What follows belongs to an exercise in optimizing a design on an open flow for small area; a production flow would make more cautious choices. RTL that was checked went through simulation tests only; none was proved equivalent to the original. Not every run is shown, and edits may drop behaviour that the tests do not exercise. Function not checked in run 2: the RTL went through the layout flow alone. Power and IR-drop figures of this design are not reliable: the tool's default activity estimate is inflated in some of its runs.

Fig. 1: run 1, the metal 1 layer
Supply wires on this layer in grey. Cells faint in the background.
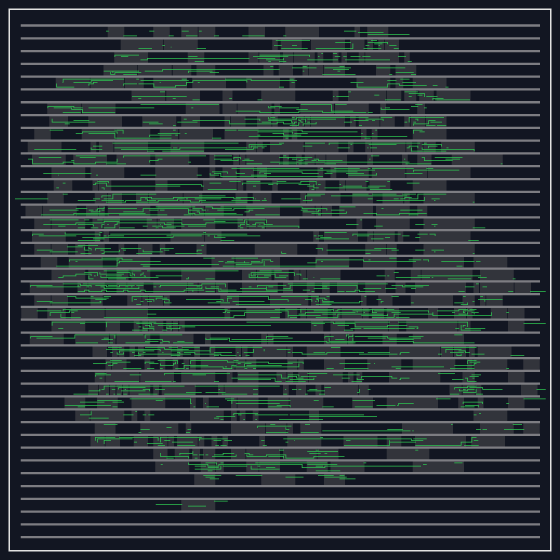
Fig. 2: run 1, met2 routing
The bar under the picture is 20 microns long.
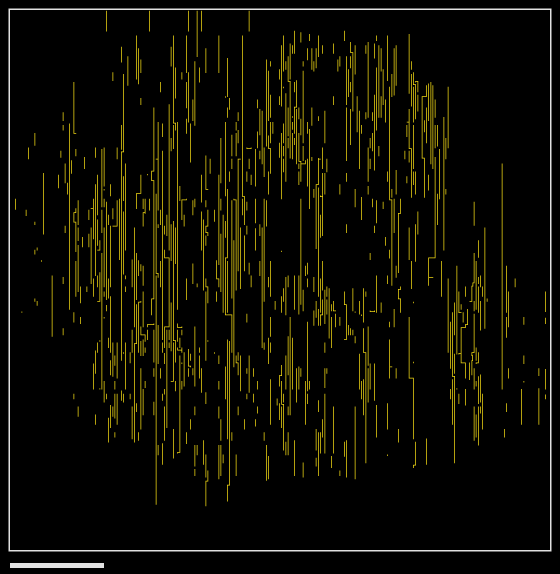
Fig. 3: run 1, the metal 3 layer
Cells faint in the background.
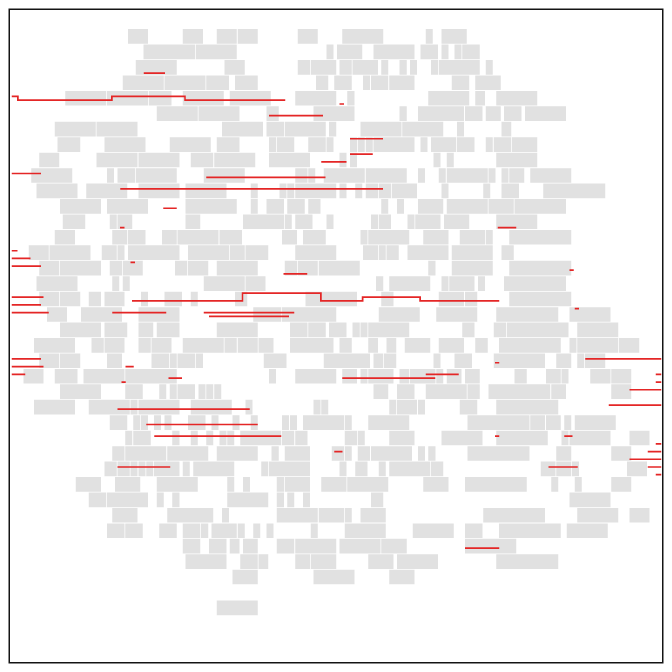
$ cat flow/config.mk
export PLATFORM = sky130hd
export DESIGN_NAME = conv
export DESIGN_NICKNAME = conv
export VERILOG_FILES = /design/flow/design.v
export SDC_FILE = /design/flow/constraint.sdc
export NUM_CORES = 4
export LEC_CHECK = 0
export CAP_MARGIN = 20
export CORE_MARGIN = 2
export CORE_UTILIZATION = 40
export SLEW_MARGIN = 20
$ cat flow/design.v
`timescale 1ns/100ps
module conv(
           input Aclk,
           input rst,
           input [7:0] Xin,
           input [7:0] Kin,
           output reg [7:0] Rout,
           output result_done
       );
reg [3:0] cnt;           
always @(posedge Aclk)
    if (rst) cnt <= 4'd0;
    else if (cnt != 4'd15) cnt <= cnt + 4'd1;
assign result_done = cnt[3] & (cnt[2] | cnt[1]);    
reg [7:0] kr0, kr1, kr2, kr3;
wire [7:0] kin_m = (cnt[3:2] == 2'b00) ? Kin : kr3;
always @(posedge Aclk) begin
    kr0 <= kin_m; kr1 <= kr0; kr2 <= kr1; kr3 <= kr2;
end
reg [7:0] d1, d2;
always @(posedge Aclk) begin
    d1 <= Xin; d2 <= d1;
end
reg [7:0] px, py;
always @(*) begin
    case (cnt)
        4'd3, 4'd4: px = Xin;
        4'd5, 4'd6: px = d2;
        default:    px = d1;
    endcase
    case (cnt)
        4'd4, 4'd5: py = Xin;
        4'd6, 4'd7: py = d2;
        default:    py = d1;
    endcase
end
wire clrx = (cnt == 4'd1) | (cnt == 4'd5);
wire clry = (cnt == 4'd2) | (cnt == 4'd6);
reg [7:0] accx, accy, hx, hy;
always @(posedge Aclk) begin
    accx <= (clrx ? 8'd0 : accx) + px * kr0;
    accy <= (clry ? 8'd0 : accy) + py * kr1;
    if (cnt == 4'd5 || cnt == 4'd9)  hx <= accx;
    if (cnt == 4'd6 || cnt == 4'd10) hy <= accy;
end
wire selx = cnt[3] & cnt[0];                        
wire sely = cnt[3] & ~cnt[0] & (cnt[2] | cnt[1]);   
always @(posedge Aclk) begin
    if (rst) Rout <= 8'd0;
    else Rout <= ({8{selx}} & hx) | ({8{sely}} & hy);
end
endmodule
$ cat flow/constraint.sdc
create_clock -name core_clock -period 10.0 [get_ports {Aclk}]
set_input_delay 2.0000 -clock core_clock [delete_from_list [all_inputs] [get_ports {Aclk}]]
set_output_delay 2.0000 -clock core_clock [all_outputs]
set_load 0.01 [all_outputs]
$ cat flow/run.sh
#!/bin/bash
# synth_recipe.tcl (not shown) runs the flow's synth.tcl, then flattens the netlist and writes it again
# the make line also repeats each setting of config.mk as NAME=value (left out here)
make -C /OpenROAD-flow-scripts/flow DESIGN_CONFIG=/design/flow/config.mk WORK_HOME=/design/flow/orfs CLKGATE_MAP_FILE= SYNTH_SCRIPT=/design/flow/synth_recipe.tcl finish
==> flow_metrics.env, run 1 <==
export IMPL_final_common_cell="dfxtp_1"
export IMPL_ys_flop_type="dfxtp_1"
export IMPL_grt_use_total_pct=15.8
export IMPL_cts_max_level=3
export IMPL_grt_pass1_vias=3093
export IMPL_drt_vias_per_instance=4.89
export IMPL_mostFrequentLayoutCells="dfxtp_1, nand2_1, inv_1"
export IMPL_coreArea_sq_mm=0.0120
export IMPL_cts_buffers=9
export IMPL_critPathLaunchType="primary input"
export IMPL_ys_warn_count=1
export IMPL_hold_path_class="reg2reg"
export IMPL_period_share_pct=64.4
export IMPL_drv_cap=0
export IMPL_area_growth_pct=13.6
export IMPL_synthArstFlopShare_pct=0
export IMPL_setup_viol=0
export IMPL_antenna_found_initial=0
export IMPL_cts_tree="built"
export IMPL_ios=27
export IMPL_status="finished clean"
export IMPL_cts_resized=0
export IMPL_synth_edf_count=16
export IMPL_gp_congestion=0.816
export IMPL_reg2reg_to="accy[7]"
export IMPL_critical_path_class="in2reg"
export IMPL_slew_violations=0
export IMPL_num_rows=40
export IMPL_drc=0
export IMPL_fin_nets=561
export IMPL_dp_cells=605
export IMPL_clockBufferDepth=2
export IMPL_grt_max_degree=20
export IMPL_layout_drive_gt1_share_pct=8.86
-- Fig. 1 (at the start) --
main direction	horizontal
share of all routed wire	48%
wire length on this layer	4550 microns
nets with wire on the layer	515
longest straight run	35.0 microns

-- Fig. 2 (at the start) --
wire length on this layer	4120 microns
share of all routed wire	44%

-- Fig. 3 (at the start) --
wire length on this layer	453 microns
main direction	horizontal
longest straight run	46.0 microns
share of all routed wire	4.8%
nets with wire on the layer	39

## run 1: cells by family after synthesis
| group | synth area share, % |
|---|---|
| AOI/OAI and AO/OA | 7.13 |
| xor gates and xnor gates | 6.98 |
| adders and majority gates | 24.4 |
| buffers and inverters | 4.89 |
| DFF | 40.8 |
| muxes | 2.50 |
| and+or+nand+nor | 13.4 |
## run 1: metal layers
metal	share of wire [%]	global-route usage, %	wire length, microns	up-vias
met2	44	23.4	4120	73
met1	48	22.1	4550	1441
met5	0	0	0	-
li1	-	-	-	1498
met4	3.1	7.55	290	0
met3	4.8	3.22	453	22
## run 1: cell usage after synthesis (2+ instances only)
master and n:
dfxtp_1 76, fa_1 36, a221o_1 8, and2_2 2
buf_4 2, clkbuf_1 5, a21oi_1 4, xnor2_1 28
and2_1 24, a221o_2 6, ha_1 38, edfxtp_1 16
buf_2 2, a22oi_1 10, nand2_1 66, a21o_1 4
nor3_1 2, inv_1 48, nand3_1 2, xnor3_1 2
and3_1 8, nor3b_1 7, nand2_2 3, mux2_2 8
xor2_1 6, nor2_1 14
## run 1: flip-flops by register name (all words and copies together) (netlist names)
register  count
cnt           4
hx            8
kr0           8
accy          8
kr3           8
hy            8
Rout          8
kr1           8
d2            8
kr2           8
accx          8
d1            8
## run 1: through the flow
stage | hold slack [ns]
3_3_place_gp | 0.310
4_1_cts | 0.328
2_1_floorplan | 0.310
3_5_place_dp | 0.312
6_report | 0.328
5_1_grt | 0.332
## run 1: area by class of cell
class                           count  area (sq um)
Timing Repair Buffer               26           260
Inverter                           48           180
Fill cell                        1141          6430
Multi-Input combinational cell    292          2670
Clock buffer                        9           225
Sequential cell                    92          2000
Tap cell                          147           184
Clock inverter                      7          57.6
## run 1: worst max path at each step
stage / startpoint / end / slack [ns]
CTS: Xin[3] / accx[7] / 3.55
finish: Xin[4] / accx[7] / 3.56
global route: Xin[3] / accy[7] / 3.30
floorplan: Xin[3] / accx[7] / 3.96
detailed placement: Xin[3] / accx[7] / 3.20
global placement: Xin[3] / accy[7] / 3.30
## run 1: worst max-delay path, stage by stage
cell             delay (ns)
clkdlybuf4s50_1        0.51
nor3b_1                0.23
a221o_2                0.20
nand2_1                0.09
fa_1                   0.52
inv_1                  0.05
fa_1                   0.45
ha_1                   0.28
inv_1                  0.05
fa_1                   0.52
inv_1                  0.08
fa_1                   0.46
a21o_1                 0.18
a21oi_1                0.18
xnor2_1                0.16
xnor2_1                0.16
xnor2_1                0.14
xnor3_1                0.40
Fig. 4: run 1, IR drop over the die
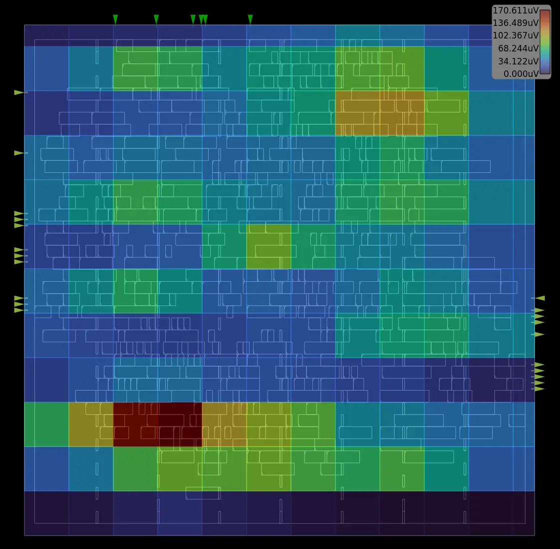

## Run 2: what changed since run 1
==> flow/design.v (replaced) <==
`timescale 1ns/100ps
module conv(
           input Aclk,
           input rst,
           input [7:0] Xin,
           input [7:0] Kin,
           output reg [7:0] Rout,
           output reg result_done
       );
reg [7:0] pattern [9-1:0];
reg [4:0] daddr;
wire pattern_done;
reg [7:0] kernel [4-1:0];
reg [4:0] kaddr;
wire kernel_done;
reg [7:0] result [4-1:0];
reg [4:0] out_cnt;
integer i;
assign pattern_done = (daddr-1>=9) ? 1'd1 : 1'd0;
always@(posedge Aclk)
begin
    if(rst)
    begin
        for(i=0;i<9;i=i+1)
        begin
            pattern[i] <= 7'd0;
        end
        daddr <= 5'd1;   
    end
    else
    begin
        if(pattern_done)
        begin
            pattern[daddr] <= pattern[daddr];
            daddr <= daddr;
        end
        else
        begin
            pattern[daddr-1] <= Xin;
            daddr <= daddr + 5'd1;
        end
    end
end
assign kernel_done = (kaddr-1>=4) ? 1'd1 : 1'd0;
always@(posedge Aclk)
begin
    if(rst)
    begin
        for(i=0;i<4;i=i+1)
        begin
            kernel[i] <= 7'd0;
        end
        kaddr <= 5'd1;
    end
    else
    begin
        if(kernel_done)
        begin
            kernel[kaddr] <= kernel[kaddr];
            kaddr <= kaddr;
        end
        else
        begin
            kernel[kaddr-1] <= Kin;
            kaddr <= kaddr + 5'd1;
        end
    end
end
always@(*)
begin
    if(rst)
    begin
        for(i=0;i<4;i=i+1)
        begin
            result[i] = 7'd0;
        end
    end
    else
    begin
        if(pattern_done & kernel_done)
        begin
            result[0] = pattern[0]*kernel[0] + pattern[1]*kernel[1] + pattern[3]*kernel[2] + pattern[4]*kernel[3];
            result[1] = pattern[1]*kernel[0] + pattern[2]*kernel[1] + pattern[4]*kernel[2] + pattern[5]*kernel[3];
            result[2] = pattern[3]*kernel[0] + pattern[4]*kernel[1] + pattern[6]*kernel[2] + pattern[7]*kernel[3];
            result[3] = pattern[4]*kernel[0] + pattern[5]*kernel[1] + pattern[7]*kernel[2] + pattern[8]*kernel[3];
        end
        else
        begin
            for(i=0;i<4;i=i+1)
            begin
                result[i] = 7'd0;
            end
        end
    end
end
always@(posedge Aclk)
begin
    if(rst)
    begin
        result_done <= 1'd0;
    end
    else
    begin
        if(pattern_done & kernel_done)
        begin
            result_done <= 1'd1;
        end
        else
        begin
            result_done <= result_done;
        end
    end
end
always@(posedge Aclk)
begin
    if(rst)
    begin
        Rout <= 7'd0;
        out_cnt <= 5'd1;
    end
    else
    begin
        if(pattern_done & kernel_done)
        begin
            out_cnt <= out_cnt + 5'd1;
            Rout <= result[out_cnt-1];
        end
        else
        begin
            out_cnt <= 5'd1;
            Rout <= 5'd0;
        end
    end
end
endmodule
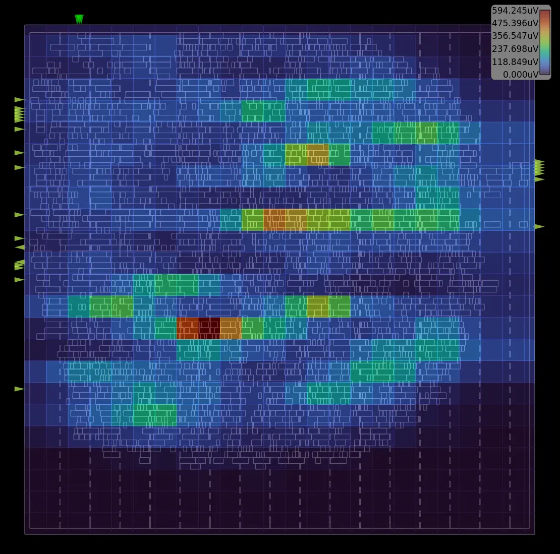
Fig. 5. IR drop over the die (run 2).

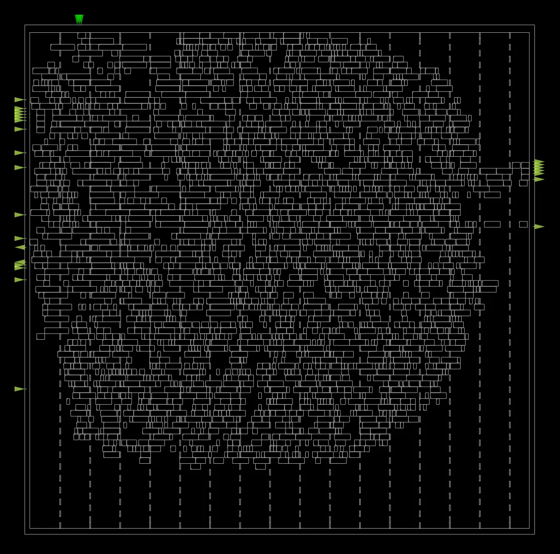
Fig. 6. Placed standard cells (run 2).
Layout fillers: 5130
fin util: 43.6%
Finished Layout Cells: 2959
Seq cells: 125
# Taps: 688

==> run 2 against run 1 <==
  * Still clean on timing, DRC and antenna
  * Flip-flop and latch count grew 33
  * Area after synthesis grew to 4.3 times the previous value
  * Non-clock buffer count grew 31
  * Count of clock-buffer cells in the layout grew 13
  * Core utilization shrank 2.8 points
  * Worst setup slack lost 1.3 ns
  * Register-to-register slack lost 1.8 ns
  * Via count grew to 4.9 times the previous value
  * First-iteration DRC count grew to 11 times the previous value
  * Global-route usage grew 6.9 points
  * Largest cell class unchanged
  * Highest routed layer unchanged
==> flow_metrics.env, run 2 <==
export IMPL_cp_slowest_cell="edfxtp_1"
export IMPL_largest_reg_flops=72
export IMPL_critPathBufInv=6
export IMPL_drv_cap=0
export IMPL_wl_per_cell_microns=20.6
export IMPL_area_growth_pct=7.69
export IMPL_synthArstFlopShare_pct=0
export IMPL_status="finished clean"
export IMPL_mostFrequentLayoutCells="inv_1, and2_1, nand2_1, fa_1, ha_1"
export IMPL_critical_path_top_delay_family="adder cells"
export IMPL_coreArea_sq_mm=0.0526
export IMPL_grt_use_total_pct=22.7
export IMPL_hold_path_class="reg2reg"
export IMPL_reg_top3="pattern (72), kernel (32), Rout (8)"
export IMPL_yosysMostFrequentCell="inv_1"
export IMPL_fin_setup_tns_ns=0
export IMPL_fin_nets=2825
export IMPL_ios=27
export IMPL_cts_tree="built"
export IMPL_reg2reg_to="Rout[7]"
export IMPL_crit_chain="buf_4 > nand2_1 > fa_1 > inv_1 > fa_1 > inv_1 > fa_1 > fa_1 > inv_1 > fa_1 > fa_1 > fa_1 > inv_1 > fa_1 > inv_1 > ha_1 > a21o_1 > a21oi_1 > xnor2_1 > xnor2_1 > xnor2_1 > xnor3_1 > a21oi_1 > a21boi_2"
export IMPL_antenna_found_initial=0
export IMPL_slew_violations=0
export IMPL_cts_max_level=4
export IMPL_setup_viol=0
export IMPL_drc=0
export IMPL_crit_top_cell="fa_1"
export IMPL_gp_congestion=0.870
export IMPL_num_rows=84
export IMPL_dp_hpwl_microns=45000
export IMPL_crit_end="Rout[7]"
export IMPL_clockBufferDepth=2
export IMPL_layout_drive_gt1_share_pct=3.88
export IMPL_synth_edf_count=104
export IMPL_ys_flop_type="edfxtp_1"
export IMPL_yosysSeqAreaShare_pct=16.6
export IMPL_grt_pass1_vias=16000
export IMPL_period_share_pct=77.5
export IMPL_startpoint="kernel[3][2]"
export IMPL_cts_resized=0
export IMPL_cts_buffers=17
-- run 2: changes by cell type in the layout (fill, tap and decap cells not counted), moves of 15 or more --
cell / before / now
ha_1: 38 / 262
nand2_1: 66 / 288
dfxtp_1: 76 / 21
edfxtp_1: 16 / 104
inv_1: 48 / 446
nor2_1: 14 / 35
fa_1: 36 / 288
a21oi_1: 4 / 19
xnor2_1: 28 / 195
and2_1: 24 / 395
buf_4: 0 / 30
xor2_1: 6 / 49
-- run 2: cells by family after synthesis --
group | after synthesis | share of synthesized area [%]
simple gates | 760 | 18.7
fa+ha+maj | 550 | 42.5
buf+inv | 538 | 9.59
xor+xnor | 254 | 11.1
flops | 125 | 16.6
compound gates | 45 | 1.50
mux | 1 | 0.0470
-- run 2: routing by layer --
layer / GRT usage, % / vias up / routed length [microns]
met5: 0 / - / 0
met1: 32.1 / 7485 / 26600
li1: - / 6745 / -
met2: 36.2 / 644 / 27600
met3: 3.20 / 128 / 4940
met4: 6.39 / 0 / 1820
-- run 2: final cells by class --
cell class | instances | area, sq um | area share (%)
Inverter | 446 | 1670 | 7.30
Clock buffer | 22 | 518 | 2.26
Sequential cell | 125 | 3540 | 15.5
Timing Repair Buffer | 57 | 500 | 2.18
Clock inverter | 10 | 123 | 0.535
Multi-Input combinational cell | 1610 | 15700 | 68.5
Antenna cell | 1 | 2.50 | 0.0109
Tap cell | 688 | 861 | 3.75
-- run 2: worst min-delay path: cells and delay by family (launching register included) --
kind | cells | cell delay, ns
flops | 1 | 0.32
compound gates | 1 | 0.08
buf+inv | 1 | 0.04
-- run 2: how the worst min path moves through the flow --
stage / end / slack [ns] / from
after floorplan: kaddr[3] / 0.47 / kaddr[3]
after CTS: result_done / 0.49 / result_done
after detailed placement: result_done / 0.47 / result_done
final: result_done / 0.49 / result_done
after global placement: result_done / 0.46 / result_done
after global routing: kaddr[4] / 0.53 / kaddr[4]
-- run 2: through the flow --
step,cells,area (sq um),setup WS [ns],utilization [%]
floorplan,2273,21300,2.95,-
global placement,2925,22300,2.41,42.4
detailed placement,2926,22300,2.27,42.4
CTS,2958,22900,2.25,43.6
global route,2958,22900,1.95,43.6
finish,2959,22900,2.25,43.6
Fig. 7: run 2, the metal 1 layer
Supply wires on this layer in grey. Cells faint in the background.
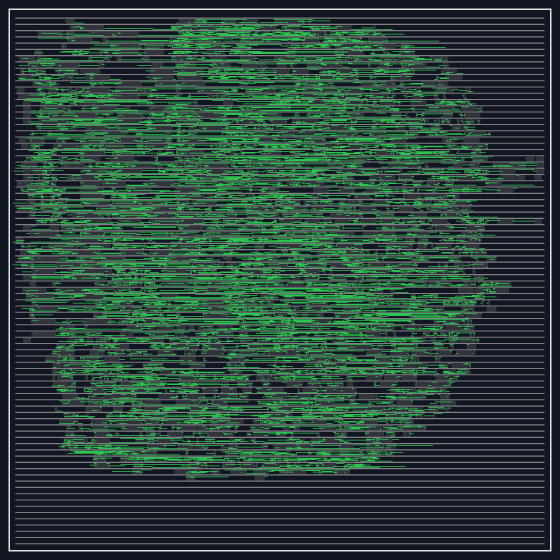

==> run 3: a larger rewrite; changed files in full <==
==> flow/design.v <==
`timescale 1ns/100ps
module conv(
           input Aclk,
           input rst,
           input [7:0] Xin,
           input [7:0] Kin,
           output [7:0] Rout,
           output result_done
       );
reg [3:0] cnt;           
always @(posedge Aclk)
    if (rst) cnt <= 4'd0;
    else if (cnt != 4'd15) cnt <= cnt + 4'd1;
assign result_done = cnt[3] & (cnt[2] | cnt[1]);    
reg [7:0] kr0, kr1, kr2, kr3;
wire [7:0] kin_m = (cnt[3:2] == 2'b00) ? Kin : kr3;
always @(posedge Aclk) begin
    kr0 <= kin_m; kr1 <= kr0; kr2 <= kr1; kr3 <= kr2;
end
reg [7:0] d1, d2;
always @(posedge Aclk) begin
    d1 <= Xin; d2 <= d1;
end
reg xs_in, xs_d1, xs_d2, ys_in, ys_d1, ys_d2;
always @(*) begin
    xs_in = (cnt == 4'd3) | (cnt == 4'd4);
    xs_d2 = (cnt == 4'd5) | (cnt == 4'd6);
    xs_d1 = (cnt == 4'd1) | (cnt == 4'd2) | (cnt == 4'd7) | (cnt == 4'd8);
    ys_in = (cnt == 4'd4) | (cnt == 4'd5);
    ys_d2 = (cnt == 4'd6) | (cnt == 4'd7);
    ys_d1 = (cnt == 4'd2) | (cnt == 4'd3) | (cnt == 4'd8) | (cnt == 4'd9);
end
wire [7:0] px = ({8{xs_in}} & Xin) | ({8{xs_d1}} & d1) | ({8{xs_d2}} & d2);
wire [7:0] py = ({8{ys_in}} & Xin) | ({8{ys_d1}} & d1) | ({8{ys_d2}} & d2);
wire clrx = (cnt == 4'd1) | (cnt == 4'd5);
wire accx_on = (cnt == 4'd2) | (cnt == 4'd3) | (cnt == 4'd4) |
               (cnt == 4'd6) | (cnt == 4'd7) | (cnt == 4'd8);
wire hx_on = cnt[3] & cnt[0];                  
wire hy_on = cnt[3] & ~cnt[0] & (cnt[2] | cnt[1]);   
wire clry = (cnt == 4'd2) | (cnt == 4'd6);
reg [7:0] accx, accy, hx, hy;
wire [7:0] nx, ny;
wire [7:0] ax = ({8{accx_on}} & accx) | ({8{hx_on}} & hx) | ({8{hy_on}} & hy);
mac8 mx(.p(px), .k(kr0), .a(ax), .y(nx));
mac8 my(.p(py), .k(kr1), .a(clry ? 8'd0 : accy), .y(ny));
always @(posedge Aclk) begin
    accx <= nx;
    accy <= ny;
    if (~cnt[1] & cnt[0]) hx <= accx;    
    if (cnt[1] & ~cnt[0]) hy <= accy;    
end
assign Rout = {8{result_done}} & accx;
endmodule
module mac8(input [7:0] p, input [7:0] k, input [7:0] a, output [7:0] y);
wire pp00 = p[0] & k[0];
wire pp01 = p[0] & k[1];
wire pp02 = p[0] & k[2];
wire pp03 = p[0] & k[3];
wire pp04 = p[0] & k[4];
wire pp05 = p[0] & k[5];
wire pp06 = p[0] & k[6];
wire pp07 = p[0] & k[7];
wire pp10 = p[1] & k[0];
wire pp11 = p[1] & k[1];
wire pp12 = p[1] & k[2];
wire pp13 = p[1] & k[3];
wire pp14 = p[1] & k[4];
wire pp15 = p[1] & k[5];
wire pp16 = p[1] & k[6];
wire pp20 = p[2] & k[0];
wire pp21 = p[2] & k[1];
wire pp22 = p[2] & k[2];
wire pp23 = p[2] & k[3];
wire pp24 = p[2] & k[4];
wire pp25 = p[2] & k[5];
wire pp30 = p[3] & k[0];
wire pp31 = p[3] & k[1];
wire pp32 = p[3] & k[2];
wire pp33 = p[3] & k[3];
wire pp34 = p[3] & k[4];
wire pp40 = p[4] & k[0];
wire pp41 = p[4] & k[1];
wire pp42 = p[4] & k[2];
wire pp43 = p[4] & k[3];
wire pp50 = p[5] & k[0];
wire pp51 = p[5] & k[1];
wire pp52 = p[5] & k[2];
wire pp60 = p[6] & k[0];
wire pp61 = p[6] & k[1];
wire pp70 = p[7] & k[0];
wire t1 = a[0] ^ pp00;
wire t2 = a[0] & pp00;
assign y[0] = t1;
wire t3 = a[1] ^ pp01 ^ pp10;
wire t4 = (a[1] & pp01) | (pp10 & (a[1] ^ pp01));
wire t5 = t2 ^ t3;
wire t6 = t2 & t3;
assign y[1] = t5;
wire t7 = a[2] ^ pp02 ^ pp11;
wire t8 = (a[2] & pp02) | (pp11 & (a[2] ^ pp02));
wire t9 = pp20 ^ t4 ^ t6;
wire t10 = (pp20 & t4) | (t6 & (pp20 ^ t4));
wire t11 = t7 ^ t9;
wire t12 = t7 & t9;
assign y[2] = t11;
wire t13 = a[3] ^ pp03 ^ pp12;
wire t14 = (a[3] & pp03) | (pp12 & (a[3] ^ pp03));
wire t15 = pp21 ^ pp30 ^ t8;
wire t16 = (pp21 & pp30) | (t8 & (pp21 ^ pp30));
wire t17 = t10 ^ t12 ^ t13;
wire t18 = (t10 & t12) | (t13 & (t10 ^ t12));
wire t19 = t15 ^ t17;
wire t20 = t15 & t17;
assign y[3] = t19;
wire t21 = a[4] ^ pp04 ^ pp13;
wire t22 = (a[4] & pp04) | (pp13 & (a[4] ^ pp04));
wire t23 = pp22 ^ pp31 ^ pp40;
wire t24 = (pp22 & pp31) | (pp40 & (pp22 ^ pp31));
wire t25 = t14 ^ t16 ^ t18;
wire t26 = (t14 & t16) | (t18 & (t14 ^ t16));
wire t27 = t20 ^ t21 ^ t23;
wire t28 = (t20 & t21) | (t23 & (t20 ^ t21));
wire t29 = t25 ^ t27;
wire t30 = t25 & t27;
assign y[4] = t29;
wire t31 = a[5] ^ pp05 ^ pp14;
wire t32 = (a[5] & pp05) | (pp14 & (a[5] ^ pp05));
wire t33 = pp23 ^ pp32 ^ pp41;
wire t34 = (pp23 & pp32) | (pp41 & (pp23 ^ pp32));
wire t35 = pp50 ^ t22 ^ t24;
wire t36 = (pp50 & t22) | (t24 & (pp50 ^ t22));
wire t37 = t26 ^ t28 ^ t30;
wire t38 = (t26 & t28) | (t30 & (t26 ^ t28));
wire t39 = t31 ^ t33 ^ t35;
wire t40 = (t31 & t33) | (t35 & (t31 ^ t33));
wire t41 = t37 ^ t39;
wire t42 = t37 & t39;
assign y[5] = t41;
wire t43 = a[6] ^ pp06 ^ pp15;
wire t44 = (a[6] & pp06) | (pp15 & (a[6] ^ pp06));
wire t45 = pp24 ^ pp33 ^ pp42;
wire t46 = (pp24 & pp33) | (pp42 & (pp24 ^ pp33));
wire t47 = pp51 ^ pp60 ^ t32;
wire t48 = (pp51 & pp60) | (t32 & (pp51 ^ pp60));
wire t49 = t34 ^ t36 ^ t38;
wire t50 = (t34 & t36) | (t38 & (t34 ^ t36));
wire t51 = t40 ^ t42 ^ t43;
wire t52 = (t40 & t42) | (t43 & (t40 ^ t42));
wire t53 = t45 ^ t47 ^ t49;
wire t54 = (t45 & t47) | (t49 & (t45 ^ t47));
wire t55 = t51 ^ t53;
wire t56 = t51 & t53;
assign y[6] = t55;
assign y[7] = a[7] ^ pp07 ^ pp16 ^ pp25 ^ pp34 ^ pp43 ^ pp52 ^ pp61 ^ pp70 ^ t44 ^ t46 ^ t48 ^ t50 ^ t52 ^ t54 ^ t56;
endmodule
==> flow/config.mk <==
export PLATFORM = sky130hd
export DESIGN_NAME = conv
export DESIGN_NICKNAME = conv
export VERILOG_FILES = /design/flow/design.v
export SDC_FILE = /design/flow/constraint.sdc
export NUM_CORES = 4
export LEC_CHECK = 0
export CAP_MARGIN = 20
export CORE_MARGIN = 2
export CORE_UTILIZATION = 40
export CTS_BUF_LIST = sky130_fd_sc_hd__clkbuf_8
export SLEW_MARGIN = 20
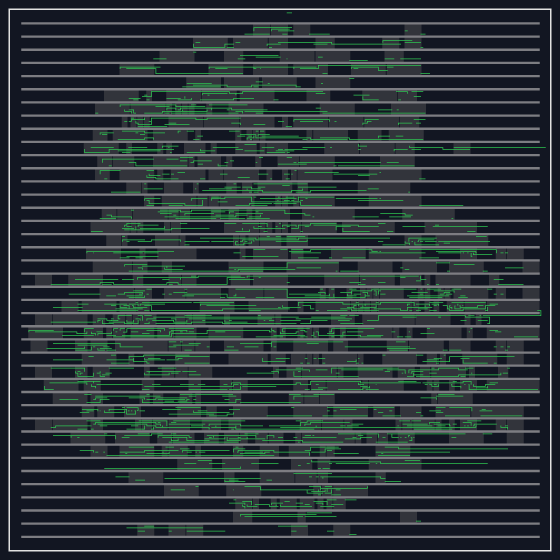
Fig. 8. The metal 1 layer (run 3).
Supply wires on this layer in grey. Cells faint in the background.
share of all routed wire	44%
wire length on this layer	4370 microns

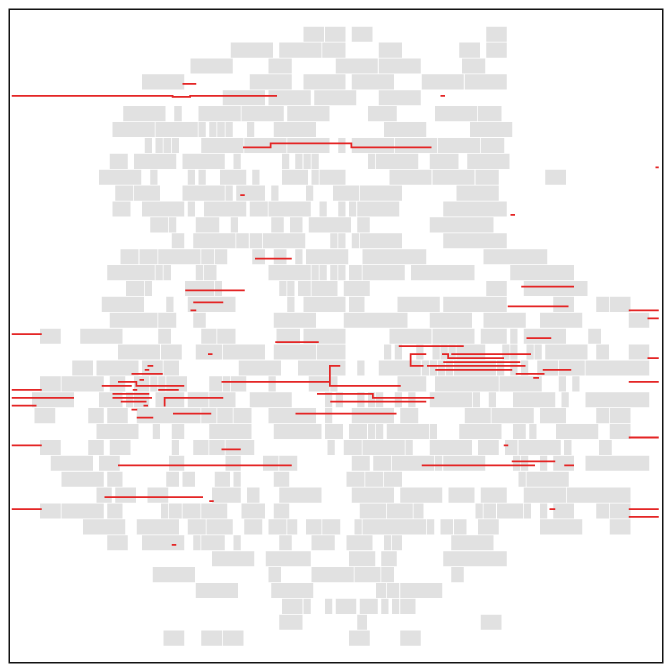
Fig. 9. The metal 3 layer (run 3).
Cells faint in the background.
share of all routed wire	5.3%
main direction	horizontal

==> run 3 against run 2 <==
  * Flip-flop and latch count is 41 lower
  * Critical endpoint is now accx[7]
  * Critical path type is now in2reg
  * Area after synthesis down 78%
  * Via count down 80%
  * Register-to-register slack got worse by 0.47 ns
  * Core utilization increased by 2.4 points
  * Still clean
  * Critical path depth rose by 6
  * Cell area decreased by 77%
  * Count of clock-buffer cells in the layout down 13
  * Die area decreased by 77%
==> flow_metrics.env, run 3 <==
export IMPL_fillers=1045
export IMPL_cp_slowest_cell="fa_1"
export IMPL_hold_path_class="reg2reg"
export IMPL_dp_cells=563
export IMPL_ys_flop_type="dfxtp_1"
export IMPL_synthArstFlopShare_pct=0
export IMPL_cts_resized=0
export IMPL_gp_congestion=0.861
export IMPL_drc=0
export IMPL_num_rows=39
export IMPL_fin_nets=509
export IMPL_drv_cap=0
export IMPL_critical_path_top_delay_family="adder cells"
export IMPL_dp_hpwl_microns=7570
export IMPL_period_share_pct=86.4
export IMPL_fin_cells=579
export IMPL_grt_pass1_vias=3103
export IMPL_cts_tree="built"
export IMPL_status="finished clean"
export IMPL_slew_violations=0
export IMPL_cts_max_level=3
export IMPL_fin_area_sq_mm=0.00523
export IMPL_layout_drive_gt1_share_pct=9.40
export IMPL_yosysMostFrequentCell="dfxtp_1"
export IMPL_coreArea_sq_mm=0.0114
export IMPL_clockBufferDepth=2
export IMPL_crit_top_cell="inv_1"
export IMPL_cts_buffers=9
export IMPL_wl_per_cell_microns=17.0
export IMPL_placed_area_sq_mm=0.00500
export IMPL_area_growth_pct=13.0
export IMPL_yosysSeqAreaShare_pct=39.8
==> run 3: changes by cell type after synthesis, moves of 46 or more <==
cell and change:
and2_1 -367, xor2_1 -46, clkbuf_1 -71, xnor2_1 -179, edfxtp_1 -88, dfxtp_1 +47, inv_1 -401, fa_1 -246
nand2_1 -230, ha_1 -244
==> run 3: logic make-up (layout without fill, tap and decap cells) <==
group / count (synthesis) / count (layout) / share of synthesized area, %
XOR/XNOR: 25 / 25 / 6.51
adder cells (fa/ha/maj): 60 / 60 / 23.0
AO/OA/AOI/OAI: 45 / 45 / 9.27
multiplexers: 10 / 10 / 2.46
flip-flops: 84 / 84 / 39.8
AND/OR/NAND/NOR: 125 / 125 / 13.9
buffers and inverters: 55 / 87 / 5.03
==> run 3: through the flow <==
| stage | setup WS, ns | hold WS, ns |
|---|---|---|
| after floorplan | 1.98 | 0.310 |
| after global placement | 1.09 | 0.310 |
| after detailed placement | 1.05 | 0.312 |
| after CTS | 1.35 | 0.328 |
| after global routing | 1.01 | 0.338 |
| final | 1.36 | 0.331 |
==> run 3: cell type report <==
class	count	area [sq um]	share of cell area, %
tap	143	179	3.42
clock inverter	7	101	1.94
timing repair buffer	26	260	4.98
multi-input combinational	265	2550	48.9
inverter	45	169	3.23
sequential	84	1840	35.2
clock buffer	9	124	2.37
==> run 3: path summary, 6_finish.rpt <==
path / cells past startpoint / startpoint / slack (ns) / end
max reg2reg: 33 / cnt[0] / 1.78 / accx[7]
max: 30 / Xin[1] / 1.36 / accx[7]
min: 0 / kr2[4] / 0.33 / kr3[4]
min reg2reg: 0 / kr2[4] / 0.33 / kr3[4]
==> run 3: worst register-to-register path, delay by kind of cell (launching register included) <==
| kind | cells | cell delay (ns) |
|---|---|---|
| xor gates and xnor gates | 6 | 1.19 |
| AOI/OAI and AO/OA | 2 | 0.81 |
| adders and majority gates | 13 | 4.70 |
| and+or+nand+nor | 2 | 0.32 |
| DFF | 1 | 0.40 |
| buffers and inverters | 10 | 0.65 |
==> run 3: per-layer routing <==
metal	part of all wire, %	global-route usage [%]	vias up
li1	-	-	1403
met1	44	22.5	1456
met2	47	27.7	100
met3	5.3	4.35	35
met4	3.5	7.16	0
met5	0	0	-
Fig. 10: run 3, met2 routing
The bar under the picture is 20 microns long.
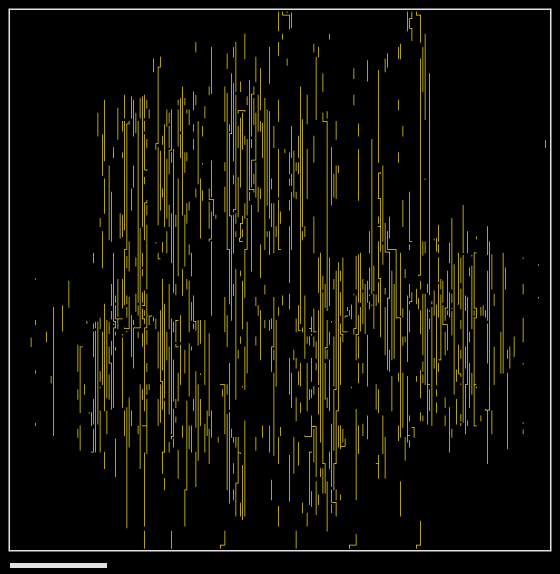

## Run 4: what changed since run 3
==> flow/flow/run.sh (new file) <==
#!/bin/bash
# Standard layout, but the port buffers are the smallest buffer cell.
set -euo pipefail
export BUFFER_PORTS_ARGS="-buffer_cell sky130_fd_sc_hd__buf_1"
bash standard.sh > standard.log 2>&1
==> flow/standard.sh (new file) <==
#!/bin/bash
# synth_recipe.tcl (not shown) runs the flow's synth.tcl, then flattens the netlist and writes it again
# the make line also repeats each setting of config.mk as NAME=value (left out here)
make -C /OpenROAD-flow-scripts/flow DESIGN_CONFIG=/design/flow/config.mk WORK_HOME=/design/flow/orfs CLKGATE_MAP_FILE= SYNTH_SCRIPT=/design/flow/synth_recipe.tcl "${@:-finish}"
removed: flow/run.sh
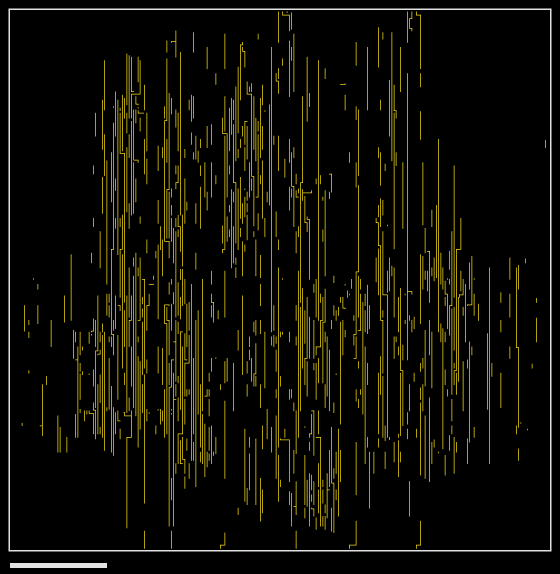
Fig. 11. Met2 routing (run 4).
The bar under the picture is 20 microns long.
longest straight run	59.2 microns
wire length on this layer	4820 microns

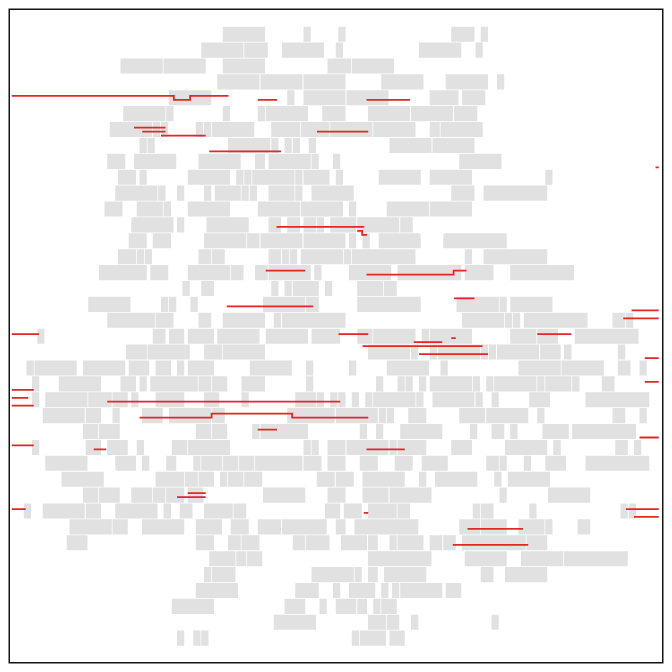
Fig. 12. The metal 3 layer (run 4).
Cells faint in the background.
wire length on this layer	356 microns
nets with wire on the layer	34
share of all routed wire	3.6%
main direction	horizontal

==> run 4 against run 3 <==
  * Clock skew grew 0.00063 ns
  * Worst setup slack gained 0.40 ns
  * Highest routed layer unchanged
  * Still clean
  * Sequential share of layout area grew 1.4 points
  * Die area is the same
==> flow_metrics.env, run 4 <==
export IMPL_status="finished clean"
export IMPL_grt_overflow_total=0
export IMPL_yosysSeqAreaShare_pct=39.8
export IMPL_critical_path_top_delay_family="adder cells"
export IMPL_slew_violations=0
export IMPL_coreArea_sq_mm=0.0114
export IMPL_cts_max_level=3
export IMPL_crit_top_cell="inv_1"
export IMPL_dp_cells=564
export IMPL_required_ns=10.24
export IMPL_wl_per_cell_microns=17.2
export IMPL_gp_congestion=0.833
export IMPL_synthArstFlopShare_pct=0
export IMPL_grt_use_total_pct=17.2
export IMPL_num_rows=39
export IMPL_period_share_pct=82.3
export IMPL_layout_drive_gt1_share_pct=9.38
export IMPL_grt_pass1_vias=3113
export IMPL_clockBufferDepth=2
export IMPL_cts_resized=0
export IMPL_reg2reg_depth=33
export IMPL_cts_tree="built"
export IMPL_cts_setup_buffers=0
export IMPL_ys_flop_type="dfxtp_1"
export IMPL_fillers=1082
export IMPL_synthCells=404
export IMPL_path_depth=33
export IMPL_cp_slowest_cell="ha_1"
export IMPL_critical_path_class="reg2reg"
export IMPL_area_growth_pct=8.76
export IMPL_drv_cap=0
export IMPL_cts_buffers=9
export IMPL_fin_nets=510
export IMPL_yosysMostFrequentCell="dfxtp_1"
export IMPL_dp_hpwl_microns=7690
export IMPL_critPathBufInv=10
export IMPL_dieArea_sq_mm=0.0125
export IMPL_hold_path_class="reg2reg"
[run 4: kinds of logic (layout without fill, tap and decap cells)]
logic type      Yosys count  in the layout  synth area share [%]
flops                    84             84                  39.8
mux                      10             10                  2.46
fa+ha+maj                60             60                  23.0
simple gates            125            125                  13.9
buf+inv                  55             88                  5.03
compound gates           45             45                  9.27
xor+xnor                 25             25                  6.51
[run 4: layout make-up]
type	count	area (sq um)	area share, %
flip-flops and latches	84	1840	36.6
clock buffers	9	124	2.46
repair buffers	27	105	2.09
well taps	143	179	3.55
clock inverters	7	61.3	1.22
multi-input cells	265	2550	50.7
inverters	45	169	3.35
[run 4: through the flow]
step	hold slack (ns)	setup WS [ns]	utilization [%]
after floorplan	0.310	1.98	-
after global placement	0.310	1.46	42.7
after detailed placement	0.312	1.39	42.7
after CTS	0.330	1.71	44.3
after global routing	0.337	1.24	44.3
final	0.328	1.77	44.3
[run 4: routing by layer]
metal | vias up | global-route usage (%) | share of wire [%]
met3 | 13 | 3.43 | 3.6
met2 | 64 | 28.1 | 48
met5 | - | 0 | 0
met1 | 1488 | 23.1 | 46
met4 | 0 | 5.76 | 2.0
li1 | 1397 | - | -
[run 4: final timing paths]
kind / start / endpoint / slack (ns)
max: cnt[0] / accx[7] / 1.77
min: kr2[5] / kr3[5] / 0.33
max reg2reg: cnt[0] / accx[7] / 1.77
min reg2reg: kr2[5] / kr3[5] / 0.33
Fig. 13: run 4, IR drop over the die
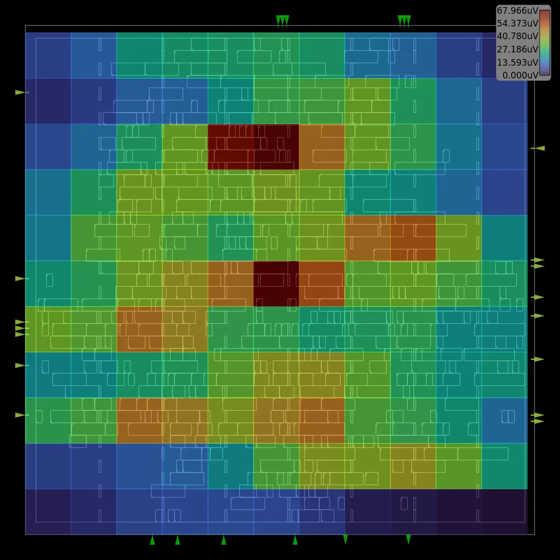

## Run 5: what changed since run 4
--- a/flow/config.mk
+++ b/flow/config.mk
@@ -8,5 +8,6 @@
 export CAP_MARGIN = 20
 export CORE_MARGIN = 2
-export CORE_UTILIZATION = 40
+export CORE_UTILIZATION = 70
 export CTS_BUF_LIST = sky130_fd_sc_hd__clkbuf_8
+export CTS_CLUSTER_SIZE = 20
 export SLEW_MARGIN = 20
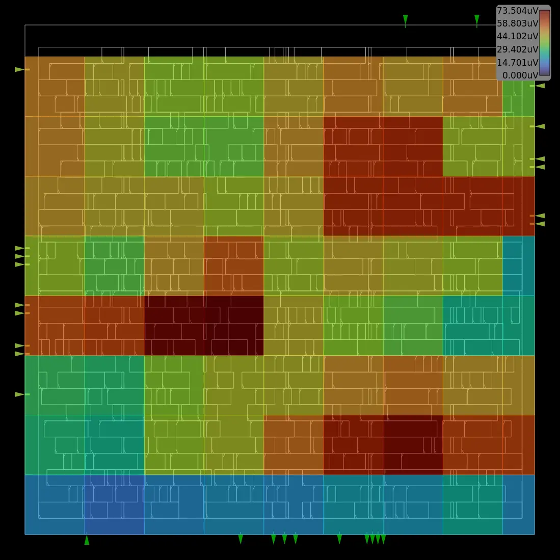
Fig. 14. IR drop over the die (run 5).

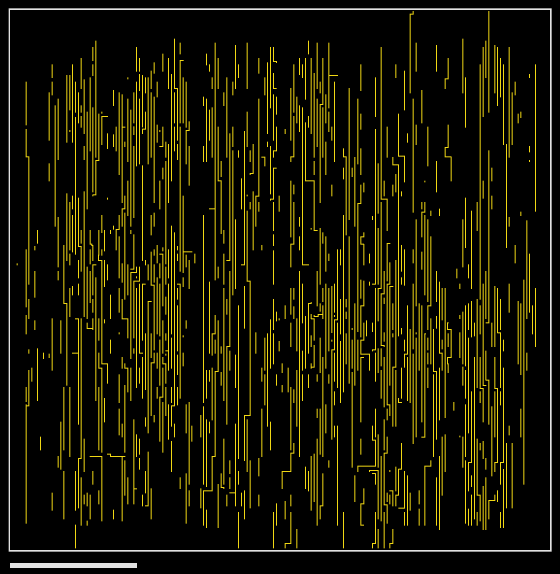
Fig. 15. Met2 routing (run 5).
The bar under the picture is 20 microns long.
nets with wire on the layer	421
main direction	vertical
share of all routed wire	49%

==> run 5 against run 4 <==
  * Synthesized cell count stayed put
  * Cell area is 1.5% lower
  * Via count is 2.2% higher
  * Sequential share of layout area is 0.55 points higher
  * Largest cell class unchanged
==> flow_metrics.env, run 5 <==
export IMPL_slew_violations=0
export IMPL_cts_resized=0
export IMPL_cp_end_kind="register"
export IMPL_grt_use_total_pct=29.2
export IMPL_area_growth_pct=7.14
export IMPL_dr_first_iter_drc_count=182
export IMPL_fin_nets=509
export IMPL_drv_cap=0
export IMPL_cts_setup_buffers=0
export IMPL_cts_buffers=9
export IMPL_crit_top_cell="inv_1"
export IMPL_critical_path_class="in2reg"
export IMPL_tightest_slew_ns=0.744
export IMPL_synthCells=404
export IMPL_layout_drive_gt1_share_pct=9.63
export IMPL_grt_pass1_vias=3113
export IMPL_dieHeight_microns=85.3
export IMPL_num_rows=29
export IMPL_status="finished clean"
export IMPL_synthArstFlopShare_pct=0
export IMPL_clock_sinks=84
export IMPL_wl_per_cell_microns=18.9
export IMPL_grt_overflow_total=0
export IMPL_ios=27
export IMPL_yosys_top_cells_count="dfxtp_1, nand2_1, inv_1"
export IMPL_mostFrequentLayoutCells="dfxtp_1, nand2_1, inv_1"
export IMPL_cts_max_level=3
export IMPL_clockBufferDepth=2
export IMPL_dr_pass1_iters=5
export IMPL_ys_flop_type="dfxtp_1"
export IMPL_hold_path_class="reg2reg"
export IMPL_dieArea_sq_mm=0.00728
export IMPL_required_ns=10.24
export IMPL_gp_congestion=0.872
export IMPL_dp_hpwl_microns=7140
export IMPL_period_share_pct=83.1
export IMPL_fillers=426
export IMPL_cp_slowest_cell="fa_1"
export IMPL_coreArea_sq_mm=0.00639
export IMPL_yosysUniqueCellTypes=50
export IMPL_cts_tree="built"
export IMPL_yosysMostFrequentCell="dfxtp_1"
export IMPL_yosysSeqAreaShare_pct=39.8
-- run 5: cell counts after synthesis --
No cell type changed its count.
-- run 5: area by class of cell --
| type | instances | area (sq um) | share of cell area (%) |
|---|---|---|---|
| clock buffers | 9 | 124 | 2.50 |
| well taps | 77 | 96.3 | 1.94 |
| clock inverters | 7 | 76.3 | 1.54 |
| repair buffers | 26 | 97.6 | 1.97 |
| flip-flops and latches | 84 | 1840 | 37.1 |
| inverters | 45 | 169 | 3.41 |
| multi-input cells | 265 | 2550 | 51.5 |
-- run 5: routing by layer --
layer,routed length (microns),track usage (%)
met2,4780,47.2
met1,4140,39.6
met4,213,11.5
met5,0,0
met3,561,5.35
-- run 5: path summary, 6_finish.rpt --
path         startpoint  slack (ns)  cells past startpoint  endpoint
max              Xin[0]        1.69                     30   accx[7]
max reg2reg      cnt[0]        1.78                     33   accx[7]
min              kr2[3]        0.33                      0    kr3[3]
min reg2reg      kr2[3]        0.33                      0    kr3[3]
-- run 5: logic make-up after synthesis --
family,share of synthesized area [%]
AND/OR/NAND/NOR,13.9
flip-flops,39.8
adder cells (fa/ha/maj),23.0
buffers and inverters,5.03
AO/OA/AOI/OAI,9.27
XOR/XNOR,6.51
multiplexers,2.46
-- run 5: metrics by stage --
step / instance area (sq um) / worst slack [ns] / hold slack (ns) / utilization, % / std cells
6_report: 4960 / 1.69 / 0.330 / 77.7 / 513
3_3_place_gp: 4760 / 1.52 / 0.310 / 74.5 / 497
5_1_grt: 4960 / 1.25 / 0.341 / 77.7 / 513
2_1_floorplan: 4630 / 1.98 / 0.310 / - / 404
3_5_place_dp: 4760 / 1.40 / 0.313 / 74.5 / 497
4_1_cts: 4960 / 1.67 / 0.332 / 77.7 / 513
-- run 5: critical path, delay by kind of cell --
family,cells,cell delay [ns]
AOI/OAI and AO/OA,1,0.47
and+or+nand+nor,1,0.14
buffers and inverters,10,0.68
xor gates and xnor gates,6,1.22
adders and majority gates,12,4.02
Fig. 16: run 5, met4 routing
Supply wires on this layer in grey. Cells faint in the background.
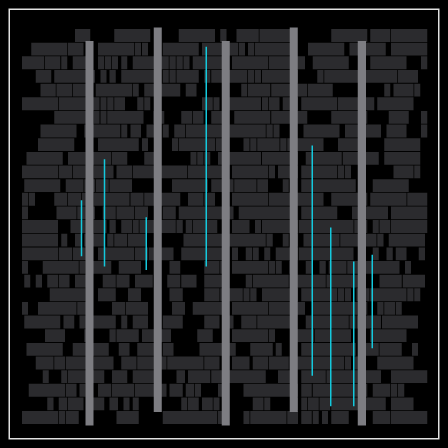

## Run 6: what changed since run 5
==> flow/flow/run.sh (replaced) <==
#!/bin/bash
# Standard layout with the smallest port buffers and a leaner clock tree.
set -euo pipefail
export BUFFER_PORTS_ARGS="-buffer_cell sky130_fd_sc_hd__buf_1"
export CTS_ARGS="-sink_clustering_enable -repair_clock_nets -buf_list sky130_fd_sc_hd__clkbuf_8 -root_buf sky130_fd_sc_hd__clkbuf_8 -sink_clustering_size 16 -dont_use_dummy_load"
bash standard.sh > standard.log 2>&1
--- a/flow/config.mk
+++ b/flow/config.mk
@@ -8,6 +8,5 @@
 export CAP_MARGIN = 20
 export CORE_MARGIN = 2
-export CORE_UTILIZATION = 70
+export CORE_UTILIZATION = 40
 export CTS_BUF_LIST = sky130_fd_sc_hd__clkbuf_8
-export CTS_CLUSTER_SIZE = 20
 export SLEW_MARGIN = 20
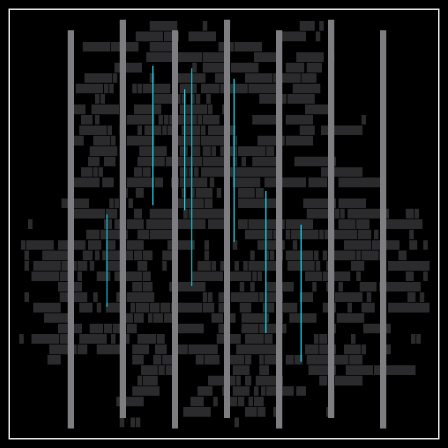
Fig. 17. Met4 routing (run 6).
Supply wires on this layer in grey. Cells faint in the background.
main direction	vertical
share of all routed wire	2.6%
longest straight run	56.4 microns
nets with wire on the layer	5

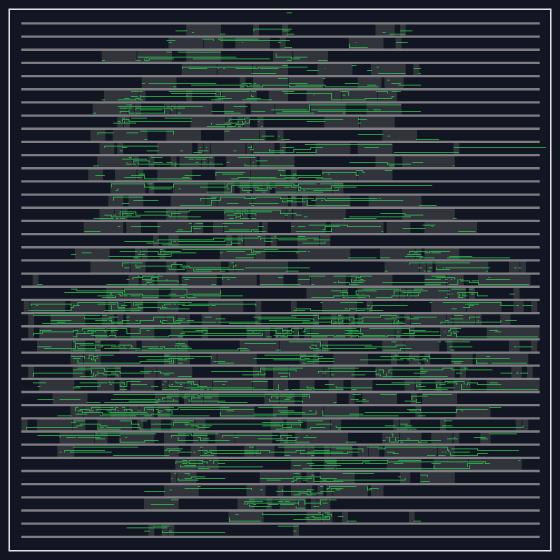
Fig. 18. The metal 1 layer (run 6).
Supply wires on this layer in grey. Cells faint in the background.
share of all routed wire	46%
nets with wire on the layer	466
wire length on this layer	4620 microns

==> run 6 against run 5 <==
  * Critical path type unchanged
  * First-iteration DRC count up 5.5%
  * Core utilization down 34 points
  * Wire length is 2.6% higher
  * Critical path depth unchanged
  * Maximum frequency grew 0.82%
  * Synthesized cell count unchanged
==> flow_metrics.env, run 6 <==
export IMPL_critical_path_class="in2reg"
export IMPL_wl_per_cell_microns=17.4
export IMPL_cp_slowest_cell="fa_1"
export IMPL_grt_pass1_vias=3084
export IMPL_num_rows=39
export IMPL_cts_max_level=3
export IMPL_grt_overflow_total=0
export IMPL_dp_hpwl_microns=7690
export IMPL_yosysMostFrequentCell="dfxtp_1"
export IMPL_multi_input_area_sq_mm=0.00255
export IMPL_coreArea_sq_mm=0.0114
export IMPL_min_from="kr2[4]"
export IMPL_fin_nets=510
export IMPL_grt_use_total_pct=17.3
export IMPL_cts_setup_buffers=0
export IMPL_ys_flop_type="dfxtp_1"
export IMPL_status="finished clean"
export IMPL_tightest_slew_ns=0.841
export IMPL_fin_cells=573
export IMPL_drv_cap=0
export IMPL_mostFrequentLayoutCells="dfxtp_1, nand2_1, inv_1"
export IMPL_dr_pass1_iters=7
export IMPL_startpoint="Xin[0]"
export IMPL_period_share_pct=82.4
[run 6: cell types whose count changed in the layout (fill, tap and decap cells not counted)]
cell      previous run  this run
clkinv_8             1         0
buf_4                0         1
clkinv_4             1         0
inv_6                2         0
inv_8                3         0
[run 6: cells by family (layout without fill, tap and decap cells)]
logic type                 after synthesis  in the layout  share of synthesized area (%)
DFF                                     84             84                           39.8
buffers and inverters                   55             81                           5.03
xor gates and xnor gates                25             25                           6.51
and+or+nand+nor                        125            125                           13.9
muxes                                   10             10                           2.46
AOI/OAI and AO/OA                       45             45                           9.27
adders and majority gates               60             60                           23.0
[run 6: routing by layer]
| layer | GRT usage (%) | share of wire [%] |
|---|---|---|
| met4 | 6.91 | 2.6 |
| met3 | 3.43 | 3.0 |
| met5 | 0 | 0 |
| met1 | 23.2 | 46 |
| met2 | 27.6 | 48 |
[run 6: through the flow]
| stage | setup slack, ns | util [%] | area (sq um) | hold slack (ns) |
|---|---|---|---|---|
| 6_report | 1.76 | 43.7 | 4970 | 0.327 |
| 2_1_floorplan | 1.98 | - | 4630 | 0.310 |
| 5_1_grt | 1.24 | 43.7 | 4970 | 0.335 |
| 3_5_place_dp | 1.39 | 42.7 | 4850 | 0.312 |
| 3_3_place_gp | 1.46 | 42.7 | 4850 | 0.310 |
| 4_1_cts | 1.71 | 43.7 | 4970 | 0.328 |
[run 6: worst max-delay path, delay by kind of cell]
kind / cells / cell delay [ns]
adder cells (fa/ha/maj): 12 / 3.98
XOR/XNOR: 6 / 1.21
buffers and inverters: 10 / 0.61
AO/OA/AOI/OAI: 1 / 0.49
AND/OR/NAND/NOR: 1 / 0.17
[run 6: final timing paths]
check	end	slack, ns	depth (start not counted)
worst max register to register	accx[7]	1.77	33
worst min register to register	kr3[4]	0.33	0
worst max-delay path	accx[7]	1.76	30
worst min-delay path	kr3[4]	0.33	0
[run 6: final cells by class]
cell class / instances / area share, %
multi-input combinational: 265 / 51.4
sequential: 84 / 37.0
tap: 143 / 3.60
inverter: 45 / 3.40
clock buffer: 9 / 2.49
timing repair buffer: 27 / 2.11
## Run 7: what changed since run 6
==> flow/flow/run.sh (replaced) <==
#!/bin/bash
# Standard layout with the smallest port buffers and a leaner clock tree.
set -euo pipefail
export BUFFER_PORTS_ARGS="-buffer_cell sky130_fd_sc_hd__buf_1"
export CTS_ARGS="-sink_clustering_enable -repair_clock_nets -buf_list sky130_fd_sc_hd__clkbuf_8 -root_buf sky130_fd_sc_hd__clkbuf_8 -sink_clustering_size 12 -dont_use_dummy_load"
bash standard.sh > standard.log 2>&1
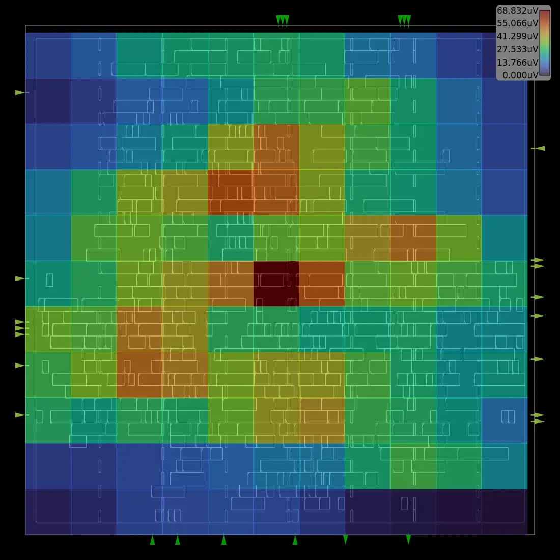
Fig. 19. IR drop over the die (run 7).

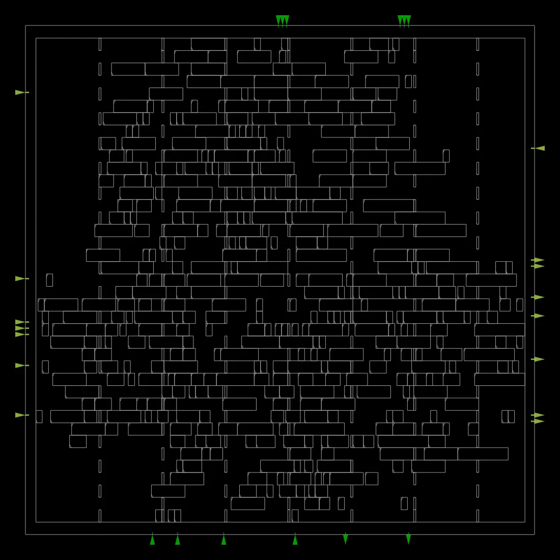
Fig. 20. Placed standard cells (run 7).
Rows: 39
# Taps: 143
Finished Layout Cells: 573
Layout fillers: 1085
core area: 0.0114 sq mm

==> run 7 against run 6 <==
  * Hold slack unchanged
  * Worst setup slack did not move
  * Count of clock-buffer cells in the layout unchanged
  * Global-route usage did not move
  * Flip-flop and latch count unchanged
  * First-iteration DRC count did not move
  * Maximum frequency stayed put
  * Clock skew did not move
  * Critical path depth unchanged
  * Critical path type unchanged
  * Critical endpoint unchanged
  * Largest cell class unchanged
  * Highest routed layer unchanged
==> flow_metrics.env, run 7 <==
export IMPL_mostFrequentLayoutCells="dfxtp_1, nand2_1, inv_1"
export IMPL_critPathBufInv=10
export IMPL_grt_use_total_pct=17.3
export IMPL_synth_top_cell_area_share_pct=29.4
export IMPL_tightest_slew_ns=0.841
export IMPL_dieHeight_microns=112
export IMPL_yosysMostFrequentCell="dfxtp_1"
export IMPL_reg2reg_depth=33
export IMPL_path_depth=30
export IMPL_cts_setup_buffers=0
export IMPL_startpoint="Xin[0]"
export IMPL_grt_pass1_vias=3084
export IMPL_antenna_left=0
export IMPL_dr_first_iter_drc_count=192
export IMPL_critical_path_class="in2reg"
export IMPL_period_share_pct=82.4
export IMPL_synth_edf_count=16
export IMPL_utilization_pct=43.7
export IMPL_dr_pass1_iters=7
export IMPL_crit_end="accx[7]"
export IMPL_cts_max_level=3
export IMPL_drv_cap=0
export IMPL_critical_path_top_delay_family="adder cells"
export IMPL_wl_per_cell_microns=17.4
export IMPL_synth_largest_area_cell="dfxtp_1"
export IMPL_multi_input_area_sq_mm=0.00255
export IMPL_reg2reg_slack_ns=1.77
export IMPL_ys_flop_type="dfxtp_1"
export IMPL_min_from="kr2[4]"
export IMPL_cp_slowest_cell="fa_1"
export IMPL_status="finished clean"
export IMPL_fin_nets=510
export IMPL_drc=0
export IMPL_dp_hpwl_microns=7690
-- run 7: worst min path at each step --
stage              to  cells after the start
5_1_grt        kr3[4]                      0
4_1_cts        kr3[4]                      0
3_3_place_gp   kr3[4]                      0
6_report       kr3[4]                      0
2_1_floorplan  kr3[0]                      0
3_5_place_dp   kr3[1]                      0
-- run 7: metal layers --
metal	GRT usage, %	share of wire [%]
met1	23.2	46
met2	27.6	48
met3	3.43	3.0
met4	6.91	2.6
met5	0	0
-- run 7: stage by stage --
step	hold WS [ns]	setup slack (ns)	area [sq um]	instances
6_report	0.327	1.76	4970	573
2_1_floorplan	0.310	1.98	4630	404
3_5_place_dp	0.312	1.39	4850	564
5_1_grt	0.335	1.24	4970	573
3_3_place_gp	0.310	1.46	4850	564
4_1_cts	0.328	1.71	4970	573
-- run 7: worst reg2reg max path, delay by kind of cell (launching register included) --
family	cells	cell delay, ns
xor+xnor	6	1.21
simple gates	2	0.34
flops	1	0.40
fa+ha+maj	13	4.69
compound gates	2	0.82
buf+inv	10	0.66
-- run 7: final cells by class --
| cell class | count | share of cell area [%] |
|---|---|---|
| clock buffers | 9 | 2.49 |
| well taps | 143 | 3.60 |
| flip-flops and latches | 84 | 37.0 |
| multi-input cells | 265 | 51.4 |
| inverters | 45 | 3.40 |
| repair buffers | 27 | 2.11 |
-- run 7: cells by family after synthesis --
kind of cell	after synthesis	share of synthesized area, %
AND/OR/NAND/NOR	125	13.9
flip-flops	84	39.8
adder cells (fa/ha/maj)	60	23.0
buffers and inverters	55	5.03
AO/OA/AOI/OAI	45	9.27
XOR/XNOR	25	6.51
multiplexers	10	2.46
Fig. 21: run 7, the metal 3 layer
Cells faint in the background.
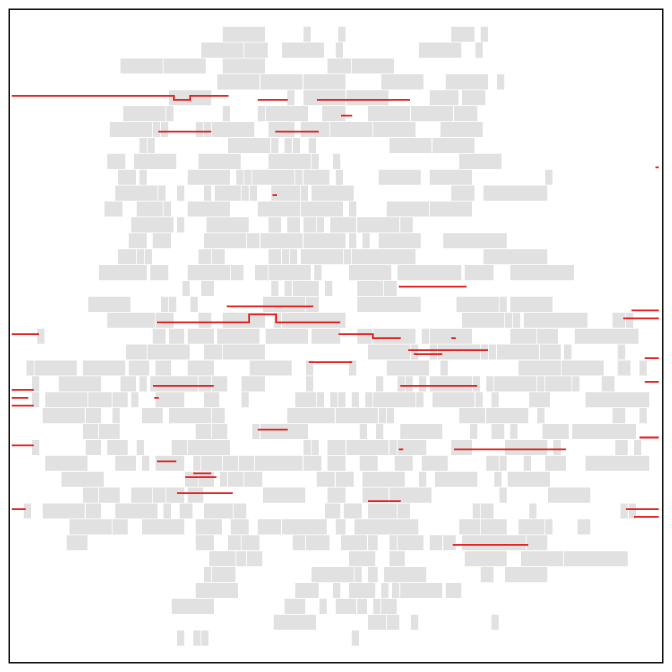

## Run 8: what changed since run 7
==> flow/flow/run.sh (replaced) <==
#!/bin/bash
# The standard layout (standard.sh) with these changes:
#  - synthesis skips the quick ABC pass inside Yosys's fine stage, so that
#    extract_fa sees the adder trees as written, and maps the rest with
#    flow/area.script (see flow/mysynth.tcl); the registers are unchanged;
#  - port buffers are the smallest buffer cell;
#  - the clock tree uses clkbuf_8 leaves, a clkbuf_8 root and no dummy loads.
set -euo pipefail
export OWN_WORK="$PWD"
export OWN_ABC_SCRIPT="$PWD/flow/area.script"
export SYNTH_ARGS="-noabc"
export BUFFER_PORTS_ARGS="-buffer_cell sky130_fd_sc_hd__buf_1"
export CTS_ARGS="-sink_clustering_enable -repair_clock_nets -buf_list sky130_fd_sc_hd__clkbuf_8 -root_buf sky130_fd_sc_hd__clkbuf_8 -dont_use_dummy_load"
sed "s|SYNTH_SCRIPT=[^ ]*|SYNTH_SCRIPT=$PWD/flow/mysynth.tcl|" standard.sh > own_standard.sh
grep -q "SYNTH_SCRIPT=$PWD/flow/mysynth.tcl" own_standard.sh
bash own_standard.sh > standard.log 2>&1
==> flow/flow/area.script (new file) <==
&get -n
&st
&dch
&nf -R 1000
&put
topo
dnsize -c
==> flow/flow/mysynth.tcl (new file) <==
# The standard flow's synthesis script (synth_recipe.tcl), with ABC's final mapping run
# from flow/area.script: area-recovering mapping without the speed script's
# buffering and upsizing (the clock period leaves ample slack).
proc abc {args} {
  set i [lsearch -exact $args -script]
  if { $i >= 0 } { lset args [expr {$i + 1}] $::env(OWN_ABC_SCRIPT) }
  yosys abc {*}$args
}
source $::env(OWN_WORK)/synth_recipe.tcl
--- a/flow/config.mk
+++ b/flow/config.mk
@@ -8,5 +8,4 @@
 export CAP_MARGIN = 20
 export CORE_MARGIN = 2
-export CORE_UTILIZATION = 40
-export CTS_BUF_LIST = sky130_fd_sc_hd__clkbuf_8
+export CORE_UTILIZATION = 70
 export SLEW_MARGIN = 20
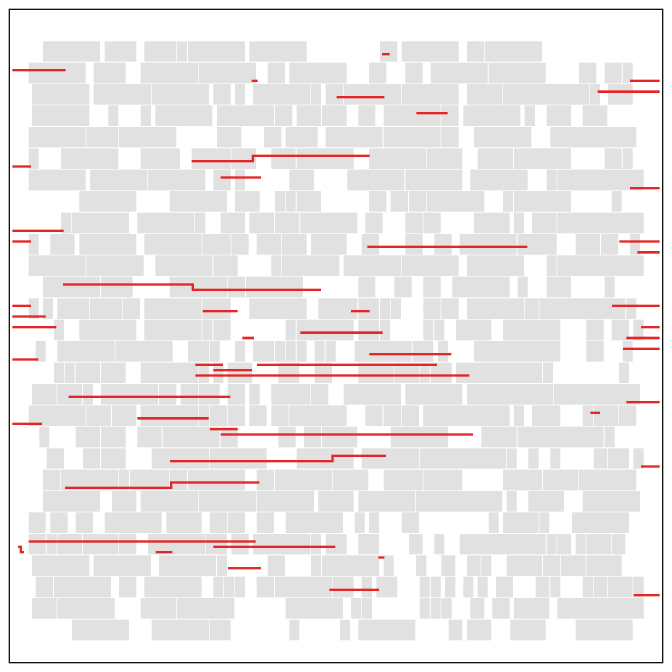
Fig. 22. The metal 3 layer (run 8).
Cells faint in the background.
wire length on this layer	440 microns
longest straight run	34.5 microns

==> run 8 against run 7 <==
  * Synthesized cell count down 7.2%
  * Still clean on timing, DRC and antenna
  * Die area down 45%
  * Sequential share of layout area up 2.5 points
  * Critical path type is now reg2reg
  * First-iteration DRC count up 5.2%
  * Count of clock-buffer cells in the layout unchanged
  * Non-clock buffer count down 1
  * Hold slack worse by 0.016 ns
  * Cell area down 6.3%
  * Flip-flop and latch count unchanged
==> flow_metrics.env, run 8 <==
export IMPL_status="finished clean"
export IMPL_synth_largest_area_cell="dfxtp_1"
export IMPL_utilization_pct=78.3
export IMPL_dr_wl_met3_microns=439
export IMPL_synthCells=375
export IMPL_grt_pass1_wl_microns=14900
export IMPL_cp_slowest_cell="nor2_1"
export IMPL_coreArea_sq_mm=0.00596
export IMPL_multi_input_area_sq_mm=0.00250
export IMPL_tightest_slew_ns=1.06
export IMPL_critical_path_class="reg2reg"
export IMPL_relSlewSlack_pct=29.0
export IMPL_num_rows=28
export IMPL_grt_max_degree=17
export IMPL_cts_max_level=3
export IMPL_route_met2_wl_microns=4660
export IMPL_fin_nets=493
export IMPL_crit_chain="nor2_1 > o21ai_0 > nand3_1 > nand2_1 > nand2_1 > and2_0 > fa_1 > ha_1 > fa_1 > ha_1 > fa_1 > ha_1 > fa_1 > ha_1 > fa_1 > fa_1 > fa_1 > ha_1 > xnor2_1 > xnor2_1 > xnor2_1 > xnor2_1"
export IMPL_mostFrequentLayoutCells="and2_0, nand2_1, dfxtp_1"
export IMPL_dp_cells=476
export IMPL_dieArea_sq_mm=0.00685
export IMPL_avgSynthCellArea_sq_um=11.6
export IMPL_cp_max_fo=14
export IMPL_whs_ns=0.311
export IMPL_synth_edf_count=16
export IMPL_synth_top_cell_area_share_pct=31.3
export IMPL_critPathLaunchType="register"
export IMPL_crit_arrival_ns=8.01
export IMPL_synthArstFlopShare_pct=0
export IMPL_ys_flop_type="dfxtp_1"
export IMPL_antenna_left=0
export IMPL_grt_pass1_vias=2863
export IMPL_period_share_pct=77.4
export IMPL_drv_cap=0
export IMPL_wl_met1_microns=4130
export IMPL_hold_path_class="reg2reg"
export IMPL_yosysMostFrequentCell="and2_0"
export IMPL_ios=27
export IMPL_dp_slack_ns=2.13
export IMPL_fin_cells=485
export IMPL_regArea_sq_mm=0.00184
export IMPL_setup_ws_ns=2.26
export IMPL_dr_first_iter_drc_count=202
export IMPL_wl_per_cell_microns=19.5
export IMPL_cts_setup_buffers=0
export IMPL_fillers=420
export IMPL_top_layer="met4"
export IMPL_dr_pass1_iters=4
export IMPL_dp_hpwl_microns=7230
export IMPL_rsz0062_at_grt="false"
export IMPL_dieHeight_microns=82.8
export IMPL_drc=0
export IMPL_grt_use_total_pct=31.2
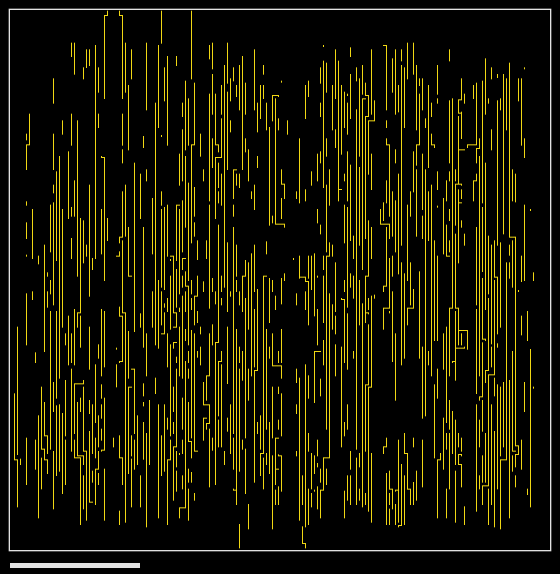
Fig. 23. Met2 routing (run 8).
The bar under the picture is 20 microns long.
main direction	vertical
share of all routed wire	49%
wire length on this layer	4660 microns

==> run 8: through the flow <==
step	instance area, sq um
after CTS	4660
after global placement	4540
after global routing	4660
final	4660
after floorplan	4350
after detailed placement	4540
==> run 8: area by class of cell <==
cell class | count | share of cell area, %
Multi-Input combinational cell | 289 | 53.6
Sequential cell | 84 | 39.5
Inverter | 2 | 0.161
Tap cell | 75 | 2.01
Timing Repair Buffer | 26 | 2.09
Clock buffer | 9 | 2.66
==> run 8: path summary, 6_finish.rpt <==
kind	start	slack (ns)	depth (start not counted)	end
worst max register to register	cnt[3]	2.26	22	accy[7]
worst min register to register	kr2[0]	0.31	0	kr3[0]
worst min-delay path	kr2[0]	0.31	0	kr3[0]
worst max-delay path	cnt[3]	2.26	22	accy[7]
==> run 8: per-layer routing <==
layer | track usage, % | up-vias
li1 | - | 1313
met2 | 52.7 | 76
met5 | 0 | -
met3 | 7.68 | 13
met1 | 39.7 | 1356
met4 | 10.0 | 0
==> run 8: kinds of logic (layout without fill, tap and decap cells) <==
kind of cell             after synthesis  after routing  synth area share (%)
AND/OR/NAND/NOR                      153            153                  17.8
flip-flops                            84             84                  42.4
adder cells (fa/ha/maj)               63             63                  25.4
XOR/XNOR                              33             33                  6.65
AO/OA/AOI/OAI                         32             32                  5.50
multiplexers                           8              8                  2.07
buffers and inverters                  2             37                 0.173
==> run 8: worst max-delay path: cells and delay by family (launching register included) <==
| kind | cells | cell delay [ns] |
|---|---|---|
| compound gates | 1 | 0.28 |
| fa+ha+maj | 12 | 4.44 |
| xor+xnor | 4 | 0.65 |
| simple gates | 5 | 1.81 |
| flops | 1 | 0.49 |
Fig. 24: run 8, IR drop over the die
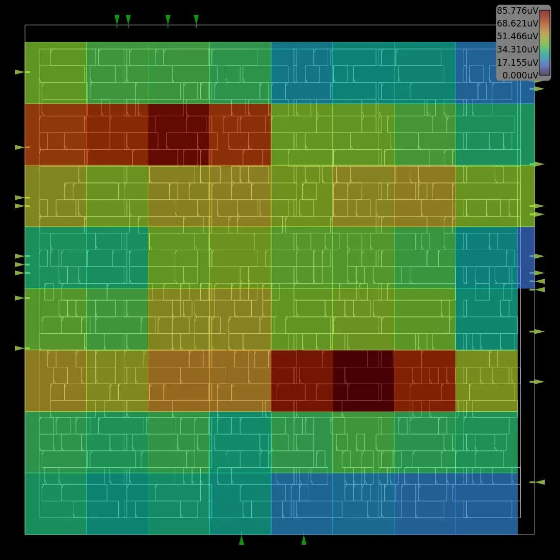

## Run 9: what changed since run 8
--- a/flow/design.v
+++ b/flow/design.v
@@ -9,7 +9,8 @@
        );
 reg [3:0] cnt;           
+wire [3:0] nxt = cnt + 4'd1;
 always @(posedge Aclk)
     if (rst) cnt <= 4'd0;
-    else if (cnt != 4'd15) cnt <= cnt + 4'd1;
+    else if (~(cnt[3] & cnt[2])) cnt <= nxt;
 assign result_done = cnt[3] & (cnt[2] | cnt[1]);    
 reg [7:0] kr0, kr1, kr2, kr3;
@@ -22,21 +23,18 @@
     d1 <= Xin; d2 <= d1;
 end
-reg xs_in, xs_d1, xs_d2, ys_in, ys_d1, ys_d2;
-always @(*) begin
-    xs_in = (cnt == 4'd3) | (cnt == 4'd4);
-    xs_d2 = (cnt == 4'd5) | (cnt == 4'd6);
-    xs_d1 = (cnt == 4'd1) | (cnt == 4'd2) | (cnt == 4'd7) | (cnt == 4'd8);
-    ys_in = (cnt == 4'd4) | (cnt == 4'd5);
-    ys_d2 = (cnt == 4'd6) | (cnt == 4'd7);
-    ys_d1 = (cnt == 4'd2) | (cnt == 4'd3) | (cnt == 4'd8) | (cnt == 4'd9);
-end
+wire xon = ~(nxt[3] & (nxt[2] | nxt[1]));         
+wire xs_in = xon & nxt[2] & ~nxt[1];
+wire xs_d2 = xon & nxt[2] & nxt[1];
+wire xs_d1 = xon & ~nxt[2];
+wire ys_in = cnt[2] & ~cnt[1];
+wire ys_d2 = cnt[2] & cnt[1];
+wire ys_d1 = ~cnt[2];
 wire [7:0] px = ({8{xs_in}} & Xin) | ({8{xs_d1}} & d1) | ({8{xs_d2}} & d2);
 wire [7:0] py = ({8{ys_in}} & Xin) | ({8{ys_d1}} & d1) | ({8{ys_d2}} & d2);
-wire clrx = (cnt == 4'd1) | (cnt == 4'd5);
-wire accx_on = (cnt == 4'd2) | (cnt == 4'd3) | (cnt == 4'd4) |
-               (cnt == 4'd6) | (cnt == 4'd7) | (cnt == 4'd8);
-wire hx_on = cnt[3] & cnt[0];                  
-wire hy_on = cnt[3] & ~cnt[0] & (cnt[2] | cnt[1]);   
-wire clry = (cnt == 4'd2) | (cnt == 4'd6);
+wire clrx = ~cnt[3] & ~cnt[1] & cnt[0];                    
+wire hx_on = cnt[3] & cnt[0];                              
+wire hy_on = cnt[3] & ~cnt[0] & (cnt[2] | cnt[1]);         
+wire accx_on = ~clrx & ~hx_on & ~hy_on;
+wire clry = cnt[1] & ~cnt[0];                              
 reg [7:0] accx, accy, hx, hy;
 wire [7:0] nx, ny;
@@ -48,5 +46,5 @@
     accy <= ny;
     if (~cnt[1] & cnt[0]) hx <= accx;    
-    if (cnt[1] & ~cnt[0]) hy <= accy;    
+    if (clry) hy <= accy;                
 end
 assign Rout = {8{result_done}} & accx;
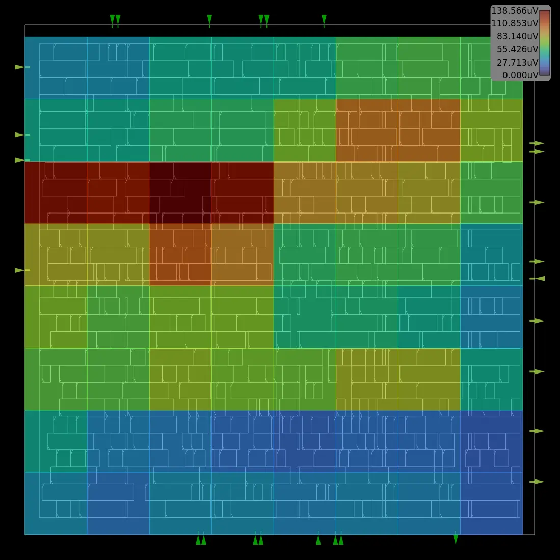
Fig. 25. IR drop over the die (run 9).

==> run 9 against run 8 <==
  * Critical path depth rose by 3
  * Maximum frequency fell by 2.2%
  * Sequential share of layout area rose by 0.83 points
  * Core utilization is 0.71 points lower
  * Hold slack got worse by 0.0021 ns
  * Cell count shrank 2.7%
  * Wire length decreased by 9.7%
  * Register-to-register slack worse by 0.18 ns
  * Count of clock-buffer cells in the layout stayed put
  * Critical endpoint is now accx[7]
==> flow_metrics.env, run 9 <==
export IMPL_status="finished clean"
export IMPL_dp_slack_ns=1.93
export IMPL_antenna_left=0
export IMPL_rsz0062_at_grt="false"
export IMPL_mostFrequentLayoutCells="dfxtp_1, and2_0, nand2_1"
export IMPL_synth_edf_count=16
export IMPL_synthArstFlopShare_pct=0
export IMPL_dieArea_sq_mm=0.00671
export IMPL_relSlewSlack_pct=29.6
export IMPL_whs_ns=0.309
export IMPL_ios=27
export IMPL_placed_area_sq_mm=0.00444
export IMPL_drv_cap=0
export IMPL_tightest_slew_ns=1.05
export IMPL_cts_setup_buffers=0
export IMPL_top_layer="met4"
export IMPL_dr_first_iter_drc_count=167
export IMPL_grt_pass1_wl_microns=13800
export IMPL_crit_arrival_ns=8.18
export IMPL_fillers=399
export IMPL_critical_path_class="reg2reg"
export IMPL_ys_flop_type="dfxtp_1"
export IMPL_setup_ws_ns=2.08
export IMPL_drc=0
export IMPL_critPathLaunchType="register"
export IMPL_reg2reg_depth=25
export IMPL_coreArea_sq_mm=0.00589
export IMPL_dr_pass1_iters=4
export IMPL_yosysMostFrequentCell="dfxtp_1"
export IMPL_fin_area_sq_mm=0.00456
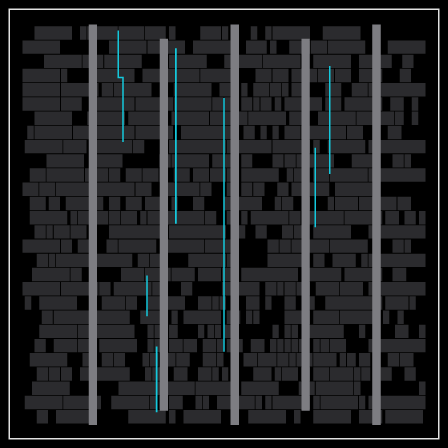
Fig. 26. Met4 routing (run 9).
Supply wires on this layer in grey. Cells faint in the background.
longest straight run	48.3 microns
main direction	vertical

-- run 9: cell count changes after synthesis, sizes merged, moves of 4 or more --
cell | previous run | this run
nand2 | 68 | 45
and2 | 72 | 57
nor2b | 3 | 17
clkinv | 2 | 11
a22oi | 14 | 21
a32oi | 7 | 0
nor2 | 4 | 9
o21ai | 3 | 8
ha | 21 | 17
nand3 | 4 | 0
-- run 9: final timing paths --
| kind | start | to | slack (ns) |
|---|---|---|---|
| setup / recovery | cnt[2] | accx[7] | 2.08 |
| hold / removal | kr2[7] | kr3[7] | 0.31 |
| setup reg to reg | cnt[2] | accx[7] | 2.08 |
| hold reg to reg | kr2[7] | kr3[7] | 0.31 |
-- run 9: worst max-delay path, cell delays in order (launching register included) --
cell	delay [ns]
dfxtp_1	0.57
clkinv_1	0.21
nor2_1	0.48
nand2_1	0.13
xor2_1	0.26
nand2_1	0.09
nor2_1	0.41
a22oi_1	0.18
nand2_1	0.22
and2_0	0.20
fa_1	0.43
ha_1	0.23
fa_1	0.48
ha_1	0.22
fa_1	0.46
ha_1	0.23
fa_1	0.44
ha_1	0.23
fa_1	0.45
fa_1	0.52
fa_1	0.51
ha_1	0.23
xor2_1	0.17
xnor2_1	0.18
xnor2_1	0.16
xnor2_1	0.13
-- run 9: cells by family after synthesis --
kind of cell | share of synthesized area (%)
buffers and inverters | 0.972
multiplexers | 2.12
flip-flops | 43.3
XOR/XNOR | 6.80
AO/OA/AOI/OAI | 6.01
AND/OR/NAND/NOR | 16.0
adder cells (fa/ha/maj) | 24.8
-- run 9: per-layer routing --
| metal | track usage, % | vias to the layer above |
|---|---|---|
| met5 | 0 | - |
| met4 | 10.2 | 0 |
| met3 | 6.92 | 15 |
| met2 | 49.3 | 79 |
| met1 | 36.4 | 1279 |
| li1 | - | 1256 |
-- run 9: final cells by class --
| class | instances | area [sq um] | share of cell area, % |
|---|---|---|---|
| clock buffer | 9 | 124 | 2.71 |
| sequential | 84 | 1840 | 40.4 |
| multi-input combinational | 267 | 2370 | 51.8 |
| timing repair buffer | 26 | 97.6 | 2.14 |
| tap | 75 | 93.8 | 2.06 |
| inverter | 11 | 41.3 | 0.905 |
-- run 9: metrics by stage --
step	cells	util (%)
6_report	472	77.6
5_1_grt	472	77.6
4_1_cts	472	77.6
3_5_place_dp	463	75.4
3_3_place_gp	463	75.4
2_1_floorplan	362	-

==> notes/layouts.md <==
Pictures saved along the way, in no particular order.

Met4 routing.
Supply wires on this layer in grey. Cells faint in the background.
picture 1
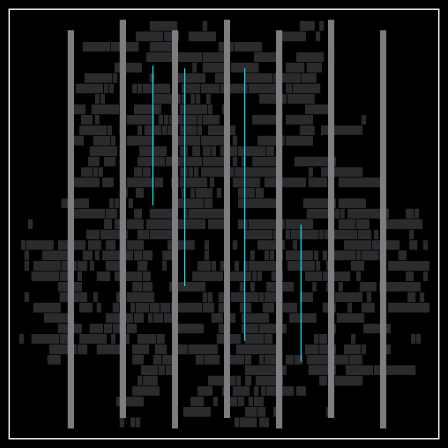
picture 2
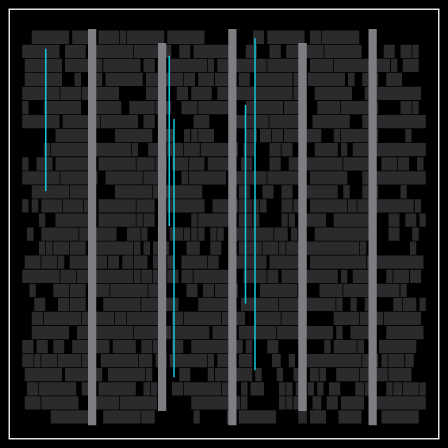
picture 3
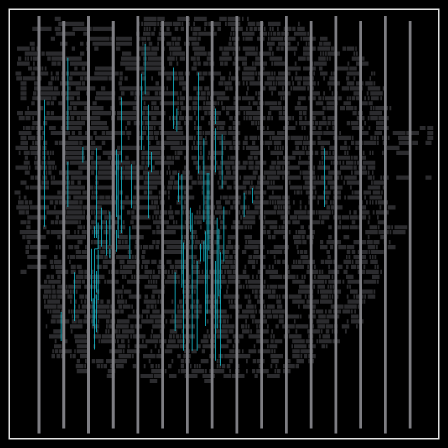
picture 4
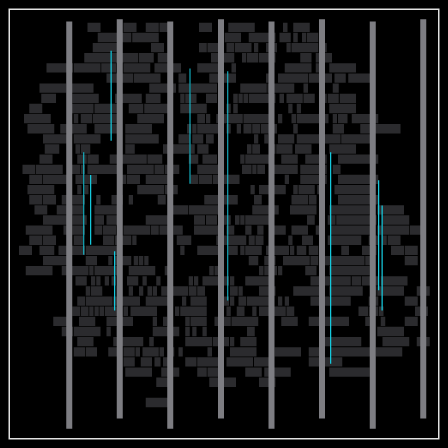
| from | picture |
|---|---|
| run 2 | picture 3 |
| run 1 | picture 4 |
| run 4 | picture 1 |
| run 8 | picture 2 |


==> screenshots <==
Placed standard cells.
image #1
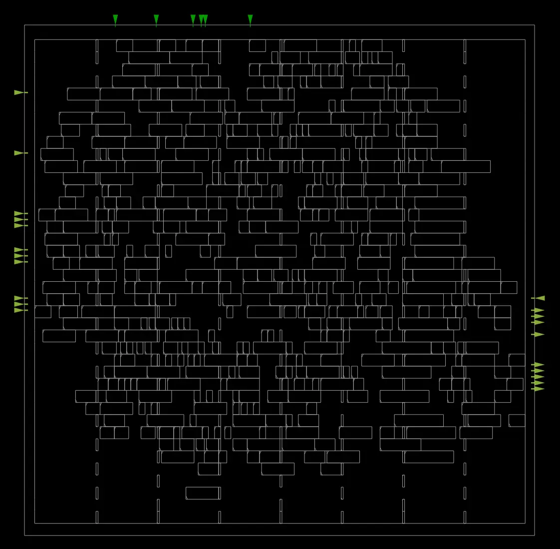
image #2
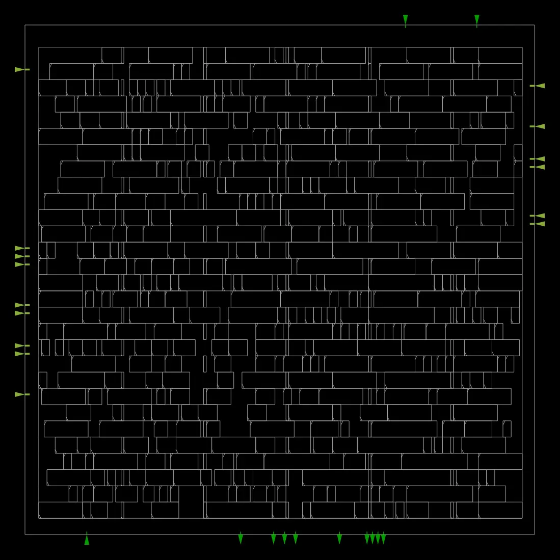
image #3
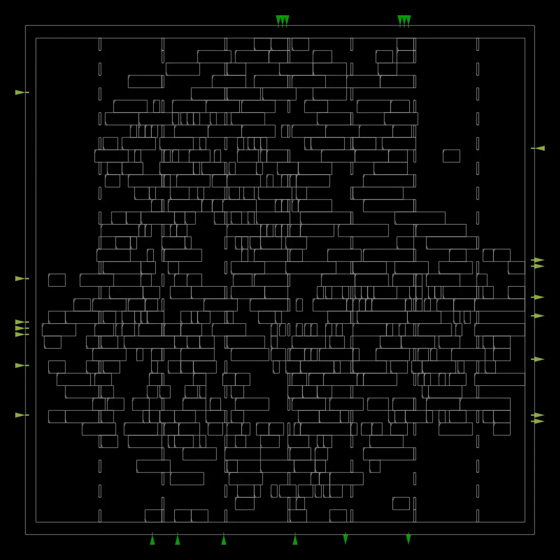
image #4
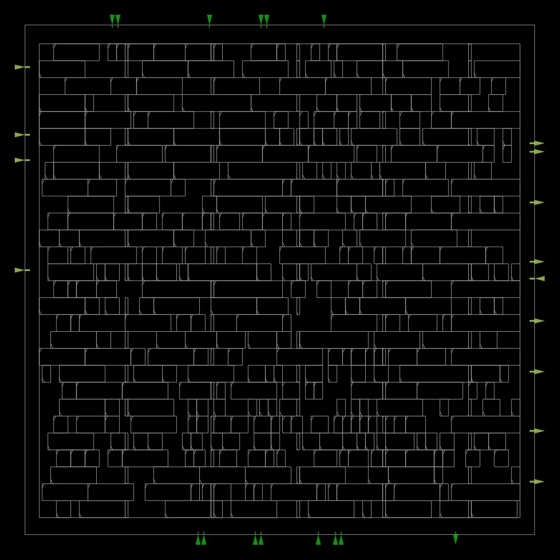
image #5
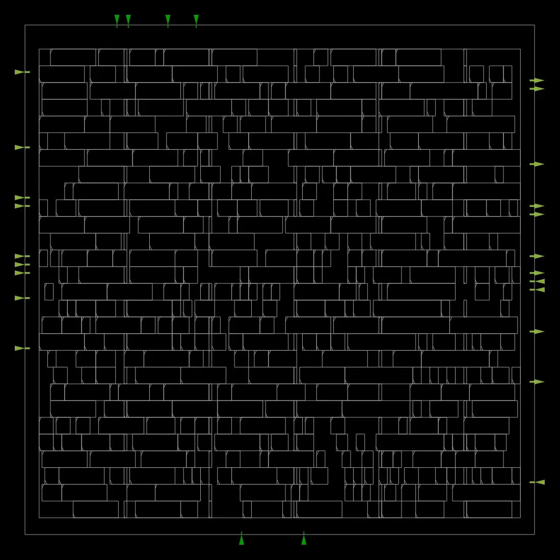
Image #5 is run 8.
Image #4 is run 9.
Image #3 is run 3.
Image #1 is run 1.
Image #2 is run 5.

-- separate check: timing with driven ports --
The results above use ideal ports. As a check the final layouts listed here were re-extracted and re-timed, cells and wires unchanged. Step 1 sets driving cells, clkbuf_16 on the clock port and buf_2 on the other inputs (assumed; they add their load-dependent delay and slew). Step 2, shift: input delay + t, output delay - t, t = (earliest + latest rising clock arrival at the registers) / 2. This alone moves slack from input paths to output paths. Three values: ideal, step 1, step 2; two values: the first two.
run | t (ns) | setup WS [ns] | worst setup path at the end | worst register clock-pin slew, ns
run 1 | 0.376 | 3.562 / 3.577 / 3.201 | input to register | 0.07 / 0.07
run 2 | 0.483 | 2.252 / 2.252 / 2.252 | register to register | 0.08 / 0.08
run 3 | 0.396 | 1.365 / 1.378 / 0.982 | input to register | 0.10 / 0.10
run 4 | 0.385 | 1.770 / 1.770 / 1.399 | input to register | 0.09 / 0.09
run 5 | 0.391 | 1.688 / 1.700 / 1.309 | input to register | 0.11 / 0.11
run 6 | 0.381 | 1.756 / 1.769 / 1.389 | input to register | 0.08 / 0.08
run 7 | 0.381 | 1.756 / 1.769 / 1.389 | input to register | 0.08 / 0.08
run 8 | 0.368 | 2.257 / 2.257 / 2.066 | input to register | 0.09 / 0.09
run 9 | 0.362 | 2.079 / 2.079 / 1.934 | input to register | 0.09 / 0.09
After both steps every run listed still meets setup and hold. For run 3, which loses most, drivers alone change the setup slack by +0.013 ns; drivers and shift together by -0.383 ns.
